Source: an optimization exercise on an open RTL-to-GDS flow (aim: small area, a short achievable clock period and few clock cycles). Production flows keep margins and buffers that such runs may drop. Function was checked by simulation only, so behaviour that the tests miss may differ from the original. Some runs may be left out. An edit can pass the tests and still lose a function that they never use. Power and IR drop assume default switching activity.

--- flow/run.sh ---
#!/bin/bash
# synth_recipe.tcl (not shown) runs the flow's synth.tcl, then flattens the netlist and writes it again
# the make line also repeats each setting of config.mk as NAME=value (left out here)
make -C /OpenROAD-flow-scripts/flow DESIGN_CONFIG=/design/flow/config.mk WORK_HOME=/design/flow/orfs CLKGATE_MAP_FILE= SYNTH_SCRIPT=/design/flow/synth_recipe.tcl finish
--- flow/config.mk ---
export PLATFORM = sky130hd
export DESIGN_NAME = mips
export DESIGN_NICKNAME = mips
export VERILOG_FILES = /design/flow/design.v
export SDC_FILE = /design/flow/constraint.sdc
export NUM_CORES = 4
export LEC_CHECK = 0
export CAP_MARGIN = 20
export CORE_MARGIN = 2
export CORE_UTILIZATION = 40
export PLACE_DENSITY = 0.6
export SLEW_MARGIN = 20
--- flow/constraint.sdc ---
create_clock -name core_clock -period 12.0 [get_ports {clk}]
set_input_delay 2.4000 -clock core_clock [delete_from_list [all_inputs] [get_ports {clk}]]
set_output_delay 2.4000 -clock core_clock [all_outputs]
set_load 0.01 [all_outputs]
--- flow/design.v ---
`timescale 1ns / 1ps
module decode(
	input [31:0] instr,
	output [51:0] instrbus,
	output RegWrite,
	output MemWrite,
	output Branch,
	output [4:0] A1,
	output [4:0] A2,
	output [4:0] A3,
	output [15:0] imm,
	output ALUmux,
	output isdm,
	output [2:0] tuse_rs,
	output [2:0] tuse_rt,
	output [2:0] tnew
	);
wire [4:0] rs;
wire [4:0] rt;
wire [4:0] rd;
wire [5:0] op;
wire [5:0] fuction;
assign rs=instr[25:21];
assign rt=instr[20:16];
assign rd=instr[15:11];
assign op=instr[31:26];
assign fuction=instr[5:0];
wire addu=((op==6'b000000)&&(fuction==6'b100001));
wire add=((op==6'b000000)&&(fuction==6'b100000));
wire subu=((op==6'b000000)&&(fuction==6'b100011));
wire sub=((op==6'b000000)&&(fuction==6'b100010));
wire ori=(op==6'b001101);
wire lw=(op==6'b100011);
wire sw=(op==6'b101011);
wire beq=(op==6'b000100);
wire bltz=((op==6'b000001)&&(rt==5'b00000));
wire bgez=((op==6'b000001)&&(rt==5'b00001));
wire bgtz=(op==6'b000111);
wire blez=(op==6'b000110);
wire bne=(op==6'b000101);
wire lui=(op==6'b001111);
wire j=(op==6'b000010);
wire jal=(op==6'b000011);
wire jr=((op==6'b000000)&&(fuction==6'b001000));
wire jalr=((op==6'b000000)&&(fuction==6'b001001));
wire addi=(op==6'b001000);
wire addiu=(op==6'b001001);
wire org=((op==6'b000000)&&(fuction==6'b100101)); 
wire nop=(instr==8'h000000);
wire bgezall=((op==6'b000001)&&(rt==5'b10011));
wire andg=((op==6'b000000)&&(fuction==6'b100100));
wire andi=(op==6'b001100);
wire xorg=((op==6'b000000)&&(fuction==6'b100110));
wire xori=(op==6'b001110);
wire norg=((op==6'b000000)&&(fuction==6'b100111));
wire slt=((op==6'b000000)&&(fuction==6'b101010));
wire sltu=((op==6'b000000)&&(fuction==6'b101011));
wire slti=(op==6'b001010);
wire sltiu=(op==6'b001011);
wire sll=((op==6'b000000)&&(fuction==6'b000000));
wire sllv=((op==6'b000000)&&(fuction==6'b000100));
wire srl=((op==6'b000000)&&(fuction==6'b000010));
wire srlv=((op==6'b000000)&&(fuction==6'b000110));
wire sra=((op==6'b000000)&&(fuction==6'b000011));
wire srav=((op==6'b000000)&&(fuction==6'b000111));
wire lb=(op==6'b100000);
wire lbu=(op==6'b100100);
wire lh=(op==6'b100001);
wire lhu=(op==6'b100101);
wire sb=(op==6'b101000);
wire sh=(op==6'b101001);
wire mult=((op==6'b000000)&&(fuction==6'b011000));
wire multu=((op==6'b000000)&&(fuction==6'b011001));
wire div=((op==6'b000000)&&(fuction==6'b011010));
wire divu=((op==6'b000000)&&(fuction==6'b011011));
wire mfhi=((op==6'b000000)&&(fuction==6'b010000));
wire mflo=((op==6'b000000)&&(fuction==6'b010010));
wire mthi=((op==6'b000000)&&(fuction==6'b010001));
wire mtlo=((op==6'b000000)&&(fuction==6'b010011));
assign instrbus={addu,subu,ori,lw,sw,beq,lui,j,jal,jr,nop,addi,org,add,jalr,bltz,bgezall,sub,addiu,andg,andi,xorg,xori,norg,slt,slti,sltiu,sltu,sll,sllv,srl,srlv,sra,srav,bne,blez,bgtz,bgez,lb,lbu,lh,lhu,sb,sh,mult,multu,div,divu,mfhi,mflo,mthi,mtlo};
assign RegWrite=(addu||subu||ori||lw||lui||jal||addi||org||add||jalr||bgezall||sub||addiu||andg||andi||xorg||xori||norg||slt||slti||sltiu||sltu||sll||sllv||srl||srlv||sra||srav||lb||lbu||lh||lhu||mfhi||mflo);
assign MemWrite=(sw||sb||sh);
assign Branch=beq;
assign ALUmux=(ori||lw||sw||lui||addi||addiu||andi||xori||slti||sltiu||lb||lbu||lh||lhu||sb||sh);
assign isdm=(mult||multu||div||divu||mfhi||mflo||mthi||mtlo);
assign A1=(instr[25:21]);
assign A2=(instr[20:16]);
assign A3=(addu||subu||org||add||jalr||sub||andg||xorg||norg||slt||sltu||sll||sllv||srl||srlv||sra||srav||mfhi||mflo)?(instr[15:11]):
			(jal||bgezall)?(5'b11111) : 
			(ori||lw||lui||addi||addiu||andi||xori||slti||sltiu||lb||lbu||lh||lhu)?(instr[20:16]):0; 
assign imm=instr[15:0];			
assign tuse_rs=(addu||subu||ori||lw||lb||lbu||lh||lhu||sw||sb||sh||addi||org||add||sub||addiu||andg||andi||xorg||xori||norg||slt||slti||sltiu||sltu||sllv||srlv||srav||mult||multu||div||divu||mthi||mtlo)? 1 : 
					(beq||jr||jalr||bltz||bgezall||bgez||bgtz||blez||bne)? 0 : 6 ;
assign tuse_rt=(sw||sb||sh)? 2 :
					(addu||subu||org||add||sub||andg||xorg||norg||slt||sltu||sll||sllv||srl||srlv||sra||srav||mult||multu||div||divu)? 1 : 
					(beq||bne)? 0 : 6 ;
assign tnew=(lw||lb||lbu||lh||lhu)? 3 :
				(addu||subu||ori||lui||addi||org||add||sub||addiu||andg||andi||xorg||xori||norg||slt||slti||sltiu||sltu||sll||sllv||srl||srlv||sra||srav||mfhi||mflo)? 2 : 
				(jal||jalr||bgezall)? 1 : 0;
endmodule
`timescale 1ns / 1ps
module IM_RF(
	input [31:0] instr,
	input [51:0] instrbus,
	input [31:0] pc,
	input [31:0] pc8,
	output reg [31:0] instrF,
	output reg [31:0] pcF,
	output reg [31:0] pc8F,
	input clk,
	input reset,
	input stall,
	input xiao
    );
wire [31:0] instrFL=instrF;
wire [31:0] pcFL=pcF;
wire [31:0] pc8FL=pc8F;
wire addu,subu,ori,lw,sw,beq,lui,j,jal,jr,nop,addi,org,add,jalr,bltz,bgezall,sub,addiu,andg,andi,xorg,xori,norg,slt,slti,sltiu,sltu,sll,sllv,srl,srlv,sra,srav,bne,blez,bgtz,bgez,lb,lbu,lh,lhu,sb,sh,mult,multu,div,divu,mfhi,mflo,mthi,mtlo;
assign {addu,subu,ori,lw,sw,beq,lui,j,jal,jr,nop,addi,org,add,jalr,bltz,bgezall,sub,addiu,andg,andi,xorg,xori,norg,slt,slti,sltiu,sltu,sll,sllv,srl,srlv,sra,srav,bne,blez,bgtz,bgez,lb,lbu,lh,lhu,sb,sh,mult,multu,div,divu,mfhi,mflo,mthi,mtlo}=instrbus;
always@(posedge clk)
begin
	if(reset)
	begin
		instrF<=0;
		pcF<=0;
		pc8F<=0;
	end
	else if(stall)
	begin
	instrF<=instrFL;
	pcF<=pcFL;
	pc8F<=pc8FL;
	end
	else if(xiao&&bgezall)
	begin
		instrF<=0;
		pcF<=0;
		pc8F<=0;
	end
	else
	begin
		instrF<=instr;
		pcF<=pc;
		pc8F<=pc8;
	end
end
endmodule
`timescale 1ns / 1ps
module RF_EX(
	input clk,
	input reset,
	input [31:0]immout,
	input [51:0] instrbus,
	input [31:0] RD1,
	input [31:0] RD2,
	input RegWrite, 
   input MemWrite, 
	input ALUmux,
	input [31:0] pc,
	input [31:0] pc8,
	input [4:0] A3,
	input [4:0] A1,
	input [4:0] A2,
	input [2:0] tnew,
	input [31:0] instr,
	input stall,
	output reg [31:0] immoutD,
	output reg [51:0] instrbusD,
	output reg [31:0] RD1D,
	output reg [31:0] RD2D,
	output reg RegWriteD, 
   output reg MemWriteD, 
	output reg ALUmuxD,
	output reg [31:0] pcD,
	output reg [31:0] pc8D,
	output reg [4:0] A3D,
	output reg [4:0] A1D,
	output reg [4:0] A2D,
	output reg [2:0] tnewD,
	output reg [31:0] instrD
    );
always@(posedge clk)
begin
	if(reset||stall)
	begin
	immoutD<=0;
	instrbusD<=0;
	RD1D<=0;
	RD2D<=0;
	RegWriteD<=0;
	MemWriteD<=0;
	ALUmuxD<=0;
	pcD<=0;
	pc8D<=0;
	A3D<=0;
	A1D<=0;
	A2D<=0;
	tnewD<=0;
	instrD<=0;
	end
	else
	begin
	immoutD<=immout;
	instrbusD<=instrbus;
	RD1D<=RD1;
	RD2D<=RD2;
	RegWriteD<=RegWrite;
	MemWriteD<=MemWrite;
	ALUmuxD<=ALUmux;
	pcD<=pc;
	pc8D<=pc8;
	A3D<=A3;
	A1D<=A1;
	A2D<=A2;
	instrD<=instr;
	if(tnew>0)
	tnewD<=tnew-1;
	else
	tnewD<=0;
	end
end
endmodule
`timescale 1ns / 1ps
module EX_DM(
	input clk,
	input reset,
	input [51:0] instrbus,
	input [31:0] RD1,
	input [31:0] RD2,
	input [31:0] ALUOUT,
	input RegWrite, 
   input MemWrite,
	input [31:0] pc,
	input [31:0] pc8,
	input [4:0] A3,
	input [4:0] A2,
	input [31:0] regdata,
	input [2:0] tnew,
	output reg [51:0] instrbusE,
	output reg [31:0] RD1E,
	output reg [31:0] RD2E,
	output reg [31:0] ALUOUTE,
	output reg RegWriteE, 
   output reg MemWriteE,
	output reg [31:0] pcE,
	output reg [31:0] pc8E,
	output reg [4:0] A3E,
	output reg [4:0] A2E,
	output reg [31:0] regdataE,
	output reg [2:0] tnewE
    );
always@(posedge clk)
begin
	if(reset)
	begin
	instrbusE<=0;
	RD1E<=0;
	RD2E<=0;
	ALUOUTE<=0;
	RegWriteE<=0;
	MemWriteE<=0;
	A3E<=0;
	regdataE<=0;
	A2E<=0;
	pcE<=0;
	pc8E<=0;
	tnewE<=0;
	end
	else
	begin
	instrbusE<=instrbus;
	RD1E<=RD1;
	RD2E<=RD2;
	ALUOUTE<=ALUOUT;
	RegWriteE<=RegWrite;
	MemWriteE<=MemWrite;
	A3E<=A3;
	A2E<=A2;
	regdataE<=regdata;
	pcE<=pc;
	pc8E<=pc8;
	if(tnew>0)
	tnewE<=tnew-1;
	else
	tnewE<=0;
	end
end
endmodule
`timescale 1ns / 1ps
module DM_WB(
	input clk,
	input reset,
	input [51:0] instrbus,
	input RegWrite,
	input [31:0] pc,
	input [4:0] A3,
	input [31:0] regdata,
	output reg [51:0] instrbusM,
	output reg RegWriteM,
	output reg [31:0] pcM,
	output reg [4:0] A3M,
	output reg [31:0] regdataM
    );
always@(posedge clk)
begin
if(reset)
begin
	instrbusM<=0;
	RegWriteM<=0;
	pcM<=0;
	A3M<=0;
	regdataM<=0;
end
else
begin
	instrbusM<=instrbus;
	RegWriteM<=RegWrite;
	pcM<=pc;
	A3M<=A3;
	regdataM<=regdata;
end
end
endmodule
`timescale 1ns / 1ps
module ALU(
    input [31:0] RD1,
    input [31:0] RD2,
    output [31:0] OUT,
	 input [51:0] instrbus,
	 input [31:0] instr,
	 output [31:0] regdata,
	 input [31:0] pc8,
	 input [31:0] hi,
	 input [31:0] lo
    );
wire addu,subu,ori,lw,sw,beq,lui,j,jal,jr,nop,addi,org,add,jalr,bltz,bgezall,sub,addiu,andg,andi,xorg,xori,norg,slt,slti,sltiu,sltu,sll,sllv,srl,srlv,sra,srav,bne,blez,bgtz,bgez,lb,lbu,lh,lhu,sb,sh,mult,multu,div,divu,mfhi,mflo,mthi,mtlo;
assign {addu,subu,ori,lw,sw,beq,lui,j,jal,jr,nop,addi,org,add,jalr,bltz,bgezall,sub,addiu,andg,andi,xorg,xori,norg,slt,slti,sltiu,sltu,sll,sllv,srl,srlv,sra,srav,bne,blez,bgtz,bgez,lb,lbu,lh,lhu,sb,sh,mult,multu,div,divu,mfhi,mflo,mthi,mtlo}=instrbus;
wire [4:0] s;
assign s=(sll||srl||sra) ? instr[10:6] :
			(sllv||srlv||srav) ? RD1[4:0] :
			0;
assign OUT=(addu||lw||sw||addi||add||addiu||lb||lbu||lh||lhu||sb||sh)? RD1+RD2 :
				(subu||sub)? RD1-RD2 :
				(ori||org)? RD1|RD2 :
				(norg) ? (~(RD1|RD2)) :
				(slt&&(($signed(RD1))<($signed(RD2)))) ? 1 :
				(slti&&(($signed(RD1))<($signed(RD2)))) ? 1 :
				((sltiu||sltu)&&(RD1<RD2)) ? 1 :
				(andg||andi) ? RD1&RD2 :
				(xorg||xori) ? (RD1^RD2) :
				(sll||sllv) ? (RD2<<s) :
				(srl||srlv) ? (RD2>>s) :
				(sra||srav) ? ($signed(($signed(RD2))>>>s)) :
				(lui)? {RD2[15:0],{16{1'b0}}} :
				0;
assign regdata=(addu||subu||ori||lui||addi||org||add||sub||addiu||andg||andi||xorg||xori||norg||slt||slti||sltiu||sltu||sll||sllv||srl||srlv||sra||srav) ? OUT :
					(jal||jalr||bgezall)? pc8 :
					(mfhi)? hi :
					(mflo)? lo :
					0;
endmodule
`timescale 1ns / 1ps
module another(
	input [15:0] imm,
	output [31:0] immout,
	input [51:0] instrbus,
	input [31:0] RD1,
	input [31:0] RD2,
	output EQU
    );
wire addu,subu,ori,lw,sw,beq,lui,j,jal,jr,nop,addi,org,add,jalr,bltz,bgezall,sub,addiu,andg,andi,xorg,xori,norg,slt,slti,sltiu,sltu,sll,sllv,srl,srlv,sra,srav,bne,blez,bgtz,bgez,lb,lbu,lh,lhu,sb,sh,mult,multu,div,divu,mfhi,mflo,mthi,mtlo;
assign {addu,subu,ori,lw,sw,beq,lui,j,jal,jr,nop,addi,org,add,jalr,bltz,bgezall,sub,addiu,andg,andi,xorg,xori,norg,slt,slti,sltiu,sltu,sll,sllv,srl,srlv,sra,srav,bne,blez,bgtz,bgez,lb,lbu,lh,lhu,sb,sh,mult,multu,div,divu,mfhi,mflo,mthi,mtlo}=instrbus;
assign immout=(lw||lb||lbu||lh||lhu||sw||sb||sh||beq||j||jr||jal||addi||bltz||bne||blez||bgtz||bgez||bgezall||addiu||slti||sltiu)? {{16{imm[15]}},imm} : {{16{1'b0}},imm};
assign EQU=(RD1==RD2)? 1 : 0;
endmodule
`timescale 1ns / 1ps
module zhuanfa(
    input [31:0] rsyuanRF,
    input [31:0] rtyuanRF,
    input [4:0] rsARF,
    input [4:0] rtARF,
    input [4:0] A3D,
    input [4:0] A3E,
	 input [4:0] A3M,
	 input [31:0] regdataD,
	 input [31:0] regdataE,
	 input [31:0] regdataM,
    output [31:0] rsrealRF,
    output [31:0] rtrealRF,
	 input [31:0] rsyuanEX,
    input [31:0] rtyuanEX,
    input [4:0] rsAEX,
    input [4:0] rtAEX,
    output [31:0] rsrealEX,
    output [31:0] rtrealEX,
	 input [31:0] rtyuanDM,
	 input [4:0] rtADM,
	 output [31:0] rtrealDM,
	 input [2:0] tuse_rs,
	 input [2:0] tuse_rt,
	 input [2:0] tnewD,
	 input [2:0] tnewE,
	 output stall,
	 input start,
	 input busy,
	 input isdm,
	 input [2:0] tnewEDM
    );
assign rsrealRF=((rsARF==A3D)&&(A3D!=0)&&(tnewD==0))? regdataD:
					((rsARF==A3E)&&(A3E!=0)&&(tnewE==0)) ? regdataE:
					rsyuanRF;
assign rtrealRF=((rtARF==A3D)&&(A3D!=0)&&(tnewD==0))? regdataD:
					((rtARF==A3E)&&(A3E!=0)&&(tnewE==0)) ? regdataE:
					rtyuanRF;
assign rsrealEX=((rsAEX==A3E)&&(A3E!=0)&&(tnewEDM==0)) ? regdataE:
					((rsAEX==A3M)&&(A3M!=0)) ? regdataM:
					rsyuanEX;
assign rtrealEX=((rtAEX==A3E)&&(A3E!=0)&&(tnewEDM==0)) ? regdataE:
					((rtAEX==A3M)&&(A3M!=0)) ? regdataM:
					rtyuanEX;
assign rtrealDM=((rtADM==A3M)&&(A3M!=0)) ? regdataM : rtyuanDM;
wire D=(((rsARF==A3D)||(rtARF==A3D))&&(A3D!=0))&&((tuse_rs<tnewD)||(tuse_rt<tnewD));
wire E=(((rsARF==A3E)||(rtARF==A3E))&&(A3E!=0))&&((tuse_rs<tnewE)||(tuse_rt<tnewE));
wire G=((isdm)&&(start||busy));
assign stall=D||E||G;
endmodule
`timescale 1ns / 1ps
module md(
	input [51:0] instrbus,
	input [31:0] RD1,
	input [31:0] RD2,
	output reg busy,
	output start,
	output [31:0] hi,
	output [31:0] lo,
	input clk,
	input reset
    );
reg [63:0] temp;
reg [31:0] count;
assign {hi,lo}=temp;
wire addu,subu,ori,lw,sw,beq,lui,j,jal,jr,nop,addi,org,add,jalr,bltz,bgezall,sub,addiu,andg,andi,xorg,xori,norg,slt,slti,sltiu,sltu,sll,sllv,srl,srlv,sra,srav,bne,blez,bgtz,bgez,lb,lbu,lh,lhu,sb,sh,mult,multu,div,divu,mfhi,mflo,mthi,mtlo;
assign {addu,subu,ori,lw,sw,beq,lui,j,jal,jr,nop,addi,org,add,jalr,bltz,bgezall,sub,addiu,andg,andi,xorg,xori,norg,slt,slti,sltiu,sltu,sll,sllv,srl,srlv,sra,srav,bne,blez,bgtz,bgez,lb,lbu,lh,lhu,sb,sh,mult,multu,div,divu,mfhi,mflo,mthi,mtlo}=instrbus;
assign start=(mult||multu||div||divu) ? 1 : 0;
reg [31:0] RD1R;
reg [31:0] RD2R;
reg [3:0] instr_r;
wire mult_r,multu_r,div_r,divu_r;
assign {mult_r,multu_r,div_r,divu_r}=instr_r;
reg [31:0] dq;       
reg [31:0] dr;       
reg negq;
reg negr;
wire sdiv_a=div&&RD1[31];
wire sdiv_b=div&&RD2[31];
wire [32:0] dtry={dr[31:0],dq[31]}-{1'b0,RD2R};
wire [31:0] qfin=negq ? (~dq+1) : dq;
wire [31:0] rfin=negr ? (~dr+1) : dr;
always@(posedge clk)
begin
if(reset)
	begin
	temp<=0;
	count<=0;
	RD1R<=0;
	RD2R<=0;
	busy<=0;
	instr_r<=0;
	dq<=0;
	dr<=0;
	negq<=0;
	negr<=0;
	end
else if((start)&&(count==0))
	begin
	busy<=1;
	count<=count+1;
	RD1R<=RD1;
	RD2R<=(div&&RD2[31]) ? (~RD2+1) : RD2;
	instr_r<={mult,multu,div,divu};
	dq<=sdiv_a ? (~RD1+1) : RD1;
	dr<=0;
	negq<=sdiv_a^sdiv_b;
	negr<=sdiv_a;
	end
else if((busy==1)&&(count==5)&&(mult_r))
	begin
	busy<=0;
	count<=0;
	temp<=(($signed(RD1R))*($signed(RD2R)));
	instr_r<=0;
	end
else if((busy)&&(count==5)&&(multu_r))
	begin
	busy<=0;
	count<=0;
	temp<=RD1R*RD2R;
	instr_r<=0;
	end
else if((busy)&&(count==33)&&(div_r||divu_r))
	begin
	busy<=0;
	count<=0;
	instr_r<=0;
	if(RD2R!=0)
		begin
		temp[31:0]<=qfin;
		temp[63:32]<=rfin;
		end
	end
else if((busy)&&(div_r||divu_r))
	begin
	count<=count+1;
	if(dtry[32])
		begin
		dr<={dr[30:0],dq[31]};
		dq<={dq[30:0],1'b0};
		end
	else
		begin
		dr<=dtry[31:0];
		dq<={dq[30:0],1'b1};
		end
	end
else if(busy==1)
	count<=count+1;
else if(mthi)
	begin
	count<=0;
	instr_r<=0;
	temp[63:32]<=RD1;
	end
else if(mtlo)
	begin
	count<=0;
	instr_r<=0;
	temp[31:0]<=RD1;
	end
else
	begin
	count<=0;
	instr_r<=0;
	end
end
endmodule
`timescale 1ns / 1ps
module GRF(
    input [4:0] A1,
    input [4:0] A2,
	 input [4:0] A3,
	 output [31:0] RD1,
	 output [31:0] RD2,
	 input [31:0] WD,
	 input [31:0] pc,
	 input clk,
	 input reset
    );
reg [31:0] rst [0:31];
integer i;
always@(posedge clk)
begin
	if(reset)
	begin
		for(i=0;i<=31;i=i+1)
		begin
			rst[i]<=0;
		end
	end
	else if(A3!=0)
	begin
	rst[A3]<=WD;
	end
end
assign RD1=((A1==A3)&&(A3!=0))? WD : rst[A1];
assign RD2=((A2==A3)&&(A3!=0))? WD : rst[A2];
endmodule
`timescale 1ns / 1ps
module IFU(
    input [31:0] imm,
	 input [31:0] instr,
	 input [31:0] RD1,
	 input [31:0] RD2,
	 input [31:0] pcRF,
    input clk,
    input reset,
    input Branch,
    input EQU,
	 input stall,
    output [31:0] out,
	 output [31:0] pc8,
	 output [31:0] wpc,
	 output xiao,
	 input [51:0] instrbus,
	 output [31:0] i_pc,
	 input [31:0] i_instr
    );
reg [31:0] pc;
assign pc8=pc+8;
assign wpc=pc;
wire addu,subu,ori,lw,sw,beq,lui,j,jal,jr,nop,addi,org,add,jalr,bltz,bgezall,sub,addiu,andg,andi,xorg,xori,norg,slt,slti,sltiu,sltu,sll,sllv,srl,srlv,sra,srav,bne,blez,bgtz,bgez,lb,lbu,lh,lhu,sb,sh,mult,multu,div,divu,mfhi,mflo,mthi,mtlo;
assign {addu,subu,ori,lw,sw,beq,lui,j,jal,jr,nop,addi,org,add,jalr,bltz,bgezall,sub,addiu,andg,andi,xorg,xori,norg,slt,slti,sltiu,sltu,sll,sllv,srl,srlv,sra,srav,bne,blez,bgtz,bgez,lb,lbu,lh,lhu,sb,sh,mult,multu,div,divu,mfhi,mflo,mthi,mtlo}=instrbus;
assign xiao=(($signed(RD1))<($signed(0)))? 1 : 0;
wire dayu=(($signed(RD1))>=($signed(0))) ? 1 : 0;
wire da=(($signed(RD1))>($signed(0))) ? 1 : 0;
wire xiaoyu=(($signed(RD1))<=($signed(0)))? 1 : 0;
wire budeng=(RD1!=RD2)? 1 : 0;
wire [31:0] npc;
assign npc=(stall) ? pc :
				(EQU&&Branch)? (pcRF+4+(imm<<2)):
				(bltz&&xiao)? (pcRF+4+(imm<<2)):
				(dayu&&bgezall)? (pcRF+4+(imm<<2)):
				(dayu&&bgez) ? (pcRF+4+(imm<<2)):
				(da&&bgtz) ? (pcRF+4+(imm<<2)):
				(xiaoyu&&blez) ? (pcRF+4+(imm<<2)):
				(budeng&&bne) ? (pcRF+4+(imm<<2)):
				(j||jal) ? {pcRF[31:28],instr[25:0],{2{1'b0}}}:
				(jr||jalr)? RD1 : pc+4;
always@(posedge clk)
begin
	if(reset)
	pc<=32'h00003000;
	else
	pc<=npc;
end
assign i_pc=pc;
assign out=i_instr;
endmodule
`timescale 1ns / 1ps
module DM(
    input [31:0] A,
    output [31:0] RD,
    input [31:0] WD,
	 input [31:0] pc,
	 input [31:0] regdata,
	 input [51:0] instrbus,
	 input [4:0] A3,
	 output [4:0] A3DM,
	 output [31:0] regdataDM,
    input WE,
    input clk,
    input reset,
	 output [31:0] m_addr,
	 output [31:0] m_wdata,
	 output [3:0] m_be,
	 input [31:0] m_rdata
    );
assign A3DM=A3;
wire addu,subu,ori,lw,sw,beq,lui,j,jal,jr,nop,addi,org,add,jalr,bltz,bgezall,sub,addiu,andg,andi,xorg,xori,norg,slt,slti,sltiu,sltu,sll,sllv,srl,srlv,sra,srav,bne,blez,bgtz,bgez,lb,lbu,lh,lhu,sb,sh,mult,multu,div,divu,mfhi,mflo,mthi,mtlo;
assign {addu,subu,ori,lw,sw,beq,lui,j,jal,jr,nop,addi,org,add,jalr,bltz,bgezall,sub,addiu,andg,andi,xorg,xori,norg,slt,slti,sltiu,sltu,sll,sllv,srl,srlv,sra,srav,bne,blez,bgtz,bgez,lb,lbu,lh,lhu,sb,sh,mult,multu,div,divu,mfhi,mflo,mthi,mtlo}=instrbus;
assign m_addr=A;
assign m_wdata=(sb)? {4{WD[7:0]}} :
				(sh)? {2{WD[15:0]}} :
				WD;
assign m_be=(!WE)? 4'b0000 :
				(sw)? 4'b1111 :
				(sb)? (4'b0001<<A[1:0]) :
				(sh)? ((A[1]==0)? 4'b0011 : 4'b1100) :
				4'b0000;
wire [31:0] RDword;
assign RDword=m_rdata;
wire [31:0] lbout;
assign lbout=(A[1:0]==0) ? {{24{RDword[7]}},RDword[7:0]} :
				(A[1:0]==1) ? {{24{RDword[15]}},RDword[15:8]} :
				(A[1:0]==2) ? {{24{RDword[23]}},RDword[23:16]} :
				(A[1:0]==3) ? {{24{RDword[31]}},RDword[31:24]} : 0;
wire [31:0] lbuout;
assign lbuout=(A[1:0]==0) ? {{24{1'b0}},RDword[7:0]} :
				(A[1:0]==1) ? {{24{1'b0}},RDword[15:8]} :
				(A[1:0]==2) ? {{24{1'b0}},RDword[23:16]} :
				(A[1:0]==3) ? {{24{1'b0}},RDword[31:24]} : 0;
wire [31:0] lhout;
assign lhout=((A[1:0]==0)||(A[1:0]==1))?{{16{RDword[15]}},RDword[15:0]} : 
				((A[1:0]==2)||(A[1:0]==3)) ?{{16{RDword[31]}},RDword[31:16]} : 0;
wire [31:0] lhuout;
assign lhuout=((A[1:0]==0)||(A[1:0]==1))?{{16{1'b0}},RDword[15:0]} : 
				((A[1:0]==2)||(A[1:0]==3)) ?{{16{1'b0}},RDword[31:16]} : 0;
assign RD=(lw) ? RDword :
			(lb)? lbout :
			(lbu) ? lbuout :
			(lh) ? lhout :
			(lhu) ?lhuout :
			0;
assign regdataDM=(addu||subu||ori||lui||jal||addi||org||add||jalr||bgezall||sub||addiu||andg||andi||xorg||xori||norg||slt||slti||sltiu||sltu||sll||sllv||srl||srlv||sra||srav||mfhi||mflo)? regdata:
				(lw||lb||lbu||lh||lhu) ? RD : 0;
endmodule
`timescale 1ns / 1ps
module mips(
	input clk,
	input reset,
	output [31:0] i_pc,
	input [31:0] i_instr,
	output [31:0] m_addr,
	output [31:0] m_wdata,
	output [3:0] m_be,
	input [31:0] m_rdata,
	output w_en,
	output [4:0] w_reg,
	output [31:0] w_data,
	output [31:0] w_pc
    );
wire [31:0] immoutRF;
wire [31:0] instrF;
wire [31:0] RD1RF;
wire BranchRF;
wire EQURF;
wire [31:0] instr;
wire [31:0] pc8;
wire [31:0] wpc;
wire [51:0] instrbusRF;
wire stall;
wire [31:0] rsrealRF;
wire [31:0] rtrealRF;
wire [31:0] pcF;
wire xiao;
IFU ifu (
    .imm(immoutRF), 
    .instr(instrF), 
    .RD1(rsrealRF), 
	 .RD2(rtrealRF),
    .clk(clk), 
    .reset(reset), 
    .Branch(BranchRF), 
    .EQU(EQURF), 
    .out(instr), 
    .pc8(pc8), 
    .wpc(wpc),
	 .instrbus(instrbusRF),
	 .stall(stall),
	 .pcRF(pcF),
	 .xiao(xiao),
	 .i_pc(i_pc),
	 .i_instr(i_instr)
    );
wire [31:0] pc8F;
IM_RF im_rf(
    .instr(instr), 
    .pc(wpc), 
    .pc8(pc8), 
    .instrF(instrF), 
    .pcF(pcF), 
    .pc8F(pc8F), 
    .clk(clk), 
    .reset(reset),
	 .stall(stall),
	 .xiao(xiao),
	 .instrbus(instrbusRF)
    );
wire RegWriteRF;
wire MemWriteRF;
wire [4:0] A1;
wire [4:0] A2;
wire [4:0] A3RF;
wire ALUmuxRF;
wire [15:0] imm;
wire [2:0] tuse_rsRF;
wire [2:0] tuse_rtRF;
wire [2:0] tnew;
wire [2:0] tnewD;
wire [2:0] tnewE;
wire isdm;
decode de (
    .instr(instrF), 
    .instrbus(instrbusRF), 
    .RegWrite(RegWriteRF), 
    .MemWrite(MemWriteRF), 
    .Branch(BranchRF), 
    .A1(A1), 
    .A2(A2), 
    .A3(A3RF),
	 .imm(imm),
	 .ALUmux(ALUmuxRF),
	 .isdm(isdm),
	 .tuse_rs(tuse_rsRF),
	 .tuse_rt(tuse_rtRF),
	 .tnew(tnew)
    );
wire [4:0] A3M;
wire [31:0] RD2RF;
wire [31:0] regdataM;
wire [31:0] pcM;
wire RegWriteM;
GRF grf (
    .A1(A1), 
    .A2(A2), 
    .A3(A3M), 
    .RD1(RD1RF), 
    .RD2(RD2RF), 
    .WD(regdataM), 
    .pc(pcM), 
    .clk(clk), 
    .reset(reset)
    );
wire [31:0] pc8D;
wire [4:0] A3D;
wire [4:0] A3E;
wire [31:0] regdataE;
wire busy;
wire start;
zhuanfa cmp (
    .rsyuanRF(RD1RF), 
    .rtyuanRF(RD2RF), 
    .rsARF(A1), 
    .rtARF(A2), 
    .A3D(A3D), 
    .A3E(A3E), 
    .A3M(A3M), 
    .regdataD(pc8D), 
    .regdataE(regdataE), 
    .regdataM(regdataM), 
    .rsrealRF(rsrealRF), 
    .rtrealRF(rtrealRF),
	 .tuse_rs(tuse_rsRF), 
    .tuse_rt(tuse_rtRF), 
    .tnewD(tnewD), 
    .tnewE(tnewE),  
    .stall(stall),
	 .busy(busy),
	 .start(start),
	 .isdm(isdm)
    );
another ano (
    .imm(imm), 
    .immout(immoutRF), 
    .instrbus(instrbusRF),
	 .RD1(rsrealRF),
	 .RD2(rtrealRF),
	 .EQU(EQURF)
    );
wire [31:0] immoutD;
wire [51:0] instrbusD;
wire [31:0] RD1D;
wire [31:0] RD2D;
wire RegWriteD;
wire MemWriteD;
wire ALUmuxD;
wire [31:0] pcD;
wire [4:0] A1D;
wire [4:0] A2D;
wire [31:0] instrD;
RF_EX rf_ex(
	.clk(clk),
	.reset(reset),
	.immout(immoutRF),
	.instrbus(instrbusRF),
	.RD1(rsrealRF),
	.RD2(rtrealRF),
	.RegWrite(RegWriteRF), 
   .MemWrite(MemWriteRF), 
	.ALUmux(ALUmuxRF),
	.pc(pcF),
	.pc8(pc8F),
	.A3(A3RF),
	.A1(A1),
	.A2(A2),
	.tnew(tnew),
	.stall(stall),
	.instr(instrF),
	.immoutD(immoutD),
	.instrbusD(instrbusD),
	.RD1D(RD1D),
	.RD2D(RD2D),
	.RegWriteD(RegWriteD), 
   .MemWriteD(MemWriteD), 
	.ALUmuxD(ALUmuxD),
	.pcD(pcD),
	.pc8D(pc8D),
	.A3D(A3D),
	.A1D(A1D),
	.A2D(A2D),
	.tnewD(tnewD),
	.instrD(instrD)
);
wire [31:0] ALURD2EX;
wire [31:0] ALUOUTEX;
wire [31:0] regdataEX;
wire [31:0] rsrealEX;
wire [31:0] rtrealEX;
wire [31:0] hi;
wire [31:0] lo;
zhuanfa ALU (
    .A3D(A3D), 
    .A3E(A3E), 
    .A3M(A3M), 
    .regdataE(regdataE), 
    .regdataM(regdataM),  
    .rsyuanEX(RD1D), 
    .rtyuanEX(RD2D), 
    .rsAEX(A1D), 
    .rtAEX(A2D), 
    .rsrealEX(rsrealEX), 
    .rtrealEX(rtrealEX),
	 .tnewEDM(tnewE)
    );
assign ALURD2EX=(ALUmuxD==1)?immoutD:rtrealEX;
ALU alu (
    .RD1(rsrealEX), 
    .RD2(ALURD2EX), 
    .OUT(ALUOUTEX),
	 .pc8(pc8D),
	 .regdata(regdataEX),
    .instrbus(instrbusD),
	 .instr(instrD),
	 .hi(hi),
	 .lo(lo)
    );
md md (
    .instrbus(instrbusD), 
    .RD1(rsrealEX), 
    .RD2(ALURD2EX), 
    .busy(busy), 
    .start(start), 
    .hi(hi), 
    .lo(lo), 
    .clk(clk), 
    .reset(reset)
    );
wire [51:0] instrbusE;
wire [31:0] RD1E;
wire [31:0] RD2E;
wire [31:0] ALUOUTE;
wire RegWriteE;
wire MemWriteE;
wire [31:0] pcE;
wire [31:0] pc8E;
wire [4:0] A2E;
EX_DM ex_dm(
	.clk(clk),
	.reset(reset),
	.instrbus(instrbusD),
	.RD1(rsrealEX),
	.RD2(rtrealEX),
	.ALUOUT(ALUOUTEX),
	.RegWrite(RegWriteD), 
   .MemWrite(MemWriteD), 
	.pc(pcD),
	.pc8(pc8D),
	.A3(A3D),
	.A2(A2D),
	.regdata(regdataEX),
	.tnew(tnewD),
	.instrbusE(instrbusE),
	.RD1E(RD1E),
	.RD2E(RD2E),
	.ALUOUTE(ALUOUTE),
	.RegWriteE(RegWriteE), 
   .MemWriteE(MemWriteE),
	.pcE(pcE),
	.pc8E(pc8E),
	.A3E(A3E),
	.A2E(A2E),
	.regdataE(regdataE),
	.tnewE(tnewE)
);
wire [31:0] regdataDM;
wire [31:0] RDDM;
wire [31:0] rtrealDM;
wire [4:0] A3DM;
zhuanfa dmf (
    .A3M(A3M), 
    .regdataE(regdataE), 
    .regdataM(regdataM), 
    .rtyuanDM(RD2E), 
    .rtADM(A2E), 
    .rtrealDM(rtrealDM)
    );
DM dm (
	.instrbus(instrbusE),
	.regdata(regdataE),
	.regdataDM(regdataDM),
    .A(ALUOUTE), 
    .RD(RDDM), 
    .WD(rtrealDM), 
    .pc(pcE), 
    .WE(MemWriteE), 
    .clk(clk),
    .reset(reset),
	 .A3DM(A3DM),
	 .A3(A3E),
	 .m_addr(m_addr),
	 .m_wdata(m_wdata),
	 .m_be(m_be),
	 .m_rdata(m_rdata)
    );
wire [51:0] instrbusM;
DM_WB dm_wb(
	.clk(clk),
	.reset(reset),
	.instrbus(instrbusE),
	.RegWrite(RegWriteE),  
	.pc(pcE),
	.A3(A3DM),
	.regdata(regdataDM),
	.instrbusM(instrbusM),
	.RegWriteM(RegWriteM), 
	.pcM(pcM),
	.A3M(A3M),
	.regdataM(regdataM)
);
assign w_en=(A3M!=0);
assign w_reg=A3M;
assign w_data=regdataM;
assign w_pc=pcM;
endmodule
Fig. 1: run 1, ports around the boundary
The bar under the picture is 200 um long. Pins as bars across the die edge, other pins in gray.
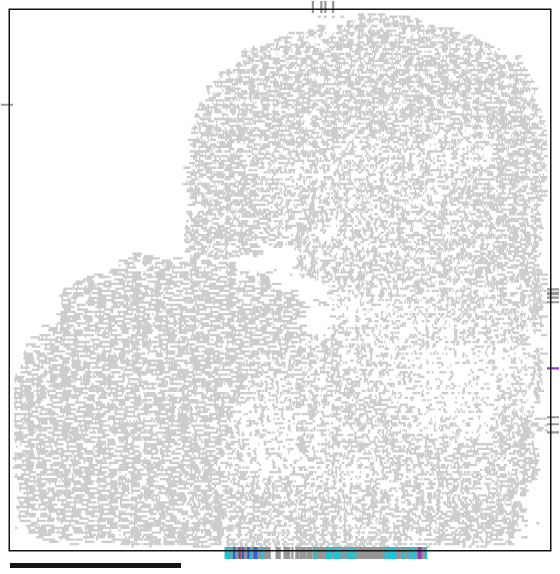
Purple stands for `m_be`, pins 4, direction output, edge 3 south, 1 east. Red stands for `w_en`, pins 1, direction output, edge south. Cyan stands for `i_instr`, pins 32, direction input, edge south. Blue stands for `w_reg`, pins 5, direction output, edge south.
All pins by edge: 222 south, 9 east, 4 north, 1 west.

Fig. 2: run 1, met3 routing
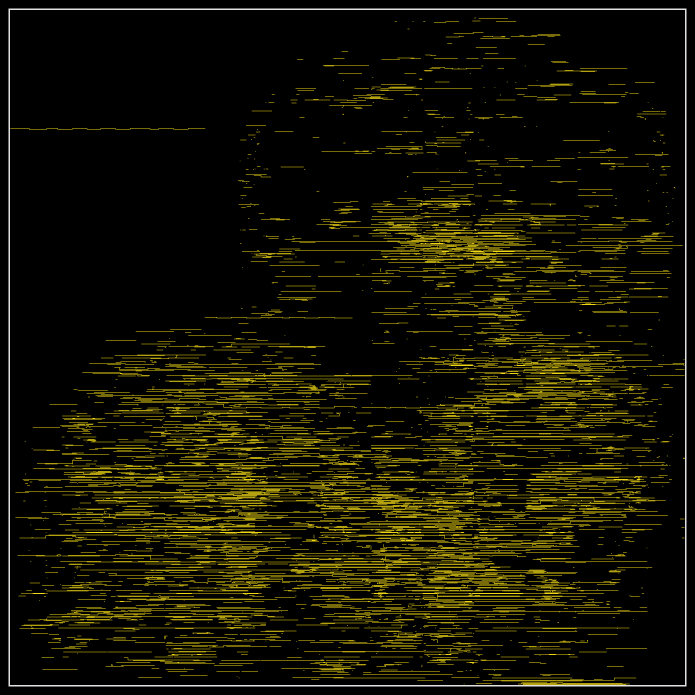
The layer holds 11% of the routed length. The wires run mostly horizontal.

Fig. 3: run 1, clock routing
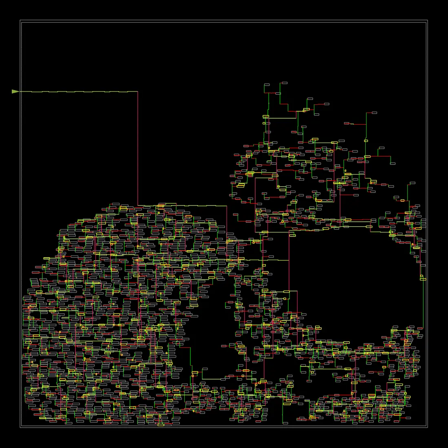
Clock Sink Count: 1844
clock latency (worst-skew pair): 0.91 ns
clk_skew: 0.0891 ns
Num CTS Buffers: 206
clock buf count: 267

==> summary.md, run 1 <==
| Metric | Value |
|---|---|
| Hold path startpoint | ex_dm.pcE[9] |
| Vias in the first global route | 127000 |
| Max reg flops | 1024 |
| Met2 Wirelength | 276000 um |
| Multiplexer share of the synthesized area | 10.6% |
| Gr ovfl total | 0 |
| Period utilization | 79.8% |
| H-tree levels | 4 |
| Post-Syn Area | 158000 um^2 |
| Max_cap viols | 0 |
| Final hold violation count | 0 |
| Highest-power group | combinational logic |
| Pre-CTS setup slack | 2.47 ns |
| Commonest non-fill, non-tap cell in the layout | inv_1 |
| Final setup violation count | 0 |
| Vias per cell | 6.15 |
| Sequential cell area | 47200 um^2 |
| Biggest Area Class | multi-input gates |
| Setup crit start kind | flop |
| Largest family of logic cells by synthesized area | adder cells |
| Core box area | 393000 um^2 |
| Area of the multi-input gates | 98400 um^2 |
| Hold Crit Class | flop to flop |
| Initial core utilization | 40.2% |
| DRT Pass-1 Iters | 7 |
| CP Launch Point | md.RD2R[8] |
| Placer Congestion | 1.06 |
| Multi-input gate share of total cell area | 57.1% |
| Clock root cell | clkbuf_16 |
| P_comb | 8.31 mW |
| Crit path to | md.temp[63] |
| Max clock buf depth | 4 |
| Maximum VDD drop | 0.000122 V |
| Number of multi-input logic gates | 10900 |
| Sum Neg Setup Slack | 0 ns |
| Synth Area in Simple Gates | 14.6% |
| Nonclk buf count | 662 |
| Ys async rst share | 0% |
| Worst slew margin | 11.4% |
| Post-synth EDFFs | 1024 |
| Clk pin slew, worst setup/hold paths | 0.06 ns |
| PnR worst setup slack | 2.43 ns |
| Tmin final | 9.57 ns |
| Post-CTS Setup Inserts | 0 |
| Seq cells | 1844 |
| Synth Warn # | 7 |
| R2r setup slk | 2.43 ns |
| WHS | 0.433 ns |
| CP Capture Type | flop |
| Largest regs | grf.rst (1024), md.temp (64), rf_ex.instrbusD (43) |
| XOR/XNOR Fraction of Synth Area | 2.54% |
| Die Span Y | 632 um |
| Post-synth top cells | 2005 x inv_1, 1539 x nand2_1, 1476 x fa_1 |
| Final Cell Area | 172000 um^2 |
| WP depth | 28 |
| Inst Count DP | 20700 |
| Met3 usage | 7.82% |
| Seq. pwr | 7.49 mW |
| Largest net degree at the start of global routing | 130 |
| # IOs | 236 |
| DIE AREA | 400000 um^2 |
| CP required | 12.79 ns |
| Top-count cell post-synth | inv_1 |
| CP Class | flop to flop |
| Post-layout util | 43.9% |
| Seq cells post-synth | 1844 |
| Status | no timing/DRC/antenna violations |
| First-pass GRT wire length | 928000 um |
| Reg2Reg Depth | 28 |
| Layout cells sized above 1 | 10.2% |
| Cell mode on critical path | fa_1 |
| PwrDens | 129 nW/um^2 |
| Register area share after synthesis | 29.9% |
| Syn Area/Cell | 9.84 um^2 |
| Fillers | 37700 |
| Sequential Power Share | 33.6% |
| Register fraction of the total cell area | 27.4% |
| Critical path peak fanout | 35 |
| Leakage | 67.9 nW |
| Hold-fix buffers, CTS | 0 |
| Worst EP arrival | 10.36 ns |
| Buf/Inv on CP | 5 |
| Grt met1 use | 43.3% |
| Top area cells in the synthesized netlist | edfxtp_1 19%, fa_1 19%, dfxtp_1 10% |
| Crit Reg-Reg Startpoint | md.RD2R[8] |
| Pins Over Slew Limit | 0 |
| PortBufs | 235 |
| Worst r2r dst | md.temp[63] |
| DP HPWL | 472000 um |
| Non-clk invs | 2039 |
| Biggest register | grf.rst |
| Metal3 WL | 73300 um |
| Crit-path max cell delay | 1.01 ns |
| Synth Area in Adders | 23.4% |
| Buffering overhead | 3.33% |
| Global Route Usage Sum | 31.9% |
| Busiest grt layer | met2 |
| Slew @ Worst Pin | 1.32 ns |
| P&R area growth vs syn | 9.21% |
| Rows | 230 |
| Most frequent cells in the layout | 2004 x inv_1, 1533 x nand2_1, 1476 x fa_1, 1089 x nor3_1, 1024 x edfxtp_1 |
| Yosys cell types | 117 |
| Unrepaired setup endpoints after global routing | false |
| Slowest CP cell | dfxtp_2 |
| Clock-cell share of area | 3.87% |
| Initial antenna violation count | 49 |
| Drt drc | 0 |
| Combinational fraction of design power | 37.3% |
| Switch share | 40.1% |
| Post-synth top area share | 19.5% |
| P_sw | 8.93 mW |
| Most used flip-flop cell after synthesis | edfxtp_1 |
| Fin nets | 17800 |
| Clock share of power | 29.1% |
| Die width | 632 um |
| Power Clock | 6.49 mW |
| Detail Route Antenna Nets | 0 |
| TAP cells | 5220 |
| Max Clk Rate | 104 MHz |
| Hold path cells | 1 |
| Ant diodes | 22 |
| Met1 WL | 255000 um |
| DR vias | 129000 |
| Max layer used | met5 |
| Post-DP Area | 166000 um^2 |
| Initial drt markers | 16900 |
| Yosys top cell by area | edfxtp_1 |
| Wirelength per Cell | 30.8 um |
| Internal power | 13.4 mW |
| Top delay family on crit path | adder cells |
| Compound-gate portion of the synthesized area | 10.8% |
| CTS resizes | 0 |
| Met2 GRT Util | 47.0% |
| Drt total wl | 647000 um |
| Clock tree from TritonCTS | done |
| Fin cells | 21000 |
| Worst hold endpoint | dm_wb.pcM[9] |
| Design Power | 22.3 mW |
| Post-Syn Instances | 16000 |
Testbench counts for the RTL of run 1, summed over its fixed seeds: cycles 36,352.
Fig. 4: run 1, wiring heat map
The die is cut into 32 by 32 equal tiles; white is low, dark blue is high, scaled to the fullest tile. Values are wire area over tile area, all layers added.
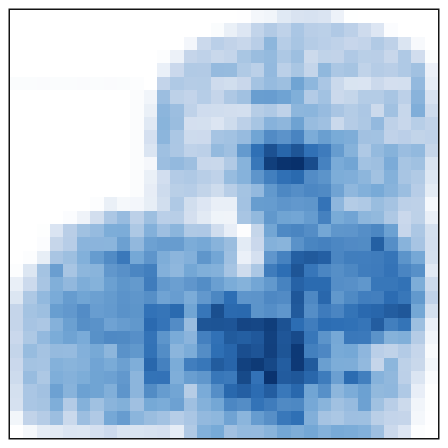

## Run 2: files that changed since run 1, shown whole
removed: flow/run.sh
==> flow/design.v <==
`timescale 1ns / 1ps
module md(
	input clk,
	input reset,
	input mult,
	input multu,
	input div,
	input divu,
	input mthi,
	input mtlo,
	input [31:0] a,
	input [31:0] b,
	output reg busy,
	output [31:0] hi,
	output [31:0] lo
    );
reg [32:0] h;       
reg [31:0] l;       
reg [32:0] d;       
reg [34:0] d3;      
reg dc;
reg [4:0] cnt;
reg isdiv, ucor, negq, negr, last, pre;
reg one0, two0, neg0, one1, two1, neg1;    
assign hi = h[31:0];
assign lo = l;
function [2:0] booth(input [2:0] g);
	booth = {g[1] ^ g[0], (g == 3'b100) | (g == 3'b011), g[2] & ~(g[1] & g[0])};
endfunction
wire [36:0] dx = {{4{d[32]}}, d};
wire [36:0] pp0 = (({37{one0}} & dx) | ({37{two0}} & {dx[35:0], 1'b0})) ^ {37{neg0}};
wire [36:0] pp1 = (({37{one1}} & {dx[34:0], 2'b0}) | ({37{two1}} & {dx[33:0], 3'b0})) ^ {{35{neg1}}, 2'b0};
wire [36:0] hx = {{4{h[32]}}, h};
wire [36:0] cs_s = hx ^ pp0 ^ pp1;
wire [36:0] cs_c = {(hx[35:0] & pp0[35:0]) | (hx[35:0] & pp1[35:0]) | (pp0[35:0] & pp1[35:0]), neg0};
wire [36:0] ms = cs_s + cs_c + {34'd0, neg1, 2'b0};
wire [2:0] bn0 = booth(cnt == 5'd7 ? {2'b00, l[3]} : {l[5], l[4], l[3]});
wire [2:0] bn1 = booth(cnt == 5'd7 ? 3'b000 : {l[7], l[6], l[5]});
wire [2:0] bs0 = booth({b[1], b[0], 1'b0});
wire [2:0] bs1 = booth({b[3], b[2], b[1]});
wire [32:0] x1 = {h[31:0], l[31]};
wire [33:0] x2 = {h[31:0], l[31], l[30]};
wire [34:0] t1w = {2'b0, x1, 1'b1} + {{2{d[32]}}, d, dc};          
wire [35:0] taw = {2'b0, x2, 1'b1} + {{3{d[32]}}, d, dc};          
wire [35:0] tbw = {1'b0, x2, 1'b1} + {d3, dc};                     
wire [33:0] t1 = t1w[34:1];
wire [34:0] ta = taw[35:1];
wire [34:0] tb = tbw[35:1];
wire q1 = ~t1[33];
wire [32:0] x2s = q1 ? {t1[31:0], l[30]} : x2[32:0];       
wire q2 = q1 ? ~tb[34] : ~ta[34];
wire [31:0] r2 = q2 ? (q1 ? tb[31:0] : ta[31:0]) : x2s[31:0];
wire sb = div & b[31];
wire [31:0] lneg = ~l + 32'd1;
always @(posedge clk) begin
	if (reset) begin
		h <= 33'd0;
		l <= 32'd0;
		busy <= 1'b0;
	end else if (busy) begin
		cnt <= cnt + 5'd1;
		if (isdiv) begin
			if (pre) begin
				if (dc && (&d[31:0])) begin
					l <= d3[31:0];
					busy <= 1'b0;
				end else begin
					h <= 33'd0;
					if (negr) l <= lneg;
				end
				d3 <= {{2{d[32]}}, d} + {d[32], d, dc} + {34'd0, dc};
				pre <= 1'b0;
			end else if (last) begin
				h <= negr ? {1'b0, ~h[31:0] + 32'd1} : h;
				if (negq) l <= lneg;
				busy <= 1'b0;
			end else begin
				h <= {1'b0, r2};
				l <= {l[29:0], q1, q2};
				if (cnt == 5'd16) last <= 1'b1;
			end
		end else if (last) begin
			h <= ms[32:0];
			busy <= 1'b0;
		end else begin
			h <= ms[36:4];
			l <= {ms[3:0], l[31:4]};
			{one0, two0, neg0} <= bn0;
			{one1, two1, neg1} <= bn1;
			if (cnt == 5'd7) begin
				if (ucor) last <= 1'b1;
				else busy <= 1'b0;
			end
		end
	end else if (mult | multu) begin
		busy <= 1'b1;
		isdiv <= 1'b0;
		last <= 1'b0;
		cnt <= 5'd0;
		d <= {mult & a[31], a};
		h <= 33'd0;
		l <= b;
		{one0, two0, neg0} <= bs0;
		{one1, two1, neg1} <= bs1;
		ucor <= multu & b[31];
	end else if (div | divu) begin
		busy <= 1'b1;
		isdiv <= 1'b1;
		pre <= 1'b1;
		last <= 1'b0;
		cnt <= 5'd0;
		d <= {1'b1, sb ? b : ~b};
		dc <= ~sb;
		d3 <= {3'd0, l};
		l <= a;
		negq <= (div & a[31]) ^ sb;
		negr <= div & a[31];
	end else if (mthi) begin
		h <= {1'b0, a};
	end else if (mtlo) begin
		l <= a;
	end
end
endmodule
`timescale 1ns / 1ps
module GRF(
	input clk,
	input reset,
	input [4:0] ra,
	input [4:0] rb,
	input [4:0] wa,
	input [31:0] wd,
	output [31:0] qa,
	output [31:0] qb
    );
wire [31:0] wdm = wd & {32{~reset}};
reg [31:0] q [1:31];
genvar g;
generate for (g = 1; g < 32; g = g + 1) begin: R
	always @(posedge clk) if (reset || wa == g) q[g] <= wdm;
end endgenerate
reg [31:0] a, b;
integer i;
always @(*) begin
	a = 32'd0;
	b = 32'd0;
	for (i = 1; i < 32; i = i + 1) begin
		a = a | (q[i] & {32{ra == i}});
		b = b | (q[i] & {32{rb == i}});
	end
end
assign qa = a;
assign qb = b;
endmodule
`timescale 1ns / 1ps
module mips(
	input clk,
	input reset,
	output [31:0] i_pc,
	input [31:0] i_instr,
	output [31:0] m_addr,
	output [31:0] m_wdata,
	output [3:0] m_be,
	input [31:0] m_rdata,
	output w_en,
	output [4:0] w_reg,
	output [31:0] w_data,
	output [31:0] w_pc
    );
localparam OP_ADD=4'd0, OP_SUB=4'd1, OP_OR=4'd2, OP_AND=4'd3, OP_XOR=4'd4,
           OP_NOR=4'd5, OP_SLT=4'd6, OP_SLTU=4'd7, OP_SLL=4'd8, OP_SRL=4'd9,
           OP_SRA=4'd10, OP_PASSB=4'd12;
reg [31:0] pc;
reg [31:0] f_ins;
reg [31:0] f_pc;
reg        f_drop;      
reg [31:0] d_rs, d_rt, d_sd;
reg [15:0] d_imm;
reg [31:0] d_pc;
reg [4:0]  d_a3;
reg [1:0]  d_tnew;
reg [3:0]  d_aluop;
reg        d_shv;
reg        d_fe_rs, d_fe_rt, d_fe_sd;
reg        d_mult, d_multu, d_div, d_divu, d_mthi, d_mtlo;
reg        d_ld;
reg [2:0]  d_ldt;
reg [1:0]  d_st;
reg        d_beq, d_bne, d_bltz, d_bgez, d_bgtz, d_blez, d_jr, d_bgezall;
reg [31:0] e_res, e_pc, e_wd;
reg [3:0]  e_be;
reg [4:0]  e_a3;
reg        e_ld;
reg [2:0]  e_ldt;
reg [31:0] w_d, w_pcr;
reg [4:0]  w_a3;
reg        w_we;
wire [31:0] pc4 = pc + 32'd4;
assign i_pc = pc;
wire [5:0] op = f_ins[31:26];
wire [5:0] fn = f_ins[5:0];
wire [4:0] rs = f_ins[25:21];
wire [4:0] rt = f_ins[20:16];
wire [4:0] rd = f_ins[15:11];
wire [15:0] imm = f_ins[15:0];
wire rtyp   = (op==6'b000000);
wire i_addu = rtyp && fn==6'b100001;
wire i_add  = rtyp && fn==6'b100000;
wire i_subu = rtyp && fn==6'b100011;
wire i_sub  = rtyp && fn==6'b100010;
wire i_and  = rtyp && fn==6'b100100;
wire i_or   = rtyp && fn==6'b100101;
wire i_xor  = rtyp && fn==6'b100110;
wire i_nor  = rtyp && fn==6'b100111;
wire i_slt  = rtyp && fn==6'b101010;
wire i_sltu = rtyp && fn==6'b101011;
wire i_sll  = rtyp && fn==6'b000000;
wire i_srl  = rtyp && fn==6'b000010;
wire i_sra  = rtyp && fn==6'b000011;
wire i_sllv = rtyp && fn==6'b000100;
wire i_srlv = rtyp && fn==6'b000110;
wire i_srav = rtyp && fn==6'b000111;
wire i_jr   = rtyp && fn==6'b001000;
wire i_jalr = rtyp && fn==6'b001001;
wire i_mult = rtyp && fn==6'b011000;
wire i_multu= rtyp && fn==6'b011001;
wire i_div  = rtyp && fn==6'b011010;
wire i_divu = rtyp && fn==6'b011011;
wire i_mfhi = rtyp && fn==6'b010000;
wire i_mflo = rtyp && fn==6'b010010;
wire i_mthi = rtyp && fn==6'b010001;
wire i_mtlo = rtyp && fn==6'b010011;
wire i_bltz = (op==6'b000001) && rt==5'b00000;
wire i_bgez = (op==6'b000001) && rt==5'b00001;
wire i_bgezall = (op==6'b000001) && rt==5'b10011;
wire i_j    = (op==6'b000010);
wire i_jal  = (op==6'b000011);
wire i_beq  = (op==6'b000100);
wire i_bne  = (op==6'b000101);
wire i_blez = (op==6'b000110);
wire i_bgtz = (op==6'b000111);
wire i_addi = (op==6'b001000);
wire i_addiu= (op==6'b001001);
wire i_slti = (op==6'b001010);
wire i_sltiu= (op==6'b001011);
wire i_andi = (op==6'b001100);
wire i_ori  = (op==6'b001101);
wire i_xori = (op==6'b001110);
wire i_lui  = (op==6'b001111);
wire i_lb   = (op==6'b100000);
wire i_lh   = (op==6'b100001);
wire i_lw   = (op==6'b100011);
wire i_lbu  = (op==6'b100100);
wire i_lhu  = (op==6'b100101);
wire i_sb   = (op==6'b101000);
wire i_sh   = (op==6'b101001);
wire i_sw   = (op==6'b101011);
wire c_load  = i_lb|i_lh|i_lw|i_lbu|i_lhu;
wire c_store = i_sb|i_sh|i_sw;
wire c_alur  = i_addu|i_add|i_subu|i_sub|i_and|i_or|i_xor|i_nor|i_slt|i_sltu|
               i_sll|i_srl|i_sra|i_sllv|i_srlv|i_srav;
wire c_alui  = i_addi|i_addiu|i_slti|i_sltiu|i_andi|i_ori|i_xori|i_lui;
wire c_link  = i_jal|i_jalr|i_bgezall;
wire c_mdop  = i_mult|i_multu|i_div|i_divu;
wire c_mf    = i_mfhi|i_mflo;
wire c_isdm  = c_mdop|c_mf|i_mthi|i_mtlo;
wire c_brrs  = i_beq|i_bne|i_bltz|i_bgez|i_bgezall|i_blez|i_bgtz|i_jr|i_jalr;
wire [4:0] a3 = (c_alur|i_jalr|c_mf) ? rd :
                (i_jal|i_bgezall) ? 5'd31 :
                (c_alui|c_load) ? rt : 5'd0;
wire [1:0] tnew = c_load ? 2'd2 : (c_alur|c_alui|c_mf) ? 2'd1 : 2'd0;
wire use_rs = c_alur&~(i_sll|i_srl|i_sra) | c_alui&~i_lui | c_load | c_store | c_mdop | i_mthi | i_mtlo | c_brrs;
wire use_rt = c_alur | c_mdop | i_beq | i_bne;
wire use_sd = c_store;
wire d_rs_m = (rs==d_a3) && (d_a3!=5'd0);
wire d_rt_m = (rt==d_a3) && (d_a3!=5'd0);
wire e_rs_m = (rs==e_a3) && (e_a3!=5'd0);
wire e_rt_m = (rt==e_a3) && (e_a3!=5'd0);
wire w_rs_m = (rs==w_a3) && (w_a3!=5'd0);
wire w_rt_m = (rt==w_a3) && (w_a3!=5'd0);
wire md_busy;
wire d_mdop = d_mult|d_multu|d_div|d_divu;
wire stall_rs = d_rs_m && use_rs && d_tnew==2'd2;
wire stall_rt = d_rt_m && (use_rt || use_sd) && d_tnew==2'd2;
wire stall_md = c_isdm && (d_mdop || md_busy) || c_mf && (d_mthi || d_mtlo);
wire stall = (stall_rs | stall_rt | stall_md) & ~f_drop;
wire [31:0] rf_rs, rf_rt;
GRF grf(.clk(clk), .reset(reset), .ra(rs), .rb(rt), .wa(w_a3), .wd(w_d), .qa(rf_rs), .qb(rf_rt));
wire [31:0] ldata;
wire [31:0] e_val = e_ld ? ldata : e_res;
wire [31:0] rsv = (d_rs_m && d_tnew==2'd0) ? d_rt :
                  e_rs_m ? e_val :
                  w_rs_m ? w_d : rf_rs;
wire [31:0] rtv = (d_rt_m && d_tnew==2'd0) ? d_rt :
                  e_rt_m ? e_val :
                  w_rt_m ? w_d : rf_rt;
wire [31:0] hi, lo;
wire [31:0] immv = i_lui ? {imm, 16'd0} :
                   (i_andi|i_ori|i_xori) ? {16'd0, imm} : {{16{imm[15]}}, imm};
wire [31:0] jtgt = {f_pc[31:28], f_ins[25:0], 2'b00};
wire redirect, kill;
wire [31:0] rtgt;
wire [31:0] npc = redirect ? rtgt :
                  kill ? pc4 :
                  stall ? pc :
                  ((i_j|i_jal) & ~f_drop) ? jtgt : pc4;
wire [3:0] aluop = (i_subu|i_sub) ? OP_SUB :
                   (i_or|i_ori) ? OP_OR :
                   (i_and|i_andi) ? OP_AND :
                   (i_xor|i_xori) ? OP_XOR :
                   i_nor ? OP_NOR :
                   (i_slt|i_slti) ? OP_SLT :
                   (i_sltu|i_sltiu) ? OP_SLTU :
                   (i_sll|i_sllv) ? OP_SLL :
                   (i_srl|i_srlv) ? OP_SRL :
                   (i_sra|i_srav) ? OP_SRA :
                   (i_lui|c_link|c_mf) ? OP_PASSB : OP_ADD;
always @(posedge clk) begin
	if (reset) pc <= 32'h00003000;
	else pc <= npc;
end
always @(posedge clk) begin
	if (reset) begin
		f_ins <= 32'd0;
		f_drop <= 1'b0;
	end else if (kill || !stall) begin
		f_ins <= i_instr;
		f_pc  <= pc;
		f_drop <= redirect;
	end else begin
		f_drop <= 1'b0;
	end
end
always @(posedge clk) begin
	if (reset || stall || kill || f_drop) begin
		d_a3 <= 5'd0;
		d_tnew <= 2'd0;
		d_mult <= 1'b0; d_multu <= 1'b0; d_div <= 1'b0; d_divu <= 1'b0;
		d_mthi <= 1'b0; d_mtlo <= 1'b0;
		d_ld <= 1'b0;
		d_st <= 2'd0;
		d_beq <= 1'b0; d_bne <= 1'b0; d_bltz <= 1'b0; d_bgez <= 1'b0;
		d_bgtz <= 1'b0; d_blez <= 1'b0; d_jr <= 1'b0; d_bgezall <= 1'b0;
	end else begin
		d_a3 <= a3;
		d_tnew <= tnew;
		d_mult <= i_mult; d_multu <= i_multu; d_div <= i_div; d_divu <= i_divu;
		d_mthi <= i_mthi; d_mtlo <= i_mtlo;
		d_ld <= c_load;
		d_st <= i_sw ? 2'd3 : i_sh ? 2'd2 : i_sb ? 2'd1 : 2'd0;
		d_beq <= i_beq; d_bne <= i_bne; d_bltz <= i_bltz; d_bgez <= i_bgez | i_bgezall;
		d_bgtz <= i_bgtz; d_blez <= i_blez; d_jr <= i_jr | i_jalr; d_bgezall <= i_bgezall;
	end
	d_rs <= rsv;
	d_rt <= c_link ? pc4 :
	        i_mfhi ? hi :
	        i_mflo ? lo :
	        (c_alui|c_load|c_store) ? immv : rtv;
	d_sd <= rtv;
	d_imm <= imm;
	d_pc <= f_pc;
	d_aluop <= aluop;
	d_shv <= i_sllv|i_srlv|i_srav;
	d_fe_rs <= d_rs_m;
	d_fe_rt <= d_rt_m & use_rt;
	d_fe_sd <= d_rt_m;
	d_ldt <= {i_lw, i_lh|i_lhu, i_lb|i_lh};
end
wire [31:0] ea = d_fe_rs ? e_res : d_rs;
wire [31:0] eb = d_fe_rt ? e_res : d_rt;
wire [31:0] esd = d_fe_sd ? e_res : d_sd;
wire [4:0] sh = d_shv ? ea[4:0] : d_imm[10:6];
reg [31:0] alu;
always @(*) begin
	case (d_aluop)
	OP_ADD:  alu = ea + eb;
	OP_SUB:  alu = ea - eb;
	OP_OR:   alu = ea | eb;
	OP_AND:  alu = ea & eb;
	OP_XOR:  alu = ea ^ eb;
	OP_NOR:  alu = ~(ea | eb);
	OP_SLT:  alu = {31'd0, $signed(ea) < $signed(eb)};
	OP_SLTU: alu = {31'd0, ea < eb};
	OP_SLL:  alu = eb << sh;
	OP_SRL:  alu = eb >> sh;
	OP_SRA:  alu = $signed(eb) >>> sh;
	OP_PASSB: alu = eb;
	default: alu = ea + eb;
	endcase
end
wire e_neg  = ea[31];
wire e_zero = (ea == 32'd0);
wire e_eq   = (ea == eb);
wire taken  = (d_beq & e_eq) | (d_bne & ~e_eq) | (d_bltz & e_neg) | (d_bgez & ~e_neg) |
              (d_bgtz & ~e_neg & ~e_zero) | (d_blez & (e_neg | e_zero));
assign redirect = taken | d_jr;
assign kill = d_bgezall & e_neg;
wire [31:0] btgt = d_pc + 32'd4 + {{14{d_imm[15]}}, d_imm, 2'b00};
assign rtgt = d_jr ? ea : btgt;
wire [1:0] alo = ea[1:0] + d_rt[1:0];
wire [31:0] wd = (d_st==2'd1) ? {4{esd[7:0]}} :
                 (d_st==2'd2) ? {2{esd[15:0]}} : esd;
wire [3:0] be = (d_st==2'd3) ? 4'b1111 :
                (d_st==2'd2) ? (alo[1] ? 4'b1100 : 4'b0011) :
                (d_st==2'd1) ? (4'b0001 << alo) : 4'b0000;
md mdu(
	.clk(clk), .reset(reset),
	.mult(d_mult), .multu(d_multu), .div(d_div), .divu(d_divu),
	.mthi(d_mthi), .mtlo(d_mtlo),
	.a(ea), .b(eb),
	.busy(md_busy), .hi(hi), .lo(lo)
);
always @(posedge clk) begin
	if (reset) begin
		e_a3 <= 5'd0;
		e_ld <= 1'b0;
		e_be <= 4'd0;
	end else begin
		e_a3 <= d_a3;
		e_ld <= d_ld;
		e_be <= be;
	end
	e_res <= alu;
	e_wd <= wd;
	e_pc <= d_pc;
	e_ldt <= d_ldt;
end
assign m_addr = e_res;
assign m_wdata = e_wd;
assign m_be = e_be;
wire [15:0] lhalf = e_res[1] ? m_rdata[31:16] : m_rdata[15:0];
wire [7:0]  lbyte = e_res[0] ? lhalf[15:8] : lhalf[7:0];
assign ldata = e_ldt[2] ? m_rdata :
               e_ldt[1] ? {{16{e_ldt[0] & lhalf[15]}}, lhalf} :
                          {{24{e_ldt[0] & lbyte[7]}}, lbyte};
always @(posedge clk) begin
	if (reset) begin
		w_a3 <= 5'd0;
		w_we <= 1'b0;
	end else begin
		w_a3 <= e_a3;
		w_we <= (e_a3 != 5'd0);
	end
	w_d <= e_val;
	w_pcr <= e_pc;
end
assign w_en = w_we;
assign w_reg = w_a3;
assign w_data = w_d;
assign w_pc = w_pcr;
endmodule
==> flow/flow/run.sh <==
#!/bin/bash
set -euo pipefail
cd "$(dirname "$0")/.."
if ! bash standard.sh SETUP_SLACK_MARGIN=8 finish > orfs_make.log 2>&1; then
  tail -50 orfs_make.log
  exit 1
fi
tail -5 orfs_make.log
==> flow/standard.sh <==
#!/bin/bash
# synth_recipe.tcl (not shown) runs the flow's synth.tcl, then flattens the netlist and writes it again
# the make line also repeats each setting of config.mk as NAME=value (left out here)
make -C /OpenROAD-flow-scripts/flow DESIGN_CONFIG=/design/flow/config.mk WORK_HOME=/design/flow/orfs CLKGATE_MAP_FILE= SYNTH_SCRIPT=/design/flow/synth_recipe.tcl "${@:-finish}"
==> flow/config.mk <==
export PLATFORM = sky130hd
export DESIGN_NAME = mips
export DESIGN_NICKNAME = mips
export VERILOG_FILES = /design/flow/design.v
export SDC_FILE = /design/flow/constraint.sdc
export NUM_CORES = 4
export LEC_CHECK = 0
export CAP_MARGIN = 40
export CORE_MARGIN = 2
export CORE_UTILIZATION = 50
export PLACE_DENSITY = 0.65
export SLEW_MARGIN = 20
Fig. 5: run 2, wiring heat map
The die is cut into 22 by 22 equal tiles; white is low, dark blue is high, scaled to the fullest tile. Values are wire area over tile area, all layers added.
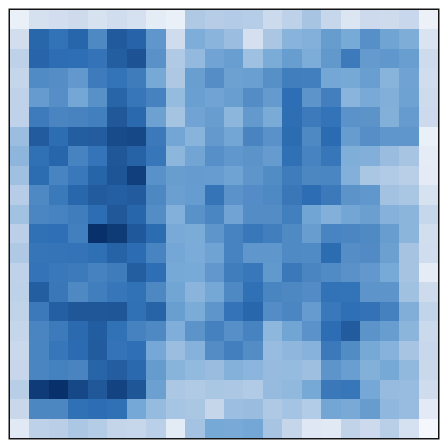
The fullest tile reaches 0.99. 64% of the tiles are over half the peak. The densest ninth of the die: west. The mean over all tiles is 0.54.

Fig. 6: run 2, register map, names as in the netlist
Other sequential cells in the stronger gray, the rest of the logic in the fainter gray.
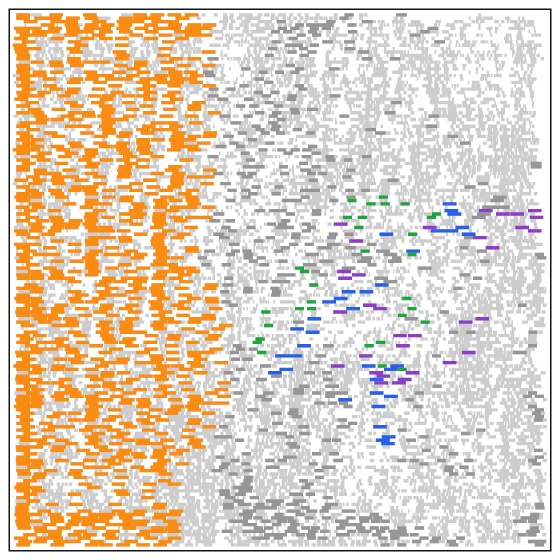
Blue stands for `mdu.d3`, placed flops 35. Orange stands for `grf.q`, placed flops 992. Green stands for `mdu.l`, placed flops 32. Purple stands for `mdu.d`, placed flops 33.
Another 506 sequential cells are not colored.

==> summary.md, run 2 <==
| Metric | Value |
|---|---|
| Worst EP arrival | 5.62 ns |
| Drt total wl | 528000 um |
| Setup crit start kind | flop |
| Worst r2r dst | mdu.h[30] |
| Max reg flops | 992 |
| Sequential Power Share | 40.0% |
| Crit Reg-Reg Startpoint | mdu.two0 |
| Wirelength per Cell | 42.7 um |
| Fillers | 15500 |
| Vias per cell | 7.65 |
| Compound-gate portion of the synthesized area | 23.1% |
| Post-synth EDFFs | 1110 |
| Initial antenna violation count | 68 |
| DR vias | 94500 |
| Grt met1 use | 62.0% |
| Status | no timing/DRC/antenna violations |
| Clock Sink Count | 1598 |
| Hold path startpoint | e_pc[29] |
| Met1 WL | 170000 um |
| Seq cells post-synth | 1598 |
| PortBufs | 235 |
| Syn Area/Cell | 10.1 um^2 |
| CP Launch Point | mdu.two0 |
| PnR worst setup slack | 7.12 ns |
| Non-clk invs | 203 |
| Reg2Reg Depth | 18 |
| Most used flip-flop cell after synthesis | edfxtp_1 |
| Seq. pwr | 8.37 mW |
| Clock root cell | clkbuf_16 |
| Leakage | 43.5 nW |
| CP Capture Type | flop |
| H-tree levels | 4 |
| TAP cells | 2480 |
| Hold path cells | 0 |
| Max layer used | met5 |
| Clock share of power | 27.3% |
| Gr ovfl total | 0 |
| Design Power | 20.9 mW |
| Largest family of logic cells by synthesized area | compound AO/OA/AOI/OAI gates |
| Nonclk buf count | 979 |
| DIE AREA | 189000 um^2 |
| Unrepaired setup endpoints after global routing | true |
| Largest net degree at the start of global routing | 79 |
| Initial core utilization | 50.2% |
| Placer Congestion | 1.04 |
| Core box area | 185000 um^2 |
| Final setup violation count | 0 |
| Buffering overhead | 8.63% |
| Top area cells in the synthesized netlist | edfxtp_1 36%, dfxtp_1 11%, ha_1 5.0% |
| Busiest grt layer | met2 |
| Post-Syn Area | 92900 um^2 |
| Pins Over Slew Limit | 0 |
| Slowest CP cell | fa_1 |
| Clock latency (worst-skew pair) | 0.90 ns |
| Clk_skew | 0.0811 ns |
| Final Cell Area | 113000 um^2 |
| Hold-fix buffers, CTS | 0 |
| Final hold violation count | 0 |
| Clock buf count | 227 |
| Seq cells | 1598 |
| Synth Warn # | 4 |
| Yosys top cell by area | edfxtp_1 |
| Rows | 158 |
| Crit path to | mdu.h[30] |
| Biggest register | grf.q |
| P&R area growth vs syn | 21.9% |
| WP depth | 18 |
| XOR/XNOR Fraction of Synth Area | 3.68% |
| Most frequent cells in the layout | 1110 x edfxtp_1, 655 x nor2_1, 639 x nand2_1, 528 x a21oi_1, 523 x a22oi_1 |
| PwrDens | 185 nW/um^2 |
| Post-synth top area share | 35.9% |
| Max clock buf depth | 3 |
| Clock tree from TritonCTS | done |
| Ant diodes | 44 |
| Combinational fraction of design power | 32.7% |
| CP required | 12.74 ns |
| Vias in the first global route | 86500 |
| Multiplexer share of the synthesized area | 3.72% |
| Synth Area in Simple Gates | 13.2% |
| Initial drt markers | 19500 |
| Yosys cell types | 109 |
| Synth Area in Adders | 5.95% |
| Largest regs | grf.q (992), mdu.d3 (35) |
| Buf/Inv on CP | 3 |
| R2r setup slk | 7.12 ns |
| Clk pin slew, worst setup/hold paths | 0.07 ns |
| P_comb | 6.84 mW |
| Max Clk Rate | 205 MHz |
| Ys async rst share | 0% |
| Post-layout util | 61.2% |
| Worst slew margin | 26.3% |
| Biggest Area Class | multi-input gates |
| Top-count cell post-synth | edfxtp_1 |
| Area of the multi-input gates | 50000 um^2 |
| Met3 usage | 21.2% |
| Metal3 WL | 81100 um |
| First-pass GRT wire length | 710000 um |
| Worst hold endpoint | w_pcr[29] |
| Sequential cell area | 43500 um^2 |
| Clock-cell share of area | 5.23% |
| Critical path peak fanout | 6 |
| Global Route Usage Sum | 53.5% |
| Register fraction of the total cell area | 38.4% |
| Drt drc | 0 |
| Crit-path max cell delay | 0.52 ns |
| Highest-power group | sequential cells |
| Inst Count DP | 11600 |
| P_sw | 8.10 mW |
| DRT Pass-1 Iters | 12 |
| Post-synth top cells | 1110 x edfxtp_1, 703 x nor2_1, 646 x nand2_1 |
| Post-CTS Setup Inserts | 195 |
| Commonest non-fill, non-tap cell in the layout | edfxtp_1 |
| Top delay family on crit path | compound AO/OA/AOI/OAI gates |
| Hold Crit Class | flop to flop |
| Pre-CTS setup slack | 6.35 ns |
| Post-DP Area | 100000 um^2 |
| Fin nets | 10200 |
| # IOs | 236 |
| Fin cells | 12400 |
| Sum Neg Setup Slack | 0 ns |
| Switch share | 38.7% |
| Layout cells sized above 1 | 19.1% |
| Post-Syn Instances | 9235 |
| Maximum VDD drop | 0.000178 V |
| Num CTS Buffers | 172 |
| Die Span Y | 435 um |
| Met2 GRT Util | 75.5% |
| Met2 Wirelength | 211000 um |
| Slew @ Worst Pin | 1.10 ns |
| Tmin final | 4.88 ns |
| Register area share after synthesis | 46.4% |
| CTS resizes | 951 |
| DP HPWL | 346000 um |
| Power Clock | 5.70 mW |
| Internal power | 12.8 mW |
| Max_cap viols | 0 |
| Detail Route Antenna Nets | 0 |
| Multi-input gate share of total cell area | 44.2% |
Testbench counts for the RTL of run 2, summed over its fixed seeds: cycles 33,181.
Fig. 7: run 2, ports around the boundary
The bar under the picture is 100 um long. Pins as bars across the die edge, other pins in gray.
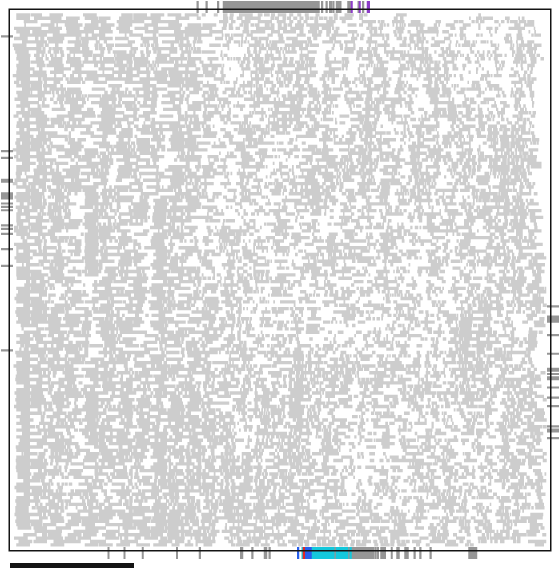
Purple stands for `m_be`, pins 4, direction output, edge north. Blue stands for `w_reg`, pins 5, direction output, edge south. Red stands for `w_en`, pins 1, direction output, edge south. Cyan stands for `i_instr`, pins 32, direction input, edge south.
All pins by edge: 104 north, 95 south, 19 east, 18 west.

Fig. 8: run 2, clock routing
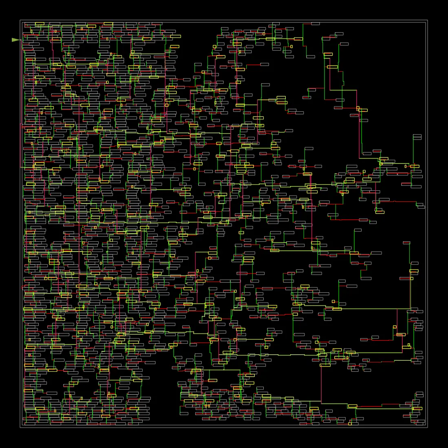

--- run 3 (diff from run 2) ---
--- a/flow/design.v
+++ b/flow/design.v
@@ -11,4 +11,5 @@
 	input [31:0] a,
 	input [31:0] b,
+	input bz,           
 	output reg busy,
 	output [31:0] hi,
@@ -30,13 +31,16 @@
 wire [36:0] dx = {{4{d[32]}}, d};
 wire [36:0] pp0 = (({37{one0}} & dx) | ({37{two0}} & {dx[35:0], 1'b0})) ^ {37{neg0}};
-wire [36:0] pp1 = (({37{one1}} & {dx[34:0], 2'b0}) | ({37{two1}} & {dx[33:0], 3'b0})) ^ {{35{neg1}}, 2'b0};
+wire [36:0] nx = {{2{d3[34]}}, d3};
+wire [36:0] dm = neg1 ? nx : dx;
+wire [36:0] pp1 = ({37{one1}} & {dm[34:0], 2'b0}) | ({37{two1}} & {dm[33:0], 3'b0}) |
+                  {35'd0, pre & isdiv & dc, 1'b0};
 wire [36:0] hx = {{4{h[32]}}, h};
 wire [36:0] cs_s = hx ^ pp0 ^ pp1;
 wire [36:0] cs_c = {(hx[35:0] & pp0[35:0]) | (hx[35:0] & pp1[35:0]) | (pp0[35:0] & pp1[35:0]), neg0};
-wire [36:0] ms = cs_s + cs_c + {34'd0, neg1, 2'b0};
+wire [36:0] ms = cs_s + cs_c;
 wire [2:0] bn0 = booth(cnt == 5'd7 ? {2'b00, l[3]} : {l[5], l[4], l[3]});
 wire [2:0] bn1 = booth(cnt == 5'd7 ? 3'b000 : {l[7], l[6], l[5]});
-wire [2:0] bs0 = booth({b[1], b[0], 1'b0});
-wire [2:0] bs1 = booth({b[3], b[2], b[1]});
+wire [2:0] bs0 = booth({l[1], l[0], 1'b0});
+wire [2:0] bs1 = booth({l[3], l[2], l[1]});
 wire [32:0] x1 = {h[31:0], l[31]};
 wire [33:0] x2 = {h[31:0], l[31], l[30]};
@@ -58,16 +62,12 @@
 		l <= 32'd0;
 		busy <= 1'b0;
+		pre <= 1'b0;
 	end else if (busy) begin
 		cnt <= cnt + 5'd1;
 		if (isdiv) begin
 			if (pre) begin
-				if (dc && (&d[31:0])) begin
-					l <= d3[31:0];
-					busy <= 1'b0;
-				end else begin
-					h <= 33'd0;
-					if (negr) l <= lneg;
-				end
-				d3 <= {{2{d[32]}}, d} + {d[32], d, dc} + {34'd0, dc};
+				d3 <= ms[34:0];
+				h <= 33'd0;
+				if (negr) l <= lneg;
 				pre <= 1'b0;
 			end else if (last) begin
@@ -80,4 +80,10 @@
 				if (cnt == 5'd16) last <= 1'b1;
 			end
+		end else if (pre) begin
+			d3 <= ms[34:0];
+			{one0, two0, neg0} <= bs0;
+			{one1, two1, neg1} <= bs1;
+			cnt <= 5'd0;
+			pre <= 1'b0;
 		end else if (last) begin
 			h <= ms[32:0];
@@ -96,13 +102,13 @@
 		busy <= 1'b1;
 		isdiv <= 1'b0;
+		pre <= 1'b1;
 		last <= 1'b0;
-		cnt <= 5'd0;
 		d <= {mult & a[31], a};
 		h <= 33'd0;
 		l <= b;
-		{one0, two0, neg0} <= bs0;
-		{one1, two1, neg1} <= bs1;
+		{one0, two0, neg0} <= 3'b101;
+		{one1, two1, neg1} <= 3'b000;
 		ucor <= multu & b[31];
-	end else if (div | divu) begin
+	end else if ((div | divu) && !bz) begin
 		busy <= 1'b1;
 		isdiv <= 1'b1;
@@ -111,6 +117,8 @@
 		cnt <= 5'd0;
 		d <= {1'b1, sb ? b : ~b};
+		h <= {1'b1, sb ? b : ~b};
 		dc <= ~sb;
-		d3 <= {3'd0, l};
+		{one0, two0, neg0} <= 3'b010;
+		{one1, two1, neg1} <= 3'b000;
 		l <= a;
 		negq <= (div & a[31]) ^ sb;
@@ -181,7 +189,7 @@
 reg [1:0]  d_tnew;
 reg [3:0]  d_aluop;
-reg        d_shv;
+reg        d_shv, d_sub;
 reg        d_fe_rs, d_fe_rt, d_fe_sd;
-reg        d_mult, d_multu, d_div, d_divu, d_mthi, d_mtlo;
+reg        d_mult, d_multu, d_div, d_divu, d_mthi, d_mtlo, d_bz;
 reg        d_ld;
 reg [2:0]  d_ldt;
@@ -283,5 +291,6 @@
 wire stall_rs = d_rs_m && use_rs && d_tnew==2'd2;
 wire stall_rt = d_rt_m && (use_rt || use_sd) && d_tnew==2'd2;
-wire stall_md = c_isdm && (d_mdop || md_busy) || c_mf && (d_mthi || d_mtlo);
+wire stall_md = c_isdm && (d_mdop || md_busy) || c_mf && (d_mthi || d_mtlo) ||
+                (i_div|i_divu) && d_rt_m && d_tnew!=2'd0;
 wire stall = (stall_rs | stall_rt | stall_md) & ~f_drop;
 wire [31:0] rf_rs, rf_rt;
@@ -358,8 +367,10 @@
 	        (c_alui|c_load|c_store) ? immv : rtv;
 	d_sd <= rtv;
+	d_bz <= (rtv == 32'd0);
 	d_imm <= imm;
 	d_pc <= f_pc;
 	d_aluop <= aluop;
 	d_shv <= i_sllv|i_srlv|i_srav;
+	d_sub <= i_subu|i_sub|i_slt|i_slti|i_sltu|i_sltiu;
 	d_fe_rs <= d_rs_m;
 	d_fe_rt <= d_rt_m & use_rt;
@@ -371,20 +382,29 @@
 wire [31:0] esd = d_fe_sd ? e_res : d_sd;
 wire [4:0] sh = d_shv ? ea[4:0] : d_imm[10:6];
+wire [31:0] bx = eb ^ {32{d_sub}};
+wire [32:0] sum = {1'b0, ea} + {1'b0, bx} + {32'd0, d_sub};
+wire slt  = (ea[31] ^ eb[31]) ? ea[31] : sum[31];
+wire sltu = ~sum[32];
+function [31:0] rev(input [31:0] x);
+	integer k;
+	for (k = 0; k < 32; k = k + 1) rev[k] = x[31-k];
+endfunction
+wire sleft = (d_aluop == OP_SLL);
+wire [31:0] shin = sleft ? rev(eb) : eb;
+wire [32:0] shx = {(d_aluop == OP_SRA) & eb[31], shin};
+wire [32:0] shr = $signed(shx) >>> sh;
+wire [31:0] shout = sleft ? rev(shr[31:0]) : shr[31:0];
 reg [31:0] alu;
 always @(*) begin
 	case (d_aluop)
-	OP_ADD:  alu = ea + eb;
-	OP_SUB:  alu = ea - eb;
 	OP_OR:   alu = ea | eb;
 	OP_AND:  alu = ea & eb;
 	OP_XOR:  alu = ea ^ eb;
 	OP_NOR:  alu = ~(ea | eb);
-	OP_SLT:  alu = {31'd0, $signed(ea) < $signed(eb)};
-	OP_SLTU: alu = {31'd0, ea < eb};
-	OP_SLL:  alu = eb << sh;
-	OP_SRL:  alu = eb >> sh;
-	OP_SRA:  alu = $signed(eb) >>> sh;
+	OP_SLT:  alu = {31'd0, slt};
+	OP_SLTU: alu = {31'd0, sltu};
+	OP_SLL, OP_SRL, OP_SRA: alu = shout;
 	OP_PASSB: alu = eb;
-	default: alu = ea + eb;
+	default: alu = sum[31:0];
 	endcase
 end
@@ -396,5 +416,6 @@
 assign redirect = taken | d_jr;
 assign kill = d_bgezall & e_neg;
-wire [31:0] btgt = d_pc + 32'd4 + {{14{d_imm[15]}}, d_imm, 2'b00};
+wire [16:0] boff = {d_imm[15], d_imm} - 17'd1;
+wire [31:0] btgt = pc + {{13{boff[16]}}, boff, 2'b00};
 assign rtgt = d_jr ? ea : btgt;
 wire [1:0] alo = ea[1:0] + d_rt[1:0];
@@ -408,5 +429,5 @@
 	.mult(d_mult), .multu(d_multu), .div(d_div), .divu(d_divu),
 	.mthi(d_mthi), .mtlo(d_mtlo),
-	.a(ea), .b(eb),
+	.a(ea), .b(eb), .bz(d_bz),
 	.busy(md_busy), .hi(hi), .lo(lo)
 );
Fig. 9: run 3, clock routing
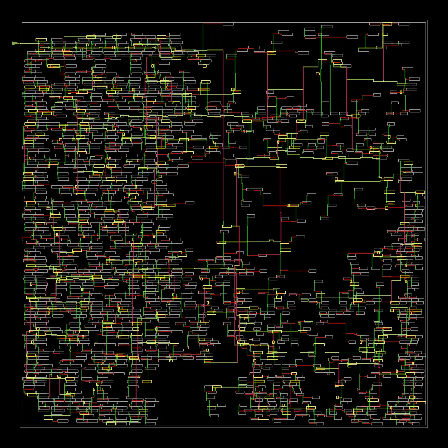
clock buf count: 211
Power Clock: 5.74 mW
Seq cells: 1600
Num CTS Buffers: 172

Fig. 10: run 3, ports around the boundary
The bar under the picture is 100 um long. Pins as bars across the die edge, other pins in gray.
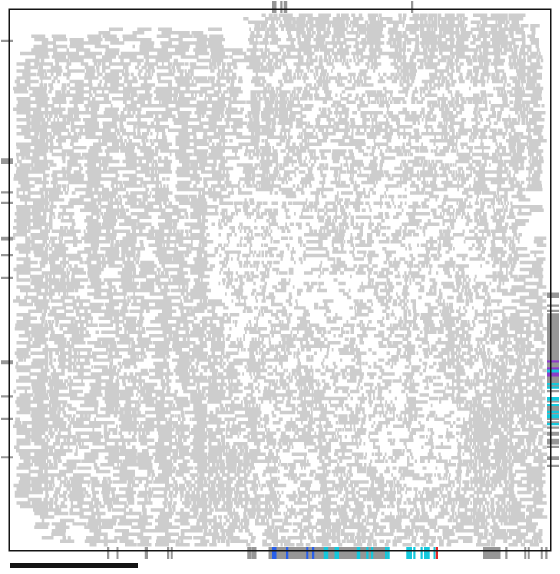
Purple stands for `m_be`, pins 4, direction output, edge east. Blue stands for `w_reg`, pins 5, direction output, edge south. Cyan stands for `i_instr`, pins 32, direction input, edge 21 south, 11 east. Red stands for `w_en`, pins 1, direction output, edge south.
All pins by edge: 142 south, 73 east, 15 west, 6 north.

==> summary.md, run 3 <==
| Metric | Value |
|---|---|
| Post-synth top cells | 1109 x edfxtp_1, 721 x a22oi_1, 681 x nor2_1 |
| Post-Syn Area | 87200 um^2 |
| Max layer used | met5 |
| WP depth | 19 |
| PortBufs | 235 |
| XOR/XNOR Fraction of Synth Area | 3.73% |
| Syn Area/Cell | 10.3 um^2 |
| Hold-fix buffers, CTS | 0 |
| Clock share of power | 30.1% |
| Status | no timing/DRC/antenna violations |
| Rows | 153 |
| H-tree levels | 4 |
| DRT Pass-1 Iters | 17 |
| Initial drt markers | 16200 |
| Initial core utilization | 50.2% |
| Die Span Y | 422 um |
| Reg2Reg Depth | 19 |
| Compound-gate portion of the synthesized area | 22.3% |
| Clk pin slew, worst setup/hold paths | 0.07 ns |
| Most used flip-flop cell after synthesis | edfxtp_1 |
| Met2 Wirelength | 181000 um |
| Metal3 WL | 68100 um |
| Layout cells sized above 1 | 20.3% |
| Crit-path max cell delay | 0.50 ns |
| Sum Neg Setup Slack | 0 ns |
| CP Class | flop to flop |
| DR vias | 84000 |
| PnR worst setup slack | 7.33 ns |
| Fin nets | 9308 |
| Synth Area in Simple Gates | 11.8% |
| Busiest grt layer | met2 |
| Final hold violation count | 0 |
| DP HPWL | 289000 um |
| Max clock buf depth | 3 |
| Hold path cells | 0 |
| Grt met1 use | 59.1% |
| Yosys cell types | 105 |
| Wirelength per Cell | 39.4 um |
| Largest family of logic cells by synthesized area | compound AO/OA/AOI/OAI gates |
| Setup crit start kind | flop |
| CP Launch Point | mdu.neg1 |
| Clock tree from TritonCTS | done |
| Combinational fraction of design power | 26.8% |
| Internal power | 12.2 mW |
| Largest net degree at the start of global routing | 96 |
| Vias in the first global route | 77000 |
| Max reg flops | 992 |
| Pre-CTS setup slack | 6.22 ns |
| Die width | 422 um |
| Inst Count DP | 10700 |
| Top-count cell post-synth | edfxtp_1 |
| Biggest register | grf.q |
| Commonest non-fill, non-tap cell in the layout | edfxtp_1 |
| Post-CTS Setup Inserts | 137 |
| Clk_skew | 0.0608 ns |
| P&R area growth vs syn | 22.8% |
| Top delay family on crit path | adder cells |
| Clock Sink Count | 1600 |
| Critical path peak fanout | 8 |
| Detail Route Antenna Nets | 0 |
| Clock-cell share of area | 5.61% |
| # IOs | 236 |
| Biggest Area Class | multi-input gates |
| Sequential cell area | 43500 um^2 |
| Most frequent cells in the layout | 1109 x edfxtp_1, 717 x a22oi_1, 649 x nand2_1, 625 x nor2_1, 501 x a21oi_1 |
| Design Power | 19.0 mW |
| Final setup violation count | 0 |
| Worst r2r dst | mdu.h[27] |
| Post-layout util | 61.7% |
| Crit Reg-Reg Startpoint | mdu.neg1 |
Testbench counts for the RTL of run 3, summed over its fixed seeds: cycles 33,328.
Fig. 11: run 3, met3 routing
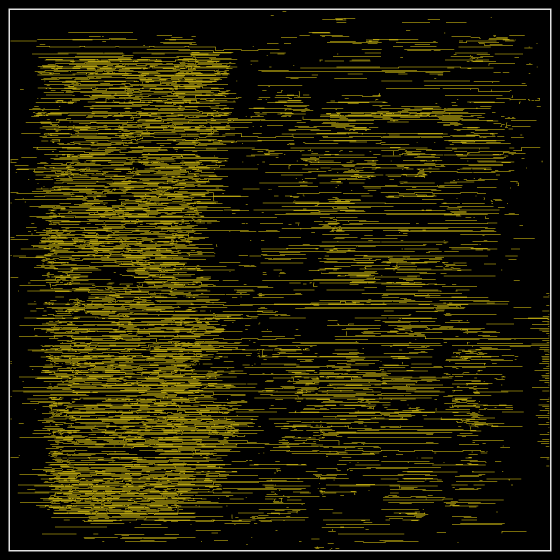
1571 nets have wire on it. The layer holds 15% of the routed length. The wires run mostly horizontal. The longest straight run is 196 um. The layer carries 68.1 mm of wire.

Fig. 12: run 3, register map, names as in the netlist
Other sequential cells in the stronger gray, the rest of the logic in the fainter gray.
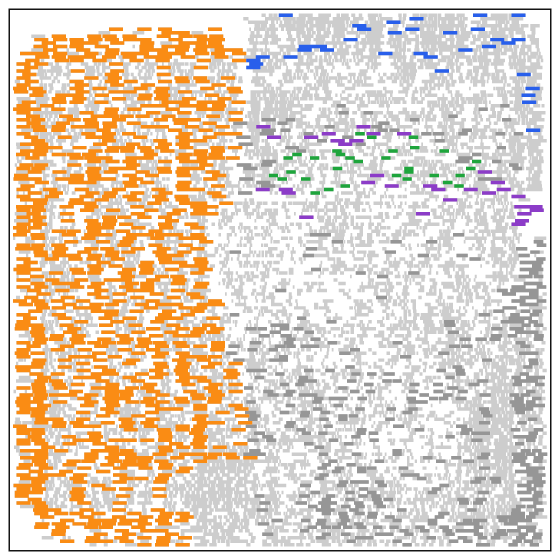

--- run 4 (diff from run 3) ---
--- a/flow/design.v
+++ b/flow/design.v
@@ -183,4 +183,5 @@
 reg [31:0] f_pc;
 reg        f_drop;      
+reg        reset_r;
 reg [31:0] d_rs, d_rt, d_sd;
 reg [15:0] d_imm;
@@ -295,13 +296,17 @@
 wire stall = (stall_rs | stall_rt | stall_md) & ~f_drop;
 wire [31:0] rf_rs, rf_rt;
-GRF grf(.clk(clk), .reset(reset), .ra(rs), .rb(rt), .wa(w_a3), .wd(w_d), .qa(rf_rs), .qb(rf_rt));
+GRF grf(.clk(clk), .reset(reset_r), .ra(rs), .rb(rt), .wa(w_a3), .wd(w_d), .qa(rf_rs), .qb(rf_rt));
 wire [31:0] ldata;
 wire [31:0] e_val = e_ld ? ldata : e_res;
-wire [31:0] rsv = (d_rs_m && d_tnew==2'd0) ? d_rt :
-                  e_rs_m ? e_val :
+wire rs_ld = e_rs_m && e_ld && !(d_rs_m && d_tnew==2'd0);
+wire rt_ld = e_rt_m && e_ld && !(d_rt_m && d_tnew==2'd0);
+wire [31:0] rsx = (d_rs_m && d_tnew==2'd0) ? d_rt :
+                  e_rs_m ? e_res :
                   w_rs_m ? w_d : rf_rs;
-wire [31:0] rtv = (d_rt_m && d_tnew==2'd0) ? d_rt :
-                  e_rt_m ? e_val :
+wire [31:0] rtx = (d_rt_m && d_tnew==2'd0) ? d_rt :
+                  e_rt_m ? e_res :
                   w_rt_m ? w_d : rf_rt;
+wire [31:0] rsv = rs_ld ? ldata : rsx;
+wire [31:0] rtv = rt_ld ? ldata : rtx;
 wire [31:0] hi, lo;
 wire [31:0] immv = i_lui ? {imm, 16'd0} :
@@ -326,4 +331,5 @@
                    (i_lui|c_link|c_mf) ? OP_PASSB : OP_ADD;
 always @(posedge clk) begin
+	reset_r <= reset;
 	if (reset) pc <= 32'h00003000;
 	else pc <= npc;
@@ -331,6 +337,5 @@
 always @(posedge clk) begin
 	if (reset) begin
-		f_ins <= 32'd0;
-		f_drop <= 1'b0;
+		f_drop <= 1'b1;
 	end else if (kill || !stall) begin
 		f_ins <= i_instr;
@@ -362,10 +367,11 @@
 	end
 	d_rs <= rsv;
-	d_rt <= c_link ? pc4 :
+	d_rt <= (rt_ld && !(c_link|c_mf|c_alui|c_load|c_store)) ? ldata :
+	        c_link ? pc4 :
 	        i_mfhi ? hi :
 	        i_mflo ? lo :
-	        (c_alui|c_load|c_store) ? immv : rtv;
+	        (c_alui|c_load|c_store) ? immv : rtx;
 	d_sd <= rtv;
-	d_bz <= (rtv == 32'd0);
+	d_bz <= rt_ld ? (ldata == 32'd0) : (rtx == 32'd0);
 	d_imm <= imm;
 	d_pc <= f_pc;
@@ -426,5 +432,5 @@
                 (d_st==2'd1) ? (4'b0001 << alo) : 4'b0000;
 md mdu(
-	.clk(clk), .reset(reset),
+	.clk(clk), .reset(reset_r),
 	.mult(d_mult), .multu(d_multu), .div(d_div), .divu(d_divu),
 	.mthi(d_mthi), .mtlo(d_mtlo),
Fig. 13: run 4, register map, names as in the netlist
Other sequential cells in the stronger gray, the rest of the logic in the fainter gray.
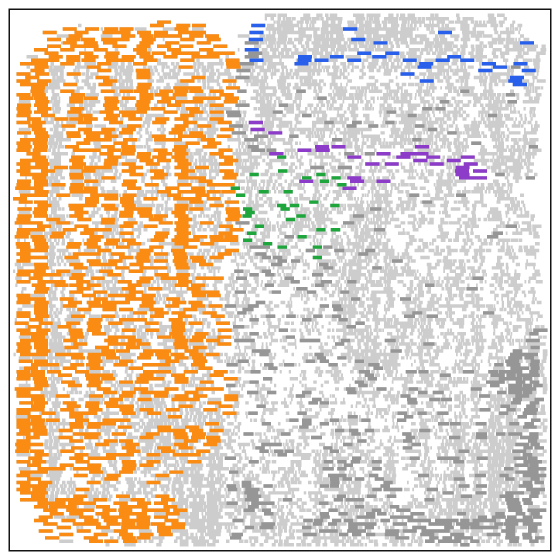
post-layout util: 61.6%
register fraction of the total cell area: 40.5%

Fig. 14: run 4, wiring heat map
The die is cut into 21 by 21 equal tiles; white is low, dark blue is high, scaled to the fullest tile. Values are wire area over tile area, all layers added.
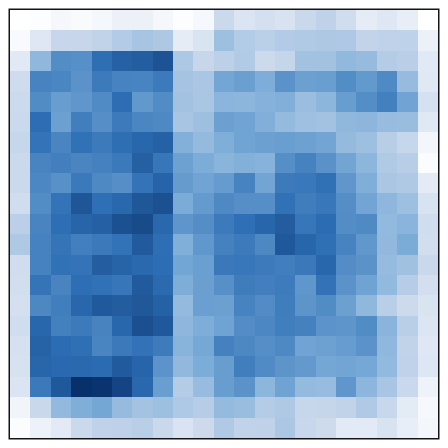
0.90% of the tiles are nearly empty. 54% of the tiles are over half the peak. The mean over all tiles is 0.50. The fullest tile reaches 1.0.

==> summary.md, run 4 <==
| Metric | Value |
|---|---|
| Status | no timing/DRC/antenna violations |
| Tmin final | 4.77 ns |
| Wirelength per Cell | 40.9 um |
| Synth Area in Adders | 4.85% |
| Clock share of power | 28.4% |
| Hold path cells | 0 |
| Number of multi-input logic gates | 6114 |
| Post-CTS Setup Inserts | 174 |
| Hold Crit Class | flop to flop |
| Most frequent cells in the layout | 1141 x edfxtp_1, 717 x nand2_1, 632 x a22oi_1, 539 x buf_4, 488 x nor2_1 |
| PnR worst setup slack | 7.23 ns |
| Design Power | 19.5 mW |
| Synth Warn # | 4 |
| CP Class | flop to flop |
| Pins Over Slew Limit | 0 |
| Grt met1 use | 59.2% |
| WHS | 0.316 ns |
| PortBufs | 235 |
| Hold-fix buffers, CTS | 0 |
| Gr ovfl total | 0 |
| Post-DP Area | 95500 um^2 |
| CP Capture Type | flop |
| Seq cells post-synth | 1601 |
| DR vias | 87300 |
| Register area share after synthesis | 49.2% |
| Most used flip-flop cell after synthesis | edfxtp_1 |
| Setup crit start kind | flop |
| Largest family of logic cells by synthesized area | compound AO/OA/AOI/OAI gates |
| Sequential cell area | 43800 um^2 |
| Max Clk Rate | 210 MHz |
| Placer Congestion | 1.08 |
| P_comb | 5.78 mW |
| Die Span Y | 424 um |
| Multi-input gate share of total cell area | 42.2% |
| P_sw | 7.26 mW |
| Rows | 154 |
| Met3 usage | 21.6% |
| Buf/Inv on CP | 2 |
| Biggest Area Class | multi-input gates |
| Hold path startpoint | d_pc[9] |
| Critical path peak fanout | 5 |
| Initial core utilization | 50.2% |
| Combinational fraction of design power | 29.6% |
| Fin nets | 9396 |
| CTS resizes | 878 |
| Biggest register | grf.q |
| WP depth | 18 |
| P&R area growth vs syn | 22.6% |
| R2r setup slk | 7.23 ns |
| Core box area | 176000 um^2 |
| Commonest non-fill, non-tap cell in the layout | edfxtp_1 |
| Global Route Usage Sum | 50.3% |
| Top delay family on crit path | compound AO/OA/AOI/OAI gates |
| Ys async rst share | 0% |
| Largest net degree at the start of global routing | 128 |
| Final setup violation count | 0 |
| H-tree levels | 4 |
| Period utilization | 39.8% |
| Slew @ Worst Pin | 1.08 ns |
| Busiest grt layer | met2 |
| Slowest CP cell | fa_1 |
| TAP cells | 2340 |
| Inst Count DP | 10800 |
| Non-clk invs | 157 |
| Max reg flops | 992 |
| Die width | 424 um |
| XOR/XNOR Fraction of Synth Area | 3.75% |
| Unrepaired setup endpoints after global routing | true |
| Post-synth EDFFs | 1141 |
| Vias per cell | 7.57 |
| PwrDens | 180 nW/um^2 |
| CP required | 12.72 ns |
| Buffering overhead | 8.64% |
| Initial antenna violation count | 68 |
| DP HPWL | 302000 um |
| Final Cell Area | 108000 um^2 |
| Detail Route Antenna Nets | 0 |
| Seq. pwr | 8.18 mW |
| Nonclk buf count | 970 |
| Max clock buf depth | 3 |
| Worst slew margin | 27.6% |
| Area of the multi-input gates | 45700 um^2 |
| Sum Neg Setup Slack | 0 ns |
| Syn Area/Cell | 10.4 um^2 |
| Met1 WL | 155000 um |
| Drt total wl | 472000 um |
| Max_cap viols | 0 |
| Yosys top cell by area | edfxtp_1 |
| Yosys cell types | 112 |
| Multiplexer share of the synthesized area | 4.22% |
| Max layer used | met5 |
| Crit-path max cell delay | 0.53 ns |
| Synth Area in Simple Gates | 11.9% |
| Leakage | 41.1 nW |
| Layout cells sized above 1 | 20.0% |
| Seq cells | 1601 |
| Met2 GRT Util | 70.7% |
| CP Launch Point | mdu.neg1 |
| Fin cells | 11500 |
| Maximum VDD drop | 0.000211 V |
| Fillers | 14300 |
| Highest-power group | sequential cells |
| Largest regs | grf.q (992), mdu.d3 (35) |
| Compound-gate portion of the synthesized area | 22.7% |
| Metal3 WL | 74700 um |
| Pre-CTS setup slack | 6.37 ns |
| Clk pin slew, worst setup/hold paths | 0.07 ns |
| Worst EP arrival | 5.50 ns |
| Reg2Reg Depth | 18 |
| Internal power | 12.3 mW |
| DIE AREA | 180000 um^2 |
| Clock tree from TritonCTS | done |
| Drt drc | 0 |
| Initial drt markers | 18400 |
| Worst hold endpoint | e_pc[9] |
| Worst r2r dst | mdu.h[30] |
| Post-synth top cells | 1141 x edfxtp_1, 727 x nand2_1, 635 x a22oi_1 |
| Crit path to | mdu.h[30] |
| Post-Syn Area | 88300 um^2 |
| Top area cells in the synthesized netlist | edfxtp_1 39%, dfxtp_1 10%, a22oi_1 5.4% |
Testbench counts for the RTL of run 4, summed over its fixed seeds: cycles 33,328.
Fig. 15: run 4, clock routing
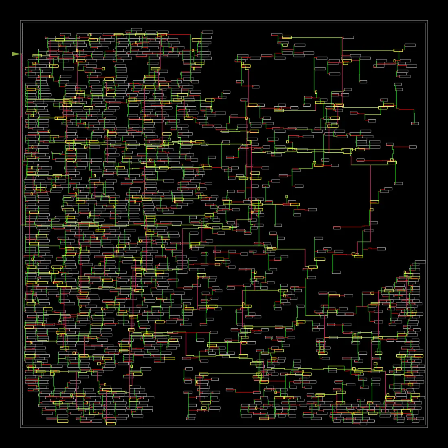
Clock Sink Count: 1601
clock latency (worst-skew pair): 0.90 ns
clock buf count: 212

==> port drivers added, routing unchanged <==
The results above use ideal ports. As a check the final layouts listed here were re-extracted and re-timed, cells and wires unchanged.
Step 1 assumes that a clkbuf_16 drives the clock port and a buf_2 every other input.
Step 2, shift: input delay + t, output delay - t, t = (earliest + latest rising clock arrival at the registers) / 2. This alone moves slack from input paths to output paths.
Three values: no drivers, after step 1, after step 2; two values: the first two.
run	shift t [ns]	setup slack, ns	clock arrival spread, ns	cell pins on the clock port's net
run 1	0.988	2.427 / 2.427 / 2.427	0.135 / 0.135	1
run 2	0.963	7.117 / 7.117 / 6.974	0.082 / 0.082	1
run 3	0.958	7.326 / 7.326 / 6.935	0.069 / 0.069	1
run 4	0.946	7.228 / 7.228 / 7.199	0.093 / 0.093	1
After both steps every run listed still meets setup and hold. For run 3, which loses most, drivers alone change the setup slack by 0.000 ns; drivers and shift together by -0.391 ns.
